From an optimization exercise on the open Yosys and OpenROAD flow, aimed at small area and a short achievable clock period; shortcuts taken in it are not production practice. Function was checked by simulation only, so behaviour that the tests miss may differ from the original. Some runs may be left out. An edit can pass the tests and still lose a function that they never use. Power and IR drop assume default switching activity.

Run 1, path with the least slack:
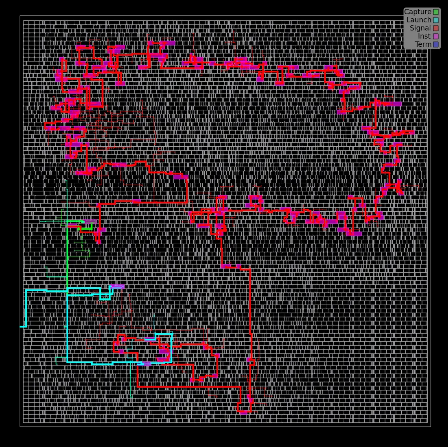
Run 1, clock tree after CTS:
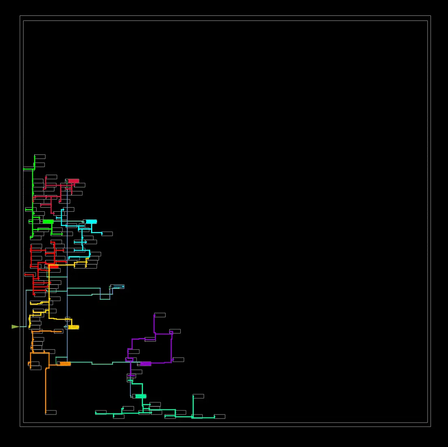
Run 1, power grid:
Bar = 100 um. Pins as bars on the die edge. Tap cells in grey.
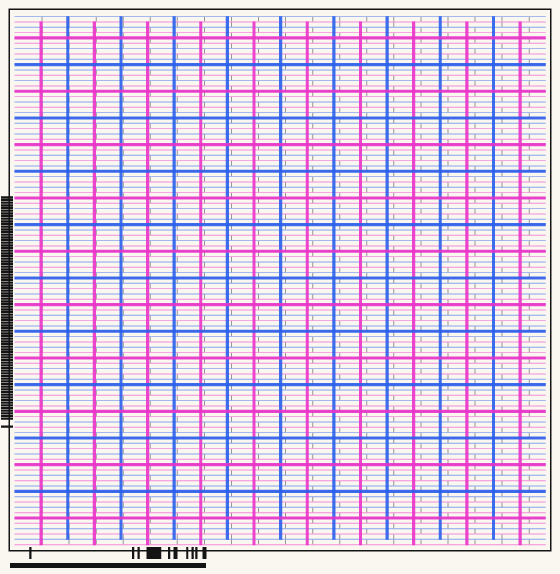
Run 1, signal wires by layer:
Two of the layers only.
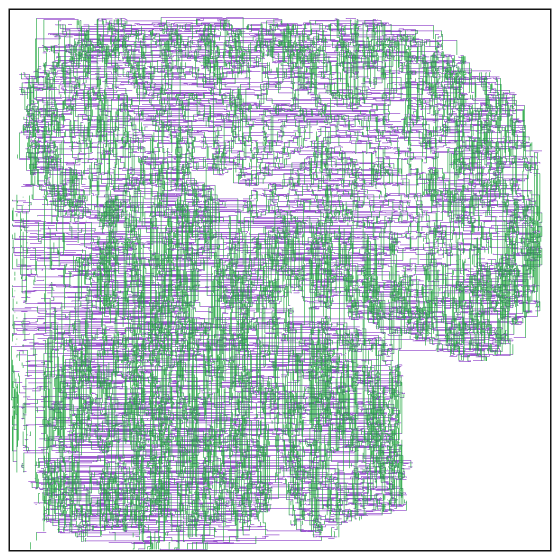
File: flow/design.v
module adder_floating_point(
							input logic signed [31:0]  operand_normalized_ieee_a , operand_normalized_ieee_b , 
							output logic signed [31:0]  final_sum , 
							output logic zero ,
							output logic overflow ,
							output logic underflow ,
							input logic op 
							);
logic carrynan;
logic signed [24:0]  fraction_a , fraction_b ; 
logic signed [24:0] sum ; 
logic [7:0] exponent_a , exponent_b , positive_difference , biggest_exponent;
logic signB;
always_comb
	begin
	sum = 0;
	carrynan = 0;
	overflow = 0;
	underflow = 0;
	signB=op^operand_normalized_ieee_b[31];
		fraction_a [22:0] = operand_normalized_ieee_a [22:0] ;
		fraction_a[23] = 1 ;
		fraction_a[24] = 0 ;
		exponent_a = operand_normalized_ieee_a [30:23] ;
		fraction_b [22:0] = operand_normalized_ieee_b [22:0] ;
		fraction_b[23] = 1 ;
		fraction_b[24] = 0 ;
		exponent_b = operand_normalized_ieee_b [30:23] ;
	if(exponent_a >= exponent_b)
		begin	
			positive_difference = exponent_a - exponent_b;
			fraction_b >>>= positive_difference ;
			biggest_exponent = exponent_a ; 
		end
	else 
		begin
			positive_difference = exponent_b - exponent_a;
			fraction_a>>>= positive_difference ;
			biggest_exponent = exponent_b;
		end
		if (&exponent_a & ~&exponent_b)
			final_sum = operand_normalized_ieee_a ;
		else if (&exponent_b & ~&exponent_a)
			begin	
			final_sum[30:0] = operand_normalized_ieee_b[30:0] ;
			final_sum[31] = signB ;
			end
		else if (&exponent_a & &exponent_b )
			begin
					if (operand_normalized_ieee_a[31] != signB)
							final_sum = 32'b01111111100000000000000000000001 ;
						else 
							begin
								{carrynan,final_sum[22:0]} = fraction_a + fraction_b ;
								final_sum[31] = operand_normalized_ieee_a[31];
								final_sum [30:23] = biggest_exponent ;
								if(carrynan)
									final_sum = 32'b01111111100000000000000000000001 ;
							end
			end
		else if ((operand_normalized_ieee_a==0)&(operand_normalized_ieee_b==0))
						final_sum = 32'b0;
		else if ((~&exponent_a & ~&exponent_b) & (operand_normalized_ieee_a[22:0] == operand_normalized_ieee_b[22:0]) & (operand_normalized_ieee_a[31] != signB) & (exponent_a == exponent_b) )
						final_sum = 32'b0;
			else
				begin
if(operand_normalized_ieee_a[31]==signB)
begin
		sum = fraction_a + fraction_b;	
		final_sum[31]=operand_normalized_ieee_a[31];
		if (sum[24] == 1 )
		begin
			biggest_exponent= biggest_exponent + 1 ;
			sum=sum>>1;
end					
end
else
if (exponent_a > exponent_b)
begin
			sum = fraction_a - fraction_b;	
      final_sum[31]=operand_normalized_ieee_a[31];
end
else if (exponent_a < exponent_b)
  begin
		sum = fraction_b - fraction_a;	
final_sum[31]=signB;
end
else if (fraction_a>=fraction_b)
  begin
		sum=fraction_a - fraction_b;
    final_sum[31]=operand_normalized_ieee_a[31];
end
else
  begin
		sum=fraction_b - fraction_a;
	final_sum[31]=signB;
	end
        if (sum[23]==0)
        for(int i =0 ; i<=23;i=i+1)	
        begin
          if(sum[23]==0)
          begin
            if (biggest_exponent>=1) 
            begin	
            biggest_exponent=biggest_exponent-1;
            sum=sum<<1;
            end
          end
        end
 if (sum[24] == 1 )
		begin
			biggest_exponent= biggest_exponent + 1 ;
			sum=sum>>1;
			end     
final_sum[30:23]=biggest_exponent;
final_sum[22:0]=sum[22:0];
		end
if (biggest_exponent == 0)
			begin
			underflow = 1 ; 
			end
else if (biggest_exponent > 8'd254)
			begin
			overflow = 1 ;
			end
zero = (~|final_sum);
end
endmodule
module fp_adder_top (
    input  logic        clk,
    input  logic        rst,
    input  logic        start,
    input  logic [31:0] operand_normalized_ieee_a,
    input  logic [31:0] operand_normalized_ieee_b,
    input  logic        op,
    output logic [31:0] final_sum,
    output logic        finish,
    output logic        zero,
    output logic        overflow,
    output logic        underflow
);
  logic [31:0] a_q, b_q;
  logic        op_q, valid_q;
  logic [31:0] sum_d;
  logic        zero_d, overflow_d, underflow_d;
  always_ff @(posedge clk) begin
    a_q  <= operand_normalized_ieee_a;
    b_q  <= operand_normalized_ieee_b;
    op_q <= op;
    if (rst) valid_q <= 1'b0;
    else     valid_q <= start;
  end
  adder_floating_point u_add (
      .operand_normalized_ieee_a(a_q),
      .operand_normalized_ieee_b(b_q),
      .final_sum(sum_d),
      .zero(zero_d),
      .overflow(overflow_d),
      .underflow(underflow_d),
      .op(op_q)
  );
  always_ff @(posedge clk) begin
    final_sum <= sum_d;
    zero      <= zero_d;
    overflow  <= overflow_d;
    underflow <= underflow_d;
    if (rst) finish <= 1'b0;
    else     finish <= valid_q;
  end
endmodule
File: flow/run.sh
#!/bin/bash
# synth_recipe.tcl (not shown) runs the flow's synth.tcl, then flattens the netlist and writes it again
# the make line also repeats each setting of config.mk as NAME=value (left out here)
make -C /OpenROAD-flow-scripts/flow DESIGN_CONFIG=/design/flow/config.mk WORK_HOME=/design/flow/orfs CLKGATE_MAP_FILE= SYNTH_SCRIPT=/design/flow/synth_recipe.tcl finish
File: flow/config.mk
export PLATFORM = sky130hd
export DESIGN_NAME = fp_adder_top
export DESIGN_NICKNAME = fp_adder_top
export VERILOG_FILES = /design/flow/design.v
export SDC_FILE = /design/flow/constraint.sdc
export NUM_CORES = 4
export LEC_CHECK = 0
export CAP_MARGIN = 20
export CORE_MARGIN = 2
export CORE_UTILIZATION = 40
export SLEW_MARGIN = 20
File: flow/constraint.sdc
create_clock -name core_clock -period 40.0 [get_ports {clk}]
set_input_delay 8.0000 -clock core_clock [delete_from_list [all_inputs] [get_ports {clk}]]
set_output_delay 8.0000 -clock core_clock [all_outputs]
set_load 0.01 [all_outputs]
==> flow_metrics.env, run 1 <==
export IMPL_most_common_cell_after_layout_fill_and_taps_aside="nand2_1"
export IMPL_power_frac_clock_pct=2.7
export IMPL_area_fraction_in_compound_gates_after_synthesis_pct=36.0
export IMPL_sequential_group_power_mw=0.144
export IMPL_hold_worst_slack_ns=0.447
export IMPL_netSwitchingFraction_pct=60.7
export IMPL_timing_clock_skew_ns=0.0112
export IMPL_ys_seq_area_share_pct=6.93
export IMPL_num_nets_final=4679
export IMPL_cell_with_the_largest_stage_delay_on_the_worst_path="or4_1"
export IMPL_finish_cell_count_without_fillers=5434
export IMPL_synthMostInstantiatedCell="nand2_1"
export IMPL_timing_critical_path_buf_inv=33
export IMPL_max_cap_violations=0
export IMPL_tritoncts="built"
export IMPL_leakage_nw=12.7
export IMPL_cp_start_kind="flip-flop"
export IMPL_synth_largest_area_cell="mux2i_1"
export IMPL_critPathTopFamily="simple AND/OR/NAND/NOR gates"
export IMPL_layout_cells_most_common_list="nand2_1 (544), nor2_1 (430), a21oi_1 (387)"
export IMPL_drc_errors=0
export IMPL_place_area_um2=32300
export IMPL_holdCritPathClass="reg -> reg"
export IMPL_route_detailed_wl_per_inst_um=22.1
export IMPL_die_area_um2=75800
export IMPL_antenna_violating_nets_remaining=0
export IMPL_synth_fp_nets=4588
export IMPL_initialDrtViolationCount=3949
export IMPL_synth_top_cells_by_area="mux2i_1 (9.3%), nand2_1 (7.0%), dfxtp_1 (6.9%)"
export IMPL_power_largest_group="combinational cells"
export IMPL_final_layout_size_suffix_gt1_share_pct=13.7
export IMPL_synth_simple_gate_area_share_pct=27.2
export IMPL_switching_power_mw=2.09
export IMPL_fmaxAchievable_ghz=0.0265
export IMPL_cts_hold_fix_buffers=0
export IMPL_floorplan_rows=99
export IMPL_maxSlewHeadroom_pct=18.6
export IMPL_cpPeakStageDelay_ns=0.56
export IMPL_viasPerCell=6.37
export IMPL_layout_top_registers="a_q (32), b_q (32), final_sum (32)"
export IMPL_crit_arrival_ns=38.02
export IMPL_worst_slew_pin_slew_ns=1.22
export IMPL_synth_enable_flop_cells=0
export IMPL_overall_overflow_remaining_after_global_route=0
export IMPL_async_flop_share_pct=0
export IMPL_cellInternalPower_mw=1.35
export IMPL_cts_repair_resized=10
export IMPL_placedCellCount=5351
export IMPL_initial_utilization_pct=40.4
export IMPL_place_congestion=0.988
export IMPL_run_status="finished clean"
export IMPL_placement_setup_worst_slack_ns=-0.609
export IMPL_area_growth_pct=14.5
export IMPL_crit_type="reg -> reg"
export IMPL_powerDensity_nw_per_um2=102
export IMPL_number_of_instances_in_the_synthesized_netlist=4378
export IMPL_max_clock_path_buffers=2
About 'path with the least slack':
time the final worst path needs with I/O delays and setup: 37.75 ns
final setup margin: 2.25 ns
setup TNS: 0 ns

About 'clock tree after CTS':
clock tree root buffer cell: clkbuf_16
sequential cell count of the final layout: 102
htree depth: 3
CTS sink count: 102

About 'power grid':
- VDD: blue
- VSS: magenta
- met1 rails: 100
- met4 straps: 19
- rows: 99
- tap cells: 959
- signal pins: 104
core area: 73000 um2
die height: 275 um
maximum resistive drop on vdd: 0.0579 mV
Horiz. Die Dim: 275 um

About 'signal wires by layer':
- M2: green (wire length 49.5 mm)
- M1: purple (wire length 56.8 mm)

## run 1: path summary, 6_finish.rpt
kind | start | endpoint | slack (ns) | cells after the start
max | a_q[23]$_DFF_P_ | zero$_DFF_P_ | 2.25 | 190
min reg2reg | valid_q$_SDFF_PP0_ | finish$_SDFF_PP0_ | 0.45 | 1
max reg2reg | a_q[23]$_DFF_P_ | zero$_DFF_P_ | 2.25 | 190
min | valid_q$_SDFF_PP0_ | finish$_SDFF_PP0_ | 0.45 | 1
## run 1: metal layers
layer / vias up / track usage (%) / share of wire, %
met2: 1543 / 44.4 / 41
met5: - / 0 / 0.013
met1: 16300 / 44.6 / 47
met4: 2 / 9.35 / 3.3
met3: 202 / 3.97 / 8.1
li1: 16600 / - / -
## run 1: final cells by class
| class | count | area [um2] |
|---|---|---|
| Fill cell | 7563 | 39200 |
| Multi-Input combinational cell | 3859 | 26800 |
| Timing Repair Buffer | 316 | 2740 |
| Sequential cell | 102 | 2040 |
| Tap cell | 959 | 1200 |
| Inverter | 181 | 679 |
| Clock buffer | 9 | 225 |
| Clock inverter | 7 | 80.1 |
| Antenna cell | 1 | 2.50 |
Run 1, cell area per tile:
Bar = 100 um. The die is cut into 28 by 28 equal tiles; dark purple is low, yellow is high, 0 to 100% covered.
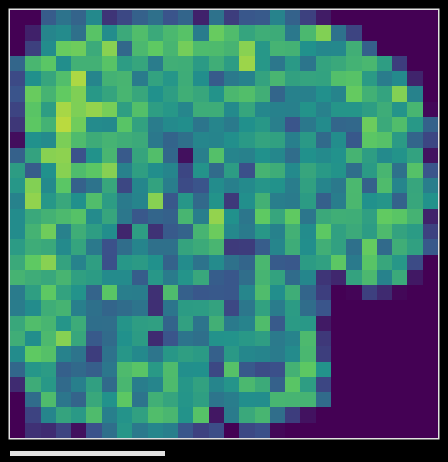

==> run 1 -> run 2 <==
==> flow/design.v (replaced) <==
module adder_floating_point (
    input  logic [31:0] operand_normalized_ieee_a,
    input  logic [31:0] operand_normalized_ieee_b,
    output logic [31:0] final_sum,
    output logic        zero,
    output logic        overflow,
    output logic        underflow,
    input  logic        op
);
  logic        sa, sb, eff_sub;
  logic [7:0]  ea, eb;
  logic [22:0] ma, mb;
  assign sa = operand_normalized_ieee_a[31];
  assign sb = operand_normalized_ieee_b[31] ^ op;
  assign ea = operand_normalized_ieee_a[30:23];
  assign eb = operand_normalized_ieee_b[30:23];
  assign ma = operand_normalized_ieee_a[22:0];
  assign mb = operand_normalized_ieee_b[22:0];
  assign eff_sub = sa ^ sb;
  logic [8:0]  dab;
  logic        e_ge, e_eq, a_big;
  logic [7:0]  diff, e_big;
  assign dab   = {1'b0, ea} - {1'b0, eb};
  assign e_ge  = ~dab[8];
  assign e_eq  = (ea == eb);
  assign diff  = e_ge ? dab[7:0] : (eb - ea);
  assign e_big = e_ge ? ea : eb;
  assign a_big = (e_ge & ~e_eq) | (e_eq & (ma >= mb));
  logic a_inf, b_inf, both_inf, one_inf, zcase;
  assign a_inf    = &ea;
  assign b_inf    = &eb;
  assign both_inf = a_inf & b_inf;
  assign one_inf  = a_inf ^ b_inf;
  assign zcase    = ((operand_normalized_ieee_a == 32'd0) & (operand_normalized_ieee_b == 32'd0)) |
                    (e_eq & (ma == mb) & eff_sub);
  logic [23:0] mx, my, my_sh;
  logic        sign;
  assign mx   = a_big ? {1'b1, ma} : {1'b1, mb};
  assign my   = a_big ? {1'b1, mb} : {1'b1, ma};
  assign sign = a_big ? sa : sb;
  assign my_sh = (one_inf | (diff > 8'd23)) ? 24'd0 : (my >> diff[4:0]);
  logic [24:0] s;
  assign s = eff_sub ? ({1'b0, mx} - {1'b0, my_sh}) : ({1'b0, mx} + {1'b0, my_sh});
  logic [23:0] t;
  logic [4:0]  lz;
  always_comb begin
    t = s[23:0];
    if (e_big < 8'd24) t[5'd23 - e_big[4:0]] = 1'b1;
    lz = 5'd0;
    for (int i = 0; i <= 23; i++)
      if (t[i]) lz = 5'(23 - i);
  end
  logic [23:0] s_l;
  logic [22:0] frac;
  logic [7:0]  e_n;
  assign s_l = s[23:0] << lz;
  always_comb begin
    if (!eff_sub && s[24]) begin
      frac = s[23:1];
      e_n  = e_big + 8'd1;
    end else if (!eff_sub) begin
      frac = s[22:0];
      e_n  = e_big;
    end else begin
      frac = s_l[22:0];
      e_n  = e_big - {3'd0, lz};
    end
  end
  always_comb begin
    if (both_inf) begin
      if (eff_sub | s[23]) final_sum = 32'h7f800001;
      else                 final_sum = {sa, 8'hff, s[22:0]};
    end else begin
      final_sum[31]    = sign & ~zcase;
      final_sum[30:23] = zcase ? 8'd0 : e_n;
      final_sum[22:0]  = frac;
    end
    overflow  = &final_sum[30:23];
    underflow = (final_sum[30:23] == 8'd0) & ~(zcase & (ea != 8'd0));
    zero      = ~|final_sum;
  end
endmodule
module fp_adder_top (
    input  logic        clk,
    input  logic        rst,
    input  logic        start,
    input  logic [31:0] operand_normalized_ieee_a,
    input  logic [31:0] operand_normalized_ieee_b,
    input  logic        op,
    output logic [31:0] final_sum,
    output logic        finish,
    output logic        zero,
    output logic        overflow,
    output logic        underflow
);
  logic [31:0] a_q, b_q;
  logic        op_q, valid_q;
  logic [31:0] sum_d;
  logic        zero_d, overflow_d, underflow_d;
  always_ff @(posedge clk) begin
    a_q  <= operand_normalized_ieee_a;
    b_q  <= operand_normalized_ieee_b;
    op_q <= op;
    if (rst) valid_q <= 1'b0;
    else     valid_q <= start;
  end
  adder_floating_point u_add (
      .operand_normalized_ieee_a(a_q),
      .operand_normalized_ieee_b(b_q),
      .final_sum(sum_d),
      .zero(zero_d),
      .overflow(overflow_d),
      .underflow(underflow_d),
      .op(op_q)
  );
  always_ff @(posedge clk) begin
    final_sum <= sum_d;
    zero      <= zero_d;
    overflow  <= overflow_d;
    underflow <= underflow_d;
    if (rst) finish <= 1'b0;
    else     finish <= valid_q;
  end
endmodule
Run 2, cell area per tile:
Bar = 50 um. The die is cut into 19 by 19 equal tiles; dark purple is low, yellow is high, 0 to 100% covered.
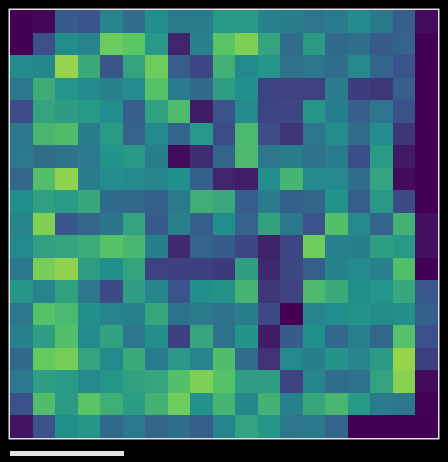
- mean over tiles: 42%
- emptiest ninth of the die: north-east
- nearly empty tiles: 5.0%
- fullest tile: 84%
- tiles over 75% full: 4.2%
core area: 33500 um2
starting density of the core: 40.6%
final core utilization: 45.9%

Run 2, path with the least slack:
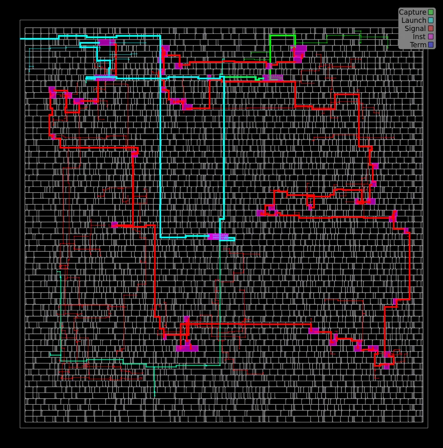
time the final worst path needs with I/O delays and setup: 14.37 ns
number of non-filler instances in the completed layout: 2383

Run 2, clock tree after CTS:
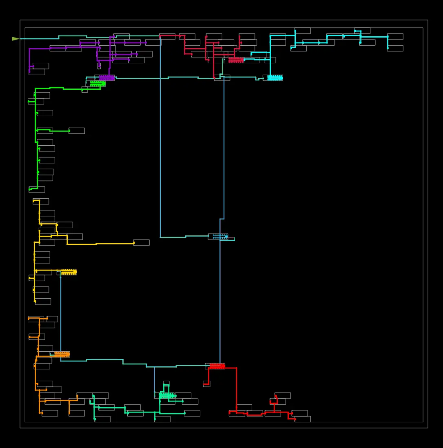
Num CTS Buffers: 9

==> flow_metrics.env, run 2 <==
export IMPL_run_status="finished clean"
export IMPL_number_of_instances_in_the_synthesized_netlist=1888
export IMPL_powerDensity_nw_per_um2=101
export IMPL_clock_buffer_count=12
export IMPL_antenna_violating_nets_remaining=0
export IMPL_netSwitchingFraction_pct=60.4
export IMPL_sequential_group_power_mw=0.136
export IMPL_tap_cells=448
export IMPL_chipHeight_um=189
export IMPL_setup_slack_ns=25.63
export IMPL_num_multi_input_gates=1583
export IMPL_final_signal_inverter_count=85
export IMPL_cp_start_kind="flip-flop"
export IMPL_max_cap_violations=0
export IMPL_cpPeakStageDelay_ns=0.85
export IMPL_holdCritPathClass="reg -> reg"
export IMPL_synth_fp_nets=2035
export IMPL_layout_top_registers="a_q (32), b_q (32), final_sum (32)"
export IMPL_multiInputGateArea_um2=10800
export IMPL_drc_errors=0
export IMPL_largest_class="multi-input gates"
export IMPL_overall_overflow_remaining_after_global_route=0
export IMPL_tritoncts="built"
export IMPL_viasPerCell=6.75
export IMPL_final_layout_size_suffix_gt1_share_pct=8.99
export IMPL_async_flop_share_pct=0
export IMPL_die_w_um=189
export IMPL_leakage_nw=5.95
export IMPL_synth_top_cells_by_area="dfxtp_1 (15%), ha_1 (6.9%), nand2_1 (6.0%)"
export IMPL_clockNetworkAreaShare_pct=1.85
export IMPL_non_clock_buffer_count=149
export IMPL_register_area_um2=2040
export IMPL_power_frac_clock_pct=5.5
export IMPL_cts_hold_fix_buffers=0
export IMPL_switching_power_mw=0.937
export IMPL_area_growth_pct=13.0
export IMPL_num_nets_final=2077
export IMPL_critPathTopFamily="simple AND/OR/NAND/NOR gates"
export IMPL_n_antenna_cell=0
export IMPL_synth_enable_flop_cells=0
export IMPL_most_common_cell_after_layout_fill_and_taps_aside="nand2_1"
run 2: changes by cell type after synthesis, sizes merged, moves of 95 or more:
cell	before	now
a21oi	408	135
inv	179	84
mux2i	276	74
nand2	552	218
nor2	445	137
o21ai	335	139
run 2: metrics by stage:
step / area [um2] / hold slack (ns) / std cells / utilization [%]
after floorplan: 13600 / 0.414 / 1888 / -
after global placement: 15100 / 0.417 / 2366 / 45.0
after detailed placement: 15100 / 0.439 / 2367 / 45.1
after CTS: 15400 / 0.453 / 2383 / 45.9
after global routing: 15400 / 0.478 / 2383 / 45.9
final: 15400 / 0.453 / 2383 / 45.9
run 2: path summary, 6_finish.rpt:
kind,start,end,depth (start not counted)
max,a_q[28]$_DFF_P_,zero$_DFF_P_,46
min,valid_q$_SDFF_PP0_,finish$_SDFF_PP0_,1
max reg2reg,a_q[28]$_DFF_P_,zero$_DFF_P_,46
min reg2reg,valid_q$_SDFF_PP0_,finish$_SDFF_PP0_,1
run 2: metal layers:
metal	part of all wire [%]	GRT usage [%]	wire, um
met1	42	49.9	27500
met2	41	52.2	26600
met3	12	8.47	7660
met4	4.7	16.3	3040
met5	0.020	0	13
Run 2, signal wires by layer:
Two of the layers only.
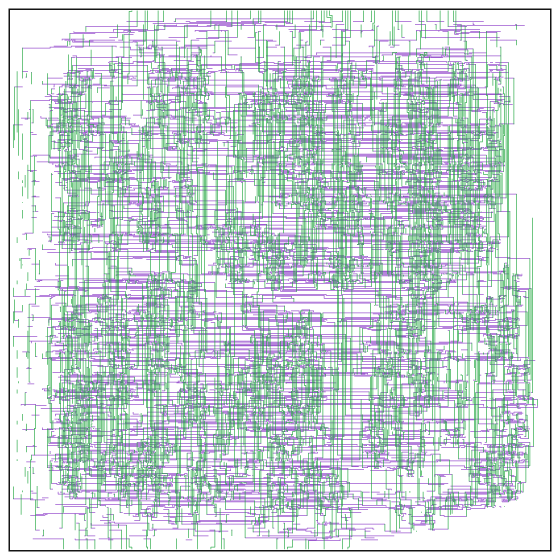

## Run 3: files that changed since run 2, shown whole
==> flow/design.v <==
module adder_floating_point (
    input  logic [31:0] operand_normalized_ieee_a,
    input  logic [31:0] operand_normalized_ieee_b,
    input  logic        eff_sub,
    output logic [31:0] final_sum,
    output logic        zero,
    output logic        overflow,
    output logic        underflow
);
  logic        sa, sb;
  logic [7:0]  ea, eb;
  logic [22:0] ma, mb;
  assign sa = operand_normalized_ieee_a[31];
  assign ea = operand_normalized_ieee_a[30:23];
  assign eb = operand_normalized_ieee_b[30:23];
  assign ma = operand_normalized_ieee_a[22:0];
  assign mb = operand_normalized_ieee_b[22:0];
  assign sb = sa ^ eff_sub;
  logic [8:0]  q;
  logic        gt, e_eq, a_big;
  logic [7:0]  sh, e_big;
  assign q     = {1'b0, ea} + {1'b0, ~eb};
  assign gt    = q[8];
  assign e_eq  = &q[7:0];
  assign a_big = gt | (e_eq & (ma >= mb));
  assign e_big = gt ? ea : eb;
  assign sh    = q[7:0] ^ {8{~gt}};
  logic a_inf, b_inf, both_inf, one_inf;
  assign a_inf    = &ea;
  assign b_inf    = &eb;
  assign both_inf = a_inf & b_inf;
  assign one_inf  = a_inf ^ b_inf;
  logic [23:0] mx, my, my_sh;
  logic        sign;
  assign mx   = a_big ? {1'b1, ma} : {1'b1, mb};
  assign my   = gt ? {2'b01, mb[22:1]} : (a_big ? {1'b1, mb} : {1'b1, ma});
  assign sign = a_big ? sa : sb;
  logic drop;
  assign drop  = one_inf | (|sh[7:5]) | (&sh[4:3]);
  assign my_sh = drop ? 24'd0 : (my >> sh[4:0]);
  logic [24:0] s;
  logic [23:0] yb, p, g, c;
  assign yb = my_sh ^ {24{eff_sub}};
  assign p  = mx ^ yb;
  assign g  = mx & yb;
  always_comb begin
    logic [23:0] gg, pp;
    gg = g;
    pp = p;
    gg[0] = g[0] | (p[0] & eff_sub);
    for (int d = 1; d < 24; d = d * 2)
      for (int i = 2 * d - 1; i < 24; i += 2 * d) begin
        gg[i] = gg[i] | (pp[i] & gg[i-d]);
        pp[i] = pp[i] & pp[i-d];
      end
    for (int d = 8; d >= 1; d = d / 2)
      for (int i = 3 * d - 1; i < 24; i += 2 * d) begin
        gg[i] = gg[i] | (pp[i] & gg[i-d]);
        pp[i] = pp[i] & pp[i-d];
      end
    c = {gg[22:0], eff_sub};
    s = {gg[23], p ^ c};
  end
  logic [23:0] t;
  always_comb
    for (int i = 0; i < 24; i++)
      t[i] = s[i] | (e_big == 8'(23 - i));
  logic [4:0] lz;
  lzc24 u_lzc (.x(t), .n(lz));
  logic        carry;
  logic [23:0] s_l;
  logic [22:0] frac;
  logic [7:0]  e_n;
  assign carry = ~eff_sub & s[24] & ~both_inf;
  assign s_l   = s[23:0] << lz;
  always_comb begin
    if (carry) begin
      frac = s[23:1];
      e_n  = e_big + 8'd1;
    end else if (!eff_sub) begin
      frac = s[22:0];
      e_n  = e_big;
    end else begin
      frac = s_l[22:0];
      e_n  = e_big - {3'd0, lz};
    end
  end
  logic nan, zcase;
  assign nan   = both_inf & (eff_sub | s[23]);
  assign zcase = ~|s[23:0] & (eff_sub | ((e_big == 8'd0) & ~sa & ~operand_normalized_ieee_b[31]));
  always_comb begin
    final_sum[31]    = sign & ~zcase & ~nan;
    final_sum[30:23] = nan ? 8'hff : (zcase ? 8'd0 : e_n);
    final_sum[22:0]  = nan ? 23'd1 : frac;
    overflow  = &final_sum[30:23];
    underflow = (final_sum[30:23] == 8'd0) & ~(zcase & (e_big != 8'd0));
    zero      = ~|final_sum;
  end
endmodule
module lzc24 (
    input  logic [23:0] x,
    output logic [4:0]  n
);
  logic [31:0] w;
  logic [1:0]  c1 [16];
  logic        a1 [16];
  logic [1:0]  c2 [8];
  logic        a2 [8];
  logic [2:0]  c3 [4];
  logic        a3 [4];
  logic [3:0]  c4 [2];
  logic        a4 [2];
  assign w = {x, 8'hff};
  always_comb begin
    for (int i = 0; i < 16; i++) begin
      a1[i] = ~(w[2*i+1] | w[2*i]);
      c1[i] = {1'b0, ~w[2*i+1]};
    end
    for (int i = 0; i < 8; i++) begin
      a2[i] = a1[2*i+1] & a1[2*i];
      c2[i] = a1[2*i+1] ? {1'b1, c1[2*i][0]} : {1'b0, c1[2*i+1][0]};
    end
    for (int i = 0; i < 4; i++) begin
      a3[i] = a2[2*i+1] & a2[2*i];
      c3[i] = a2[2*i+1] ? {1'b1, c2[2*i]} : {1'b0, c2[2*i+1]};
    end
    for (int i = 0; i < 2; i++) begin
      a4[i] = a3[2*i+1] & a3[2*i];
      c4[i] = a3[2*i+1] ? {1'b1, c3[2*i]} : {1'b0, c3[2*i+1]};
    end
    n = a4[1] ? {1'b1, c4[0]} : {1'b0, c4[1]};
  end
endmodule
module fp_adder_top (
    input  logic        clk,
    input  logic        rst,
    input  logic        start,
    input  logic [31:0] operand_normalized_ieee_a,
    input  logic [31:0] operand_normalized_ieee_b,
    input  logic        op,
    output logic [31:0] final_sum,
    output logic        finish,
    output logic        zero,
    output logic        overflow,
    output logic        underflow
);
  logic [31:0] a_q, b_q;
  logic        eff_sub_q, valid_q;
  logic [31:0] sum_d;
  logic        zero_d, overflow_d, underflow_d;
  always_ff @(posedge clk) begin
    a_q       <= operand_normalized_ieee_a;
    b_q       <= operand_normalized_ieee_b;
    eff_sub_q <= operand_normalized_ieee_a[31] ^ operand_normalized_ieee_b[31] ^ op;
    if (rst) valid_q <= 1'b0;
    else     valid_q <= start;
  end
  adder_floating_point u_add (
      .operand_normalized_ieee_a(a_q),
      .operand_normalized_ieee_b(b_q),
      .eff_sub(eff_sub_q),
      .final_sum(sum_d),
      .zero(zero_d),
      .overflow(overflow_d),
      .underflow(underflow_d)
  );
  always_ff @(posedge clk) begin
    final_sum <= sum_d;
    zero      <= zero_d;
    overflow  <= overflow_d;
    underflow <= underflow_d;
    if (rst) finish <= 1'b0;
    else     finish <= valid_q;
  end
endmodule
Run 3, signal wires by layer:
Two of the layers only.
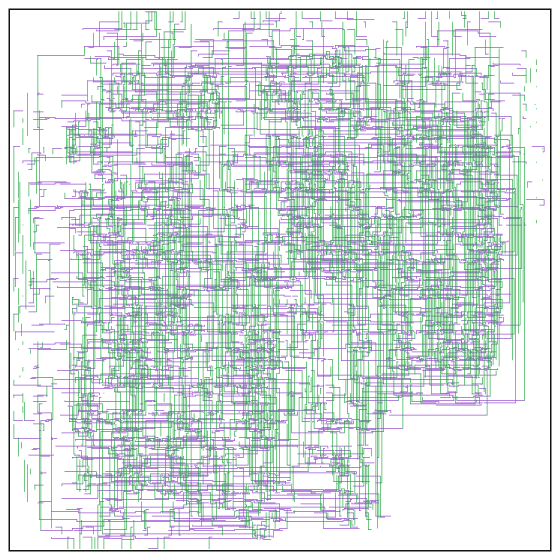
- M1: purple (wire length 17200 um)
- M2: green (wire length 18500 um)

Run 3, cell area per tile:
Bar = 50 um. The die is cut into 17 by 17 equal tiles; dark purple is low, yellow is high, 0 to 100% covered.
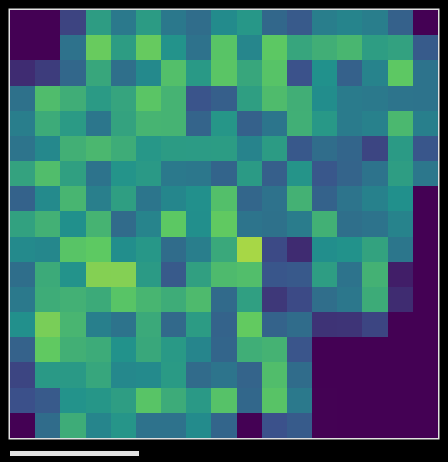
- nearly empty tiles: 12%
- fullest tile: 87%
- tiles over 75% full: 3.1%
- emptiest ninth of the die: south-east
- mean over tiles: 43%

Run 3, clock tree after CTS:
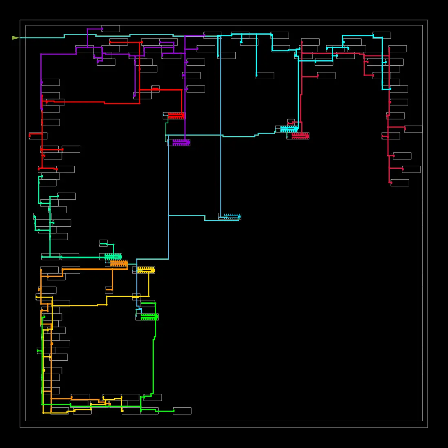

==> flow_metrics.env, run 3 <==
export IMPL_max_clock_path_buffers=2
export IMPL_gr_usage_met1_pct=37.9
export IMPL_synth_fp_nets=1551
export IMPL_cts_repair_resized=0
export IMPL_maxSlewHeadroom_pct=30.7
export IMPL_tritoncts_num_sinks=102
export IMPL_sequential_group_power_mw=0.130
export IMPL_route_detailed_wl_per_inst_um=22.7
export IMPL_cts_hold_fix_buffers=0
export IMPL_hold_worst_slack_ns=0.441
export IMPL_synth_enable_flop_cells=0
export IMPL_timing_critical_path_buf_inv=6
export IMPL_crit_arrival_ns=14.55
export IMPL_number_of_instances_in_the_synthesized_netlist=1405
export IMPL_layout_cell_area_non_filler_um2=12000
export IMPL_setup_total_negative_slack_ns=0
export IMPL_crit_type="reg -> reg"
export IMPL_logic_depth_of_the_worst_path_buffers_included=57
export IMPL_final_core_util_pct=46.6
export IMPL_most_common_cell_after_layout_fill_and_taps_aside="nand2_1"
export IMPL_rrSetupSlack_ns=25.72
export IMPL_worstReg2RegStart="b_q[23]$_DFF_P_"
export IMPL_cpPeakStageDelay_ns=0.65
export IMPL_chipHeight_um=165
export IMPL_cp_start_kind="flip-flop"
export IMPL_switching_power_mw=0.437
export IMPL_min_delay_start="valid_q$_SDFF_PP0_"
export IMPL_async_flop_share_pct=0
export IMPL_initial_utilization_pct=40.3
export IMPL_run_status="finished clean"
export IMPL_final_layout_size_suffix_gt1_share_pct=6.59
export IMPL_initialDrtViolationCount=1234
export IMPL_min_delay_path_depth=1
export IMPL_critical_path_startpoint="b_q[23]$_DFF_P_"
export IMPL_reg2regPathDepth=57
export IMPL_viasPerCell=6.27
export IMPL_cellInternalPower_mw=0.380
export IMPL_core_area_um2=25800
==> run 3: cell types whose count changed in the layout (fill, tap and decap cells not counted), moves of 11 or more <==
cell | before | now
nor3_1 | 55 | 42
nand2_1 | 216 | 160
nand3_1 | 66 | 41
nor4_1 | 33 | 15
a311oi_1 | 18 | 6
a211oi_1 | 41 | 25
nand2b_1 | 31 | 13
ha_1 | 74 | 63
buf_4 | 45 | 26
mux2_2 | 27 | 10
o21ai_0 | 129 | 109
a31oi_1 | 31 | 17
a21oi_1 | 130 | 75
mux2i_1 | 72 | 54
==> run 3: cells by family after synthesis <==
| family | share of synthesized area, % |
|---|---|
| and+or+nand+nor | 22.3 |
| muxes | 7.25 |
| DFF | 19.6 |
| buffers and inverters | 6.12 |
| AOI/OAI and AO/OA | 29.0 |
| xor gates and xnor gates | 5.35 |
| adders and majority gates | 10.4 |
==> run 3: layout make-up <==
cell class,instances,area [um2]
clock buffers,9,225
well taps,335,419
fillers,2629,13800
repair buffers,129,1230
inverters,82,308
flip-flops and latches,102,2040
multi-input cells,1145,7770
clock inverters,6,58.8
==> run 3: routing by layer <==
layer	part of all wire (%)	vias up
li1	-	5322
met1	42	5304
met2	45	558
met3	6.5	149
met4	6.3	0
met5	0	-
Run 3, path with the least slack:
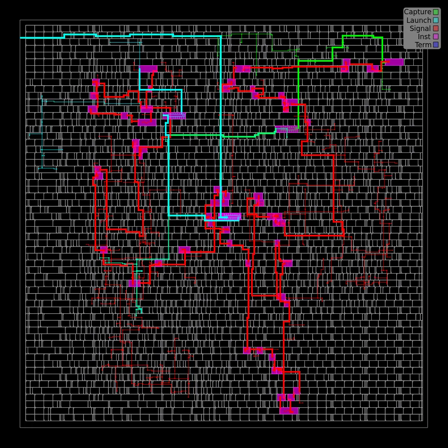

==> run 3 -> run 4 <==
--- a/flow/config.mk
+++ b/flow/config.mk
@@ -9,3 +9,4 @@
 export CORE_MARGIN = 2
-export CORE_UTILIZATION = 40
+export CORE_UTILIZATION = 70
+export PLACE_DENSITY = 0.8
 export SLEW_MARGIN = 20
Run 4, path with the least slack:
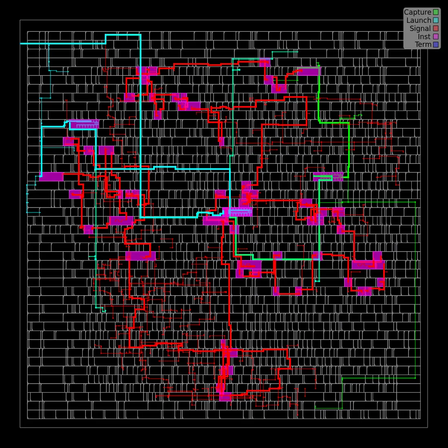
number of non-filler instances in the completed layout: 1653
time the final worst path needs with I/O delays and setup: 14.31 ns

Run 4, signal wires by layer:
Two of the layers only.
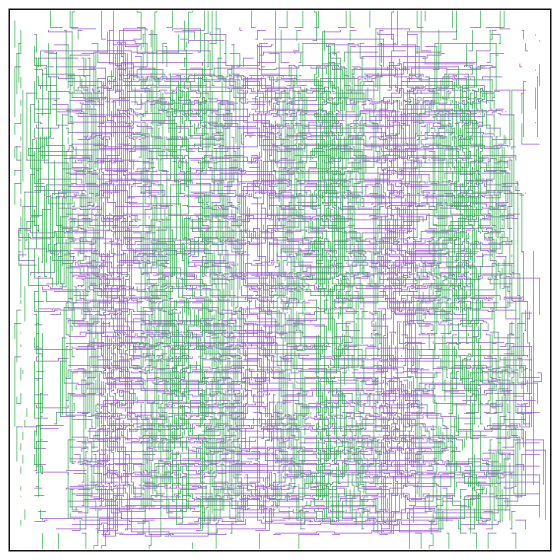
- M2: green (wire length 15400 um)
- M1: purple (wire length 13700 um)
wire length per cell after detailed routing: 23.0 um
routed via count: 12300
Total Routing Usage GR: 46.7%

Run 4, clock tree after CTS:
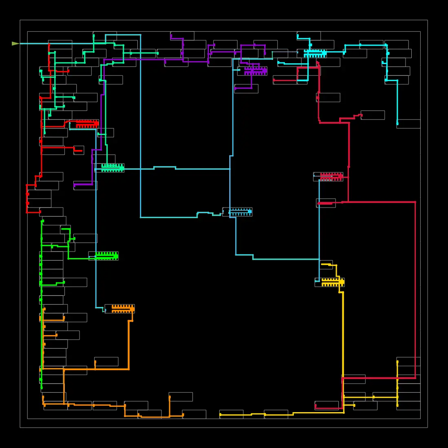

==> flow_metrics.env, run 4 <==
export IMPL_run_status="finished clean"
export IMPL_crit_type="reg -> reg"
export IMPL_overall_overflow_remaining_after_global_route=0
export IMPL_drc_errors=0
export IMPL_synth_simple_gate_area_share_pct=22.3
export IMPL_dr_max_layer_used="met4"
export IMPL_powerDensity_nw_per_um2=67.0
export IMPL_antenna_violating_nets_remaining=0
export IMPL_netSwitchingFraction_pct=52.3
export IMPL_layout_top_registers="a_q (32), b_q (32), final_sum (32)"
export IMPL_logic_depth_of_the_worst_path_buffers_included=56
export IMPL_hold_worst_slack_ns=0.465
export IMPL_worstSetupEndpoint="zero$_DFF_P_"
export IMPL_layout_cells_most_common_list="nand2_1 (160), nor2_1 (131), o21ai_0 (109)"
export IMPL_peakVddDrop_mv=0.0388
export IMPL_gr_usage_met2_pct=68.9
export IMPL_viasPerCell=7.42
export IMPL_use_met3_pct=18.2
export IMPL_synth_top_family_by_area="compound AO/OA/AOI/OAI gates"
export IMPL_final_layout_size_suffix_gt1_share_pct=6.13
export IMPL_min_delay_path_depth=1
export IMPL_area_growth_pct=13.6
export IMPL_die_w_um=126
export IMPL_max_clock_path_buffers=2
export IMPL_tritoncts="built"
export IMPL_sequential_group_power_mw=0.132
export IMPL_power_largest_group="combinational cells"
export IMPL_top_usage_layer="met2"
export IMPL_min_delay_start="valid_q$_SDFF_PP0_"
export IMPL_async_flop_share_pct=0
export IMPL_critical_path_startpoint="b_q[23]$_DFF_P_"
export IMPL_num_cts_buffers=9
export IMPL_maxSlewHeadroom_pct=31.3
export IMPL_die_area_um2=15900
export IMPL_leakage_nw=4.86
export IMPL_clock_tree_htree_level_count=3
export IMPL_setup_total_negative_slack_ns=0
export IMPL_cts_hold_fix_buffers=0
export IMPL_timing_clock_skew_ns=0.0209
export IMPL_cts_repair_resized=0
export IMPL_power_frac_clock_pct=11.6
export IMPL_met2_length_um=15400
export IMPL_core_area_um2=14500
export IMPL_max_cap_violations=0
export IMPL_chipHeight_um=126
export IMPL_number_of_instances_in_the_synthesized_netlist=1405
export IMPL_cell_with_the_largest_stage_delay_on_the_worst_path="ha_4"
export IMPL_synth_fp_nets=1551
export IMPL_crit_arrival_ns=14.60
export IMPL_floorplan_rows=44
export IMPL_worst_slew_pin_slew_ns=1.02
export IMPL_cellInternalPower_mw=0.378
export IMPL_timing_critical_path_buf_inv=6
export IMPL_initial_utilization_pct=71.6
export IMPL_tritoncts_num_sinks=102
run 4: metrics by stage:
stage / utilization [%] / cells / instance area (um2) / worst slack [ns] / power (mW)
2_1_floorplan: - / 1405 / 10400 / 26.96 / 0.505
3_3_place_gp: 79.2 / 1636 / 11500 / 26.53 / 0.658
3_5_place_dp: 79.2 / 1636 / 11500 / 25.99 / 0.664
4_1_cts: 81.3 / 1652 / 11800 / 25.84 / 0.757
5_1_grt: 81.4 / 1652 / 11800 / 24.95 / 0.828
6_report: 81.4 / 1653 / 11800 / 25.70 / 0.793
run 4: final cells by class:
| class | instances | area (um2) | share of cell area, % |
|---|---|---|---|
| diodes | 1 | 2.50 | 0.0212 |
| clock buffers | 10 | 239 | 2.02 |
| clock inverters | 6 | 62.6 | 0.529 |
| inverters | 82 | 308 | 2.60 |
| multi-input cells | 1145 | 7760 | 65.6 |
| flip-flops and latches | 102 | 2040 | 17.3 |
| well taps | 184 | 230 | 1.95 |
| repair buffers | 123 | 1180 | 9.98 |
Run 4, clock distribution:
Bar = 50 um.
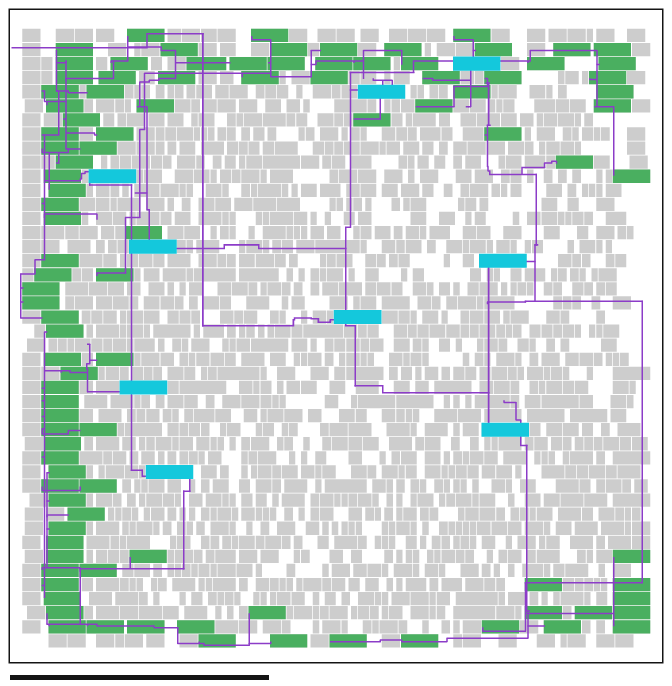

## Run 5: files that changed since run 4, shown whole
removed: flow/run.sh
==> flow/design.v <==
module adder_floating_point (
    input  logic [22:0] x,           
    input  logic [22:0] y,           
    input  logic [7:0]  e_big,       
    input  logic [4:0]  sh,          
    input  logic        drop,        
    input  logic        gt,          
    input  logic        both_inf,    
    input  logic        sign_in,     
    input  logic        zc_en,       
    input  logic        eff_sub,     
    output logic [31:0] final_sum,
    output logic        underflow
);
  logic [23:0] mx, my, my_sh;
  assign mx    = {1'b1, x};
  assign my    = {~gt, y};
  assign my_sh = drop ? 24'd0 : (my >> sh);
  logic [24:0] s;
  logic [23:0] yb, p, g, gs, ps;
  logic        cin, neg, sign;
  assign yb = my_sh ^ {24{eff_sub}};
  assign p  = mx ^ yb;
  assign g  = mx & yb;
  always_comb begin
    logic [23:0] gg, pp;
    gg = g;
    pp = p;
    for (int d = 1; d < 24; d = d * 2)
      for (int i = 2 * d - 1; i < 24; i += 2 * d) begin
        gg[i] = gg[i] | (pp[i] & gg[i-d]);
        pp[i] = pp[i] & pp[i-d];
      end
    for (int d = 8; d >= 1; d = d / 2)
      for (int i = 3 * d - 1; i < 24; i += 2 * d) begin
        gg[i] = gg[i] | (pp[i] & gg[i-d]);
        pp[i] = pp[i] & pp[i-d];
      end
    gs = gg;
    ps = pp;
  end
  assign neg = eff_sub & ~(gs[23] | ps[23]);
  assign cin = eff_sub & ~neg;
  always_comb begin
    s[0] = p[0] ^ cin ^ neg;
    for (int i = 1; i < 24; i++)
      s[i] = p[i] ^ neg ^ (gs[i-1] | (ps[i-1] & cin));
    s[24] = gs[23];
  end
  assign sign = sign_in ^ neg;
  logic [23:0] t;
  always_comb
    for (int i = 0; i < 24; i++)
      t[i] = s[i] | (e_big == 8'(23 - i));
  logic [4:0] lz;
  lzc24 u_lzc (.x(t), .n(lz));
  logic        carry;
  logic [23:0] s_l;
  logic [22:0] frac;
  logic [7:0]  e_n;
  assign carry = ~eff_sub & s[24] & ~both_inf;
  assign s_l   = s[23:0] << lz;
  always_comb begin
    if (carry) begin
      frac = s[23:1];
      e_n  = e_big + 8'd1;
    end else if (!eff_sub) begin
      frac = s[22:0];
      e_n  = e_big;
    end else begin
      frac = s_l[22:0];
      e_n  = e_big - {3'd0, lz};
    end
  end
  logic nan, zcase;
  assign nan   = both_inf & (eff_sub | s[23]);
  assign zcase = ~|s[23:0] & zc_en;
  always_comb begin
    final_sum[31]    = sign & ~zcase & ~nan;
    final_sum[30:23] = nan ? 8'hff : (zcase ? 8'd0 : e_n);
    final_sum[22:0]  = nan ? 23'd1 : frac;
    underflow = (final_sum[30:23] == 8'd0) & ~(zcase & (e_big != 8'd0));
  end
endmodule
module lzc24 (
    input  logic [23:0] x,
    output logic [4:0]  n
);
  logic [31:0] w;
  logic [1:0]  c1 [16];
  logic        a1 [16];
  logic [1:0]  c2 [8];
  logic        a2 [8];
  logic [2:0]  c3 [4];
  logic        a3 [4];
  logic [3:0]  c4 [2];
  logic        a4 [2];
  assign w = {x, 8'hff};
  always_comb begin
    for (int i = 0; i < 16; i++) begin
      a1[i] = ~(w[2*i+1] | w[2*i]);
      c1[i] = {1'b0, ~w[2*i+1]};
    end
    for (int i = 0; i < 8; i++) begin
      a2[i] = a1[2*i+1] & a1[2*i];
      c2[i] = a1[2*i+1] ? {1'b1, c1[2*i][0]} : {1'b0, c1[2*i+1][0]};
    end
    for (int i = 0; i < 4; i++) begin
      a3[i] = a2[2*i+1] & a2[2*i];
      c3[i] = a2[2*i+1] ? {1'b1, c2[2*i]} : {1'b0, c2[2*i+1]};
    end
    for (int i = 0; i < 2; i++) begin
      a4[i] = a3[2*i+1] & a3[2*i];
      c4[i] = a3[2*i+1] ? {1'b1, c3[2*i]} : {1'b0, c3[2*i+1]};
    end
    n = a4[1] ? {1'b1, c4[0]} : {1'b0, c4[1]};
  end
endmodule
module fp_adder_top (
    input  logic        clk,
    input  logic        rst,
    input  logic        start,
    input  logic [31:0] operand_normalized_ieee_a,
    input  logic [31:0] operand_normalized_ieee_b,
    input  logic        op,
    output logic [31:0] final_sum,
    output logic        finish,
    output logic        zero,
    output logic        overflow,
    output logic        underflow
);
  logic        sa, sb, eff_sub;
  logic [7:0]  ea, eb;
  logic [22:0] ma, mb;
  assign sa      = operand_normalized_ieee_a[31];
  assign sb      = operand_normalized_ieee_b[31] ^ op;
  assign ea      = operand_normalized_ieee_a[30:23];
  assign eb      = operand_normalized_ieee_b[30:23];
  assign ma      = operand_normalized_ieee_a[22:0];
  assign mb      = operand_normalized_ieee_b[22:0];
  assign eff_sub = sa ^ sb;
  logic [8:0] q;
  logic       gt, a_inf, b_inf;
  logic [7:0] sh;
  assign q     = {1'b0, ea} + {1'b0, ~eb};
  assign gt    = q[8];
  assign a_inf = &ea;
  assign b_inf = &eb;
  assign sh    = q[7:0] ^ {8{~gt}};
  logic [22:0] x_d, y_d;
  logic [7:0]  e_big_d;
  logic [4:0]  sh_d;
  logic        drop_d, gt_d, both_inf_d, sign_d, zc_en_d;
  assign x_d        = gt ? ma : mb;
  assign y_d        = gt ? {1'b1, mb[22:1]} : ma;
  assign e_big_d    = gt ? ea : eb;
  assign sh_d       = sh[4:0];
  assign drop_d     = (a_inf ^ b_inf) | (|sh[7:5]) | (&sh[4:3]);
  assign both_inf_d = a_inf & b_inf;
  assign sign_d     = gt ? sa : sb;
  assign zc_en_d    = eff_sub | ((e_big_d == 8'd0) & ~sa & ~operand_normalized_ieee_b[31]);
  logic [22:0] x_q, y_q;
  logic [7:0]  e_big_q;
  logic [4:0]  sh_q;
  logic        drop_q, gt_q, both_inf_q, sign_q, zc_en_q, eff_sub_q, valid_q;
  always_ff @(posedge clk) begin
    x_q        <= x_d;
    y_q        <= y_d;
    e_big_q    <= e_big_d;
    sh_q       <= sh_d;
    drop_q     <= drop_d;
    gt_q       <= gt;
    both_inf_q <= both_inf_d;
    sign_q     <= sign_d;
    zc_en_q    <= zc_en_d;
    eff_sub_q  <= eff_sub;
    if (rst) valid_q <= 1'b0;
    else     valid_q <= start;
  end
  logic [31:0] sum_d;
  logic        underflow_d;
  adder_floating_point u_add (
      .x(x_q),
      .y(y_q),
      .e_big(e_big_q),
      .sh(sh_q),
      .drop(drop_q),
      .gt(gt_q),
      .both_inf(both_inf_q),
      .sign_in(sign_q),
      .zc_en(zc_en_q),
      .eff_sub(eff_sub_q),
      .final_sum(sum_d),
      .underflow(underflow_d)
  );
  always_ff @(posedge clk) begin
    final_sum <= sum_d;
    underflow <= underflow_d;
    if (rst) finish <= 1'b0;
    else     finish <= valid_q;
  end
  assign zero     = ~|final_sum;
  assign overflow = &final_sum[30:23];
endmodule
==> flow/flow/run.sh <==
#!/bin/bash
# Own layout flow. the standard synthesis, except that ABC maps the
# combinational logic with an area-recovering script (flow/map.abc); the
# registers are mapped by dfflibmap before ABC runs, so their names and cells
# are the standard synthesis's. Then ORFS's layout, as standard.sh runs it.
# Each tool's output goes to a log file in the work folder.
set -euo pipefail
W=$(pwd)
F=$W/flow
R=$W/orfs/results/$FLOW_PLATFORM/fp_adder_top/base

# synth_recipe.tcl with abc's -script argument replaced by flow/map.abc
{
  head -n 1 synth_recipe.tcl
  echo "proc abc {args} { set i [lsearch -exact \$args -script]; if {\$i >= 0} { lset args [expr {\$i + 1}] {$F/map.abc} }; yosys abc {*}\$args }"
  tail -n +2 synth_recipe.tcl
} > own_synth.tcl

# the make command line standard.sh uses, with our synthesis script; extra
# settings for every step come from flow/make_vars and for the floorplan step
# (whose timing repair only resizes gates) from flow/fp_vars, one VAR=value
# per line
mk=$(grep -o 'make -C .*finish}"' standard.sh | sed 's/ "\${@:-finish}"$//' | sed "s#SYNTH_SCRIPT=[^ ]*#SYNTH_SCRIPT=$W/own_synth.tcl#")
vars() {
  local out=()
  if [[ -f $1 ]]; then
    while read -r kv; do [[ -n $kv && $kv != \#* ]] && out+=("$kv"); done < "$1"
  fi
  echo "${out[*]:-}"
}
eval "$mk $(vars $F/make_vars) synth" > make_synth.log 2>&1
eval "$mk $(vars $F/make_vars) $(vars $F/fp_vars) floorplan" > make_floorplan.log 2>&1
eval "$mk $(vars $F/make_vars) finish" > make_finish.log 2>&1

: # left out here: write the final layout as DEF
==> flow/flow/fp_vars <==
SETUP_SLACK_MARGIN=31
==> flow/flow/make_vars <==
# extra make variables for the layout
SKIP_CTS_REPAIR_TIMING=1
SKIP_INCREMENTAL_REPAIR=1
==> flow/flow/map.abc <==
strash
dc2
dch -f
amap
==> flow/standard.sh <==
#!/bin/bash
# synth_recipe.tcl (not shown) runs the flow's synth.tcl, then flattens the netlist and writes it again
# the make line also repeats each setting of config.mk as NAME=value (left out here)
make -C /OpenROAD-flow-scripts/flow DESIGN_CONFIG=/design/flow/config.mk WORK_HOME=/design/flow/orfs CLKGATE_MAP_FILE= SYNTH_SCRIPT=/design/flow/synth_recipe.tcl "${@:-finish}"
==> flow/config.mk <==
export PLATFORM = sky130hd
export DESIGN_NAME = fp_adder_top
export DESIGN_NICKNAME = fp_adder_top
export VERILOG_FILES = /design/flow/design.v
export SDC_FILE = /design/flow/constraint.sdc
export NUM_CORES = 4
export LEC_CHECK = 0
export CAP_MARGIN = 20
export CORE_MARGIN = 2
export CORE_UTILIZATION = 40
export SLEW_MARGIN = 20
Run 5, clock distribution:
Bar = 50 um.
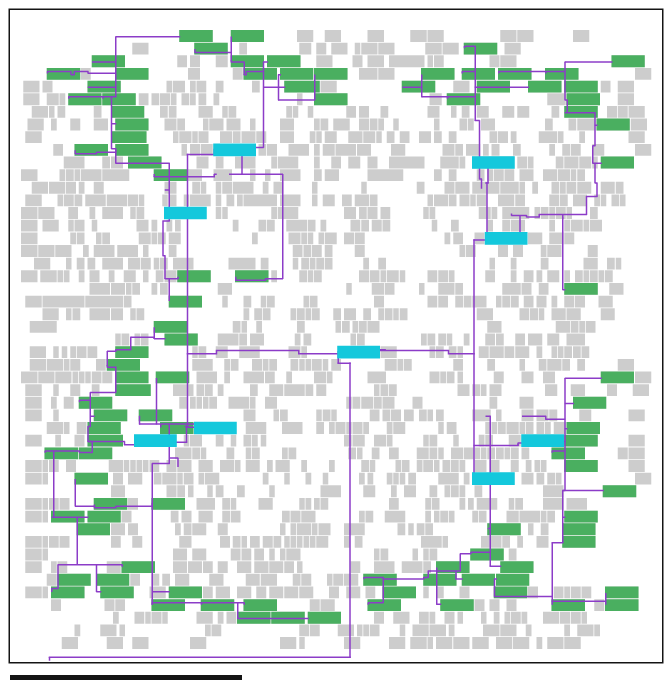
- clock-net drivers: cyan (count 9)
- clock wires: purple (length 1340 um)
- flip-flops: green (count 100)
- routed clock nets: 10
- flops lie: all over the die
fraction of power consumed by the clock network: 14.6%
source-to-sink clock delay at the later pin of the worst-skew pair: 0.36 ns
clock-net power: 0.0885 mW
clock tree skew after final layout: 0.0114 ns

Run 5, cell area per tile:
Bar = 50 um. The die is cut into 14 by 14 equal tiles; dark purple is low, yellow is high, 0 to 100% covered.
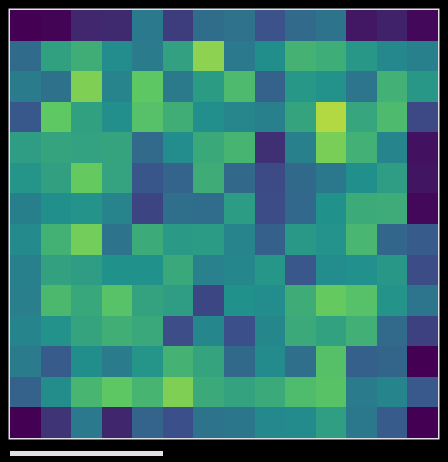
- densest ninth of the die: west
- fullest tile: 88%
- tiles over 75% full: 4.1%
- nearly empty tiles: 2.6%
- mean over tiles: 46%

Run 5, sequential cells grouped by signal name:
Bar = 50 um. Other sequential cells in the stronger grey, the rest of the logic in the fainter grey.
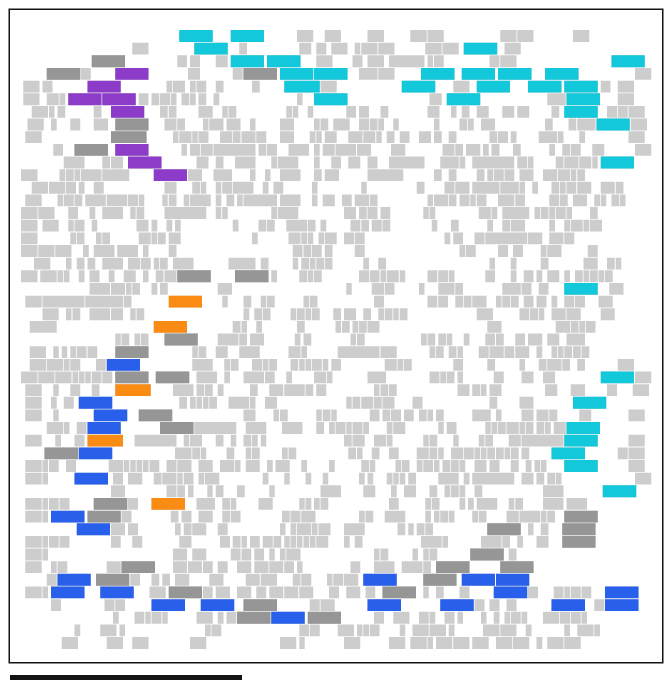
- final_sum: cyan (sequential cells 32)
- e_big_q: purple (sequential cells 8; where north-west)
- y_q: blue (sequential cells 23)
- sh_q: orange (sequential cells 5; where west)
final core utilization: 51.4%
flip-flop and latch share of the layout cell area: 21.6%

==> flow_metrics.env, run 5 <==
export IMPL_run_status="finished clean"
export IMPL_clock_tree_root_cell="clkbuf_16"
export IMPL_num_cts_buffers=9
export IMPL_worstSetupEndpoint="underflow$_DFF_P_"
export IMPL_area_fraction_in_compound_gates_after_synthesis_pct=40.1
export IMPL_peakVddDrop_mv=0.0267
export IMPL_antenna_violating_nets_remaining=0
export IMPL_dr_max_layer_used="met4"
export IMPL_area_growth_pct=25.3
export IMPL_synth_simple_gate_area_share_pct=18.8
export IMPL_timing_critical_path_buf_inv=4
export IMPL_power_total_mw=0.606
export IMPL_capturing_point_of_the_worst_reg2reg_path="underflow$_DFF_P_"
export IMPL_critPathTopFamily="compound AO/OA/AOI/OAI gates"
export IMPL_multiInputGateArea_um2=5060
export IMPL_viasPerCell=6.12
export IMPL_logic_depth_of_the_worst_path_buffers_included=47
export IMPL_layout_cells_most_common_list="nor2_1 (134), clkinv_1 (119), o22ai_1 (112)"
export IMPL_tritoncts_num_sinks=100
export IMPL_hold_path_end="finish$_SDFF_PP0_"
export IMPL_clock_tree_htree_level_count=3
export IMPL_min_delay_path_depth=1
export IMPL_setup_total_negative_slack_ns=0
export IMPL_crit_type="reg -> reg"
export IMPL_routedLengthMet1_um=12500
export IMPL_netSwitchingFraction_pct=48.1
export IMPL_synth_fp_nets=1156
export IMPL_yosys_area_share_adder_pct=7.62
export IMPL_met2_length_um=10800
export IMPL_maxSlewHeadroom_pct=19.2
export IMPL_wl_met3_um=1890
export IMPL_tritoncts="built"
export IMPL_ys_seq_area_share_pct=27.0
export IMPL_n_antenna_cell=0
export IMPL_synth_enable_flop_cells=0
export IMPL_core_area_um2=18100
export IMPL_route_detailed_wl_per_inst_um=18.8
export IMPL_setup_slack_ns=28.61
export IMPL_initialDrtViolationCount=925
export IMPL_rrSetupSlack_ns=28.61
export IMPL_die_area_um2=19700
export IMPL_cp_start_kind="flip-flop"
export IMPL_synthMostInstantiatedCell="nor2_1"
export IMPL_total_routing_usage_gr_pct=27.0
export IMPL_muxShareOfSynthArea_pct=0
export IMPL_switching_power_mw=0.292
export IMPL_min_delay_start="valid_q$_SDFF_PP0_"
export IMPL_async_flop_share_pct=0
export IMPL_synth_top_cells_by_area="dfxtp_1 (27%), o22ai_1 (9.7%), ha_1 (7.1%)"
export IMPL_layout_cell_area_non_filler_um2=9300
export IMPL_max_clock_path_buffers=2
export IMPL_cellInternalPower_mw=0.314
[run 5: cell types whose count changed in the layout (fill, tap and decap cells not counted), sizes merged, moves of 15 or more]
cell	delta
o22ai	+101
nand3	-26
nor3	-21
clkinv	+126
inv	-81
o22a	+35
nand2	-84
mux2i	-54
xor2	-15
xnor2	-46
o211ai	-34
ha	-22
o21ai	-27
a21o	-16
[run 5: power by group through the flow]
stage          clock network, mW  logic, mW  registers (mW)
2_1_floorplan                  0      0.232           0.149
6_report                  0.0885      0.373           0.144
5_1_grt                   0.0940      0.407           0.148
3_5_place_dp                   0      0.362           0.147
4_1_cts                   0.0904      0.364           0.144
3_3_place_gp                   0      0.367           0.147
[run 5: logic make-up after synthesis]
| group | count (synthesis) |
|---|---|
| adders and majority gates | 44 |
| buffers and inverters | 128 |
| DFF | 100 |
| AOI/OAI and AO/OA | 458 |
| and+or+nand+nor | 314 |
[run 5: area by class of cell]
| cell class | instances | share of cell area (%) |
|---|---|---|
| Timing Repair Buffer | 116 | 12.1 |
| Sequential cell | 100 | 21.6 |
| Inverter | 128 | 5.57 |
| Clock inverter | 7 | 0.847 |
| Clock buffer | 9 | 2.42 |
| Tap cell | 229 | 3.08 |
| Multi-Input combinational cell | 816 | 54.4 |
Run 5, power grid:
Bar = 50 um. Pins as bars on the die edge. Tap cells in grey.
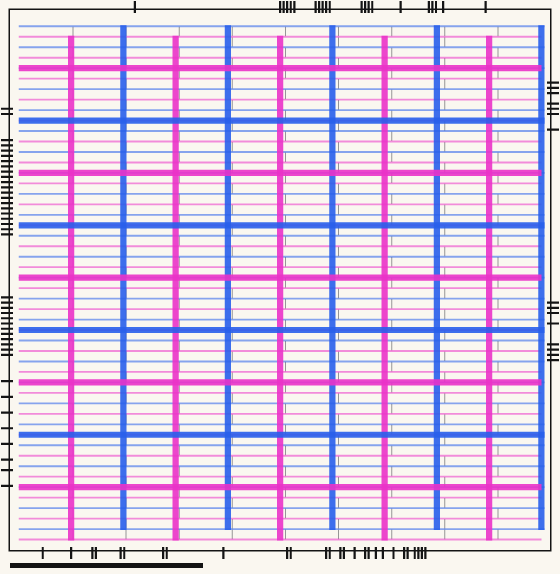

==> run 5 -> run 6 <==
--- a/flow/design.v
+++ b/flow/design.v
@@ -12,3 +12,3 @@
     output logic [31:0] final_sum,
-    output logic        underflow
+    output logic        uf_kill      
 );
@@ -50,26 +50,18 @@
   assign sign = sign_in ^ neg;
-  logic [23:0] t;
-  always_comb
+  logic [24:0] w, t;
+  assign w = s;
+  always_comb begin
+    t[24] = w[24] & ~eff_sub & ~both_inf;
     for (int i = 0; i < 24; i++)
-      t[i] = s[i] | (e_big == 8'(23 - i));
-  logic [4:0] lz;
-  lzc24 u_lzc (.x(t), .n(lz));
-  logic        carry;
-  logic [23:0] s_l;
+      t[i] = w[i] | (e_big == 8'(23 - i));
+    t[23] = t[23] | both_inf;
+  end
+  logic [4:0] k;
+  lzc25 u_lzc (.x(t), .n(k));
+  logic [24:0] w_l;
   logic [22:0] frac;
   logic [7:0]  e_n;
-  assign carry = ~eff_sub & s[24] & ~both_inf;
-  assign s_l   = s[23:0] << lz;
-  always_comb begin
-    if (carry) begin
-      frac = s[23:1];
-      e_n  = e_big + 8'd1;
-    end else if (!eff_sub) begin
-      frac = s[22:0];
-      e_n  = e_big;
-    end else begin
-      frac = s_l[22:0];
-      e_n  = e_big - {3'd0, lz};
-    end
-  end
+  assign w_l  = w << k;
+  assign frac = w_l[23:1];
+  assign e_n  = e_big + 8'd1 - {3'd0, k};
   logic nan, zcase;
@@ -81,7 +73,7 @@
     final_sum[22:0]  = nan ? 23'd1 : frac;
-    underflow = (final_sum[30:23] == 8'd0) & ~(zcase & (e_big != 8'd0));
+    uf_kill = zcase & (e_big != 8'd0);
   end
 endmodule
-module lzc24 (
-    input  logic [23:0] x,
+module lzc25 (
+    input  logic [24:0] x,
     output logic [4:0]  n
@@ -97,3 +89,3 @@
   logic        a4 [2];
-  assign w = {x, 8'hff};
+  assign w = {x, 7'h7f};
   always_comb begin
@@ -144,3 +136,16 @@
   logic [7:0] sh;
-  assign q     = {1'b0, ea} + {1'b0, ~eb};
+  always_comb begin
+    logic [7:0] g, p, gg, pp;
+    g  = ea & ~eb;
+    p  = ea ^ ~eb;
+    gg = g;
+    pp = p;
+    for (int d = 1; d < 8; d = d * 2)
+      for (int i = 0; i < 8; i++)
+        if ((i / d) % 2 == 1) begin
+          gg[i] = gg[i] | (pp[i] & gg[(i/d)*d - 1]);
+          pp[i] = pp[i] & pp[(i/d)*d - 1];
+        end
+    q = {gg[7], p ^ {gg[6:0], 1'b0}};
+  end
   assign gt    = q[8];
@@ -160,3 +165,3 @@
   assign sign_d     = gt ? sa : sb;
-  assign zc_en_d    = eff_sub | ((e_big_d == 8'd0) & ~sa & ~operand_normalized_ieee_b[31]);
+  assign zc_en_d    = eff_sub | ((ea == 8'd0) & (eb == 8'd0) & ~sa & ~operand_normalized_ieee_b[31]);
   logic [22:0] x_q, y_q;
@@ -180,3 +185,3 @@
   logic [31:0] sum_d;
-  logic        underflow_d;
+  logic        uf_kill_d, uf_kill_q;
   adder_floating_point u_add (
@@ -193,3 +198,3 @@
       .final_sum(sum_d),
-      .underflow(underflow_d)
+      .uf_kill(uf_kill_d)
   );
@@ -197,3 +202,3 @@
     final_sum <= sum_d;
-    underflow <= underflow_d;
+    uf_kill_q <= uf_kill_d;
     if (rst) finish <= 1'b0;
@@ -202,3 +207,4 @@
   assign zero     = ~|final_sum;
-  assign overflow = &final_sum[30:23];
+  assign overflow  = &final_sum[30:23];
+  assign underflow = ~|final_sum[30:23] & ~uf_kill_q;
 endmodule
==> flow/flow/make_vars (replaced) <==
# extra make variables for the layout
BUFFER_PORTS_ARGS="-buffer_cell sky130_fd_sc_hd__buf_1"
CTS_BUF_LIST=sky130_fd_sc_hd__clkbuf_8
ADDER_MAP_FILE=
SETUP_SLACK_MARGIN=30
==> flow/flow/map.abc (replaced) <==
strash
dch -f
amap
topo
stime -c
buffer -c
upsize -c
dnsize -c
Run 6, power grid:
Bar = 50 um. Pins as bars on the die edge. Tap cells in grey.
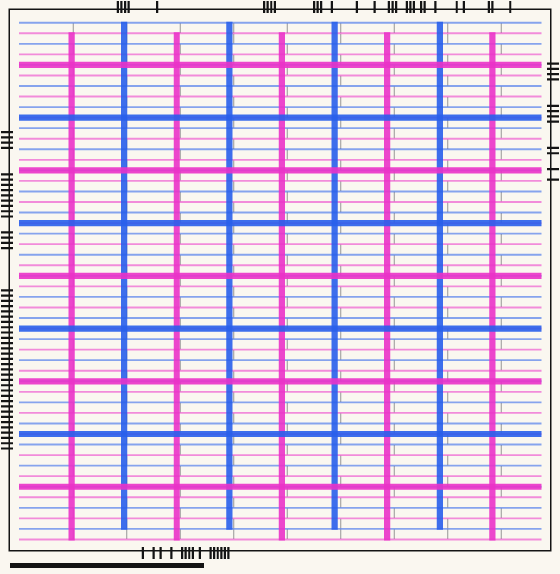
- VSS: magenta
- VDD: blue
- rows: 49
- signal pins: 104
- met4 straps: 9
core area: 18000 um2
Horiz. Die Dim: 139 um
die height: 139 um
maximum resistive drop on vdd: 0.0338 mV

Run 6, clock distribution:
Bar = 50 um.
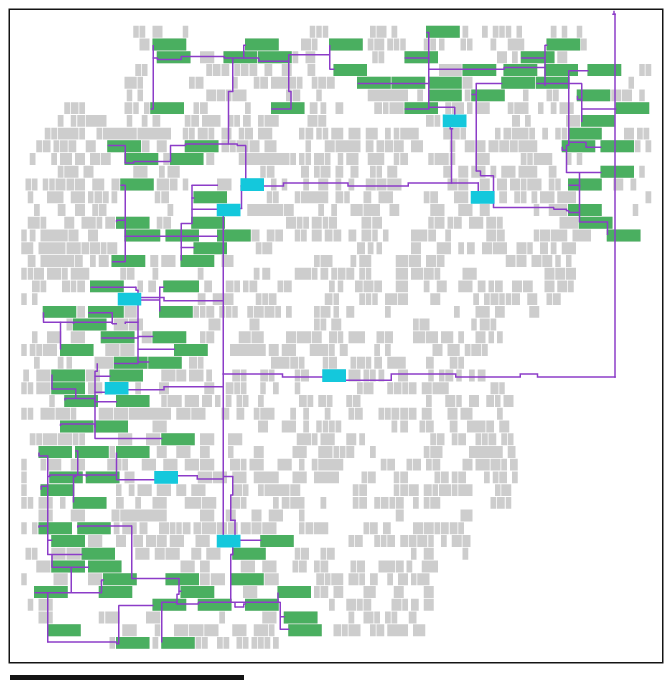
- flip-flops: green (count 100)
- clock wires: purple (length 1310 um)
- clock-net drivers: cyan (count 9)
- routed clock nets: 10
clock-net power: 0.0641 mW
source-to-sink clock delay at the later pin of the worst-skew pair: 0.39 ns
fraction of power consumed by the clock network: 12.9%
clock tree skew after final layout: 0.0153 ns

==> flow_metrics.env, run 6 <==
export IMPL_run_status="finished clean"
export IMPL_worstReg2RegStart="sh_q[0]$_DFF_P_"
export IMPL_cpPeakStageDelay_ns=0.20
export IMPL_fmaxAchievable_ghz=0.101
export IMPL_layout_cells_most_common_list="nor2_1 (170), buf_1 (100), dfxtp_1 (97)"
export IMPL_num_cts_buffers=9
export IMPL_overall_overflow_remaining_after_global_route=0
export IMPL_placedCellCount=1334
export IMPL_layout_top_registers="final_sum (32), x_q (23), y_q (23)"
export IMPL_min_delay_path_depth=1
export IMPL_tritoncts="built"
export IMPL_place_congestion=0.923
export IMPL_cts_repair_resized=9
export IMPL_cp_start_kind="input port"
export IMPL_cell_with_the_largest_stage_delay_on_the_worst_path="o22ai_2"
export IMPL_ys_seq_area_share_pct=27.3
export IMPL_critical_path_startpoint="operand_normalized_ieee_b[24]"
export IMPL_hold_worst_slack_ns=0.462
export IMPL_async_flop_share_pct=0
export IMPL_synth_top_cells_by_area="dfxtp_1 (27%), o22a_1 (9.9%), nor2_1 (8.9%)"
export IMPL_die_area_um2=19400
export IMPL_synth_enable_flop_cells=0
export IMPL_viasPerCell=5.88
export IMPL_finish_cell_count_without_fillers=1360
export IMPL_holdCritPathClass="reg -> reg"
export IMPL_timing_critical_path_buf_inv=3
export IMPL_route_detailed_wl_per_inst_um=16.9
export IMPL_maxSlewHeadroom_pct=32.4
export IMPL_antenna_violating_nets_remaining=0
export IMPL_leakage_nw=3.05
export IMPL_capturing_point_of_the_worst_reg2reg_path="final_sum[30]$_SDFF_PP1_"
export IMPL_synth_largest_area_cell="dfxtp_1"
export IMPL_cts_hold_fix_buffers=0
export IMPL_max_cap_violations=0
export IMPL_min_period_ns=9.91
export IMPL_area_growth_pct=12.6
export IMPL_final_core_util_pct=45.9
export IMPL_placement_setup_worst_slack_ns=28.34
export IMPL_reg2regPathDepth=43
export IMPL_final_layout_size_suffix_gt1_share_pct=10.2
export IMPL_synthMostInstantiatedCell="nor2_1"
export IMPL_setup_slack_ns=30.09
export IMPL_initialDrtViolationCount=727
export IMPL_n_antenna_cell=0
export IMPL_most_common_cell_after_layout_fill_and_taps_aside="nor2_1"
export IMPL_crit_type="in -> reg"
export IMPL_clock_tree_htree_level_count=3
export IMPL_nFillCells=1892
Run 6, clock tree after CTS:
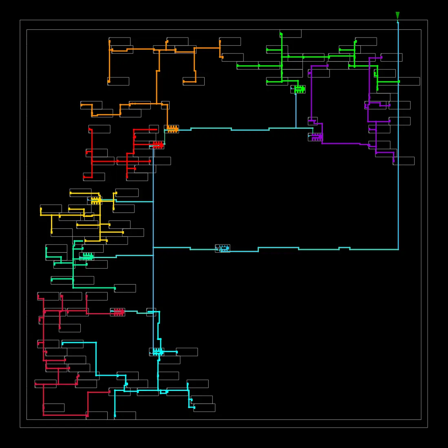
CTS sink count: 100
clock tree root buffer cell: clkbuf_8
sequential cell count of the final layout: 100

[run 6: layout make-up]
cell class | count | area, um2 | area share [%]
multi-input combinational | 808 | 4810 | 58.3
tap | 229 | 287 | 3.47
sequential | 100 | 2010 | 24.3
inverter | 88 | 388 | 4.70
timing repair buffer | 119 | 566 | 6.86
clock inverter | 6 | 53.8 | 0.653
clock buffer | 10 | 138 | 1.67
[run 6: metal layers]
layer | part of all wire [%] | track usage, % | wire (um)
met2 | 43 | 36.0 | 9910
met4 | 1.6 | 5.37 | 368
met3 | 7.5 | 4.54 | 1720
met5 | 0 | 0 | 0
met1 | 48 | 33.9 | 11000
[run 6: kinds of logic (layout without fill, tap and decap cells)]
family | count (synthesis) | count (layout) | synth area share [%]
buffers and inverters | 148 | 223 | 8.43
AND/OR/NAND/NOR | 366 | 367 | 22.8
flip-flops | 100 | 100 | 27.3
AO/OA/AOI/OAI | 440 | 441 | 41.4
[run 6: where the power goes]
group	switching [mW]	internal, mW	leakage (nW)
Clock	0.0387	0.0254	0.0954
Combinational	0.180	0.105	2.11
Sequential	0.0209	0.125	0.842
==> run 6 -> run 7 <==
--- a/flow/design.v
+++ b/flow/design.v
@@ -157,3 +157,3 @@
   logic [4:0]  sh_d;
-  logic        drop_d, gt_d, both_inf_d, sign_d, zc_en_d;
+  logic        drop_d, both_inf_d, sign_d, zc_en_d;
   assign x_d        = gt ? ma : mb;
--- a/flow/flow/run.sh
+++ b/flow/flow/run.sh
@@ -1,7 +1,9 @@
 #!/bin/bash
-# Own layout flow. the standard synthesis, except that ABC maps the
-# combinational logic with an area-recovering script (flow/map.abc); the
-# registers are mapped by dfflibmap before ABC runs, so their names and cells
-# are the standard synthesis's. Then ORFS's layout, as standard.sh runs it.
-# Each tool's output goes to a log file in the work folder.
+# Own layout flow: the standard ORFS flow with these changes.
+#  - Synthesis is synth_recipe.tcl unchanged except that ABC maps the
+#    combinational logic with flow/map.abc (area-oriented mapping, then ABC's
+#    own buffering and sizing) instead of ORFS's script, and Yosys does not
+#    extract full/half-adder cells (ADDER_MAP_FILE empty), so the prefix
+#    adders stay prefix adders. The registers are mapped by dfflibmap before
+#    either step, so their names and cells are the standard synthesis's.
 set -euo pipefail
@@ -18,6 +20,4 @@
 
-# the make command line standard.sh uses, with our synthesis script; extra
-# settings for every step come from flow/make_vars and for the floorplan step
-# (whose timing repair only resizes gates) from flow/fp_vars, one VAR=value
-# per line
+# the make command line standard.sh uses, with our synthesis script and the
+# extra settings, one VAR=value per line
 mk=$(grep -o 'make -C .*finish}"' standard.sh | sed 's/ "\${@:-finish}"$//' | sed "s#SYNTH_SCRIPT=[^ ]*#SYNTH_SCRIPT=$W/own_synth.tcl#")
==> flow/flow/fp_vars (replaced) <==
# extra make variables for the floorplan step, whose repair only resizes gates
SETUP_SLACK_MARGIN=31
==> flow/flow/make_vars (replaced) <==
# extra make variables for every step of the layout (one VAR=value per line)
# one buffer per port, the smallest one; timing repair upsizes where needed
BUFFER_PORTS_ARGS="-buffer_cell sky130_fd_sc_hd__buf_1"
# clock tree buffers
CTS_BUF_LIST=sky130_fd_sc_hd__clkbuf_8
# no full/half-adder cell extraction in synthesis
ADDER_MAP_FILE=
# timing repair after clock tree synthesis and global routing aims at this
# setup slack (ns) on the 40 ns clock
SETUP_SLACK_MARGIN=30
Run 7, sequential cells grouped by signal name:
Bar = 50 um. Other sequential cells in the stronger grey, the rest of the logic in the fainter grey.
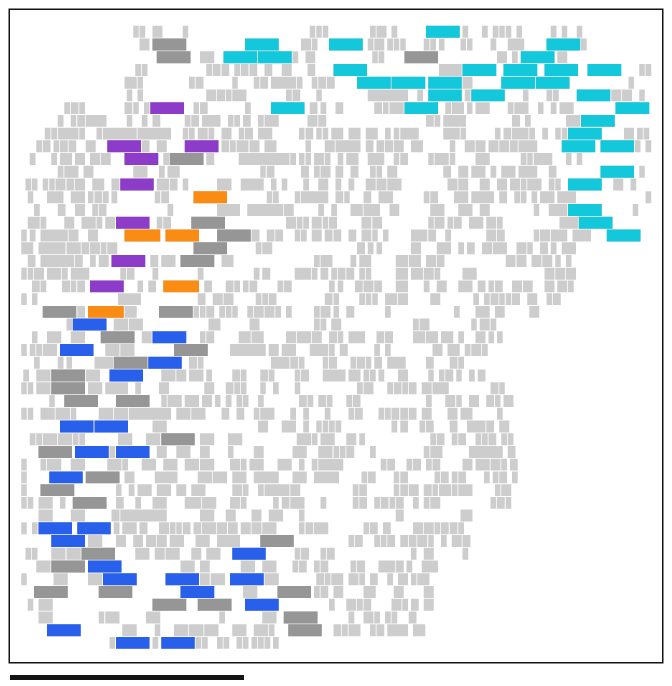
- y_q: blue (sequential cells 23)
- final_sum: cyan (sequential cells 32)
- e_big_q: purple (sequential cells 8; where north-west)
- sh_q: orange (sequential cells 5)
- not coloured: 32
flip-flop and latch share of the layout cell area: 24.3%
sequential group power: 0.146 mW
final core utilization: 45.9%

Run 7, path with the least slack:
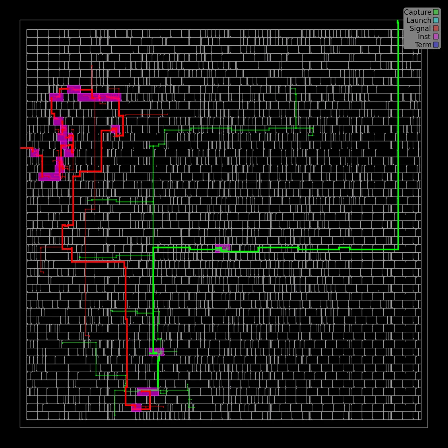
number of non-filler instances in the completed layout: 1360
time the final worst path needs with I/O delays and setup: 9.91 ns
final setup margin: 30.09 ns

==> flow_metrics.env, run 7 <==
export IMPL_final_layout_size_suffix_gt1_share_pct=10.2
export IMPL_min_delay_path_depth=1
export IMPL_route_detailed_wl_per_inst_um=16.9
export IMPL_met2_length_um=9910
export IMPL_worst_skew_pair_late_latency_ns=0.39
export IMPL_flops_and_latches=100
export IMPL_top_usage_layer="met2"
export IMPL_overall_overflow_remaining_after_global_route=0
export IMPL_area_fraction_in_compound_gates_after_synthesis_pct=41.4
export IMPL_nFillCells=1892
export IMPL_place_congestion=0.923
export IMPL_antenna_violating_nets_remaining=0
export IMPL_synth_top_cells_by_area="dfxtp_1 (27%), o22a_1 (9.9%), nor2_1 (8.9%)"
export IMPL_netSwitchingFraction_pct=48.4
export IMPL_fmaxAchievable_ghz=0.101
export IMPL_power_frac_clock_pct=12.9
export IMPL_setup_total_negative_slack_ns=0
export IMPL_critPathTopFamily="compound AO/OA/AOI/OAI gates"
export IMPL_run_status="finished clean"
export IMPL_maxSlewHeadroom_pct=32.4
export IMPL_gr_usage_met2_pct=36.0
export IMPL_die_area_um2=19400
export IMPL_tap_cells=229
export IMPL_initialDrtViolationCount=727
export IMPL_dr_max_layer_used="met4"
export IMPL_synth_simple_gate_area_share_pct=22.8
export IMPL_async_flop_share_pct=0
export IMPL_gr_usage_met1_pct=33.9
export IMPL_cp_start_kind="input port"
export IMPL_largest_class="multi-input gates"
export IMPL_tritoncts="built"
export IMPL_layout_top_registers="final_sum (32), x_q (23), y_q (23)"
export IMPL_leakage_nw=3.05
export IMPL_power_clock_mw=0.0641
export IMPL_die_w_um=139
export IMPL_max_clock_path_buffers=2
Run 7, cell area per tile:
Bar = 50 um. The die is cut into 14 by 14 equal tiles; dark purple is low, yellow is high, 0 to 100% covered.
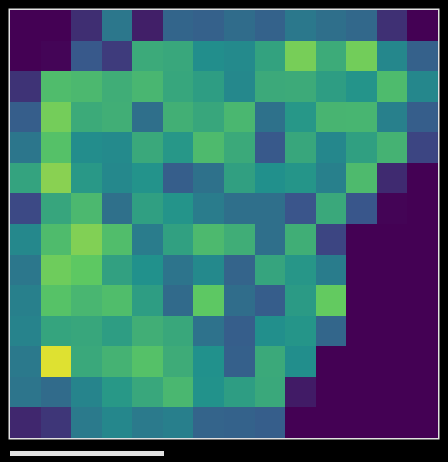
- nearly empty tiles: 17%
- fullest tile: 95%
- tiles over 75% full: 4.1%
starting density of the core: 40.8%

[run 7: per-stage QoR]
stage | util, % | power [mW] | setup WS [ns] | cell area (um2) | cells
6_report | 45.9 | 0.496 | 30.09 | 8250 | 1360
5_1_grt | 45.9 | 0.537 | 29.97 | 8250 | 1360
4_1_cts | 45.4 | 0.490 | 30.00 | 8150 | 1352
3_5_place_dp | 43.8 | 0.422 | 28.34 | 7870 | 1334
3_3_place_gp | 43.8 | 0.422 | 28.37 | 7870 | 1334
2_1_floorplan | - | 0.355 | 30.04 | 7500 | 1054
[run 7: worst max-delay path by stage]
stage	end	slack [ns]	depth (start not counted)
floorplan	x_q[11]$_DFF_P_	30.04	16
global placement	x_q[13]$_DFF_P_	28.37	16
detailed placement	x_q[12]$_DFF_P_	28.34	16
CTS	y_q[0]$_DFF_P_	30.00	16
global route	x_q[11]$_DFF_P_	29.97	16
finish	x_q[11]$_DFF_P_	30.09	16
[run 7: repair_timing]
action / 4_1_cts / 5_1_grt
gates cloned: 1 / 3
pin swaps: 1 / 5
endpoints found under the setup margin: 61 / 89
endpoints found under the hold margin: 0 / 0
gates resized for setup: 9 / 12
setup buffers: 1 / 5

==> re-timing with driven ports <==
No port has a modelled driver above. Below, the same layouts with a new extraction and two added sets of constraints.
Step 1: set_driving_cell puts a clkbuf_16 on clk and a buf_2 on each other input, an assumption about the parent block.
Step 2 moves the port delays by t, midway between the first and last clock arrival at a register: inputs arrive t later, outputs are due t later. That takes back most of the time a late clock gives input paths.
Slacks: no drivers / after step 1 / after step 2; pairs: no drivers / after step 1.
| run | t (ns) | slack for setup (ns) | worst data-port slew with drivers (ns) |
|---|---|---|---|
| run 1 | 0.417 | 2.249 / 2.249 / 2.249 | 0.06 |
| run 2 | 0.432 | 25.630 / 25.630 / 25.630 | 0.06 |
| run 3 | 0.404 | 25.724 / 25.724 / 25.724 | 0.04 |
| run 4 | 0.414 | 25.695 / 25.695 / 25.695 | 0.06 |
| run 5 | 0.399 | 28.615 / 28.615 / 28.251 | 0.04 |
| run 6 | 0.428 | 30.090 / 30.110 / 29.682 | 0.04 |
| run 7 | 0.428 | 30.090 / 30.110 / 29.682 | 0.04 |
After both steps setup and hold are still met in every run listed.
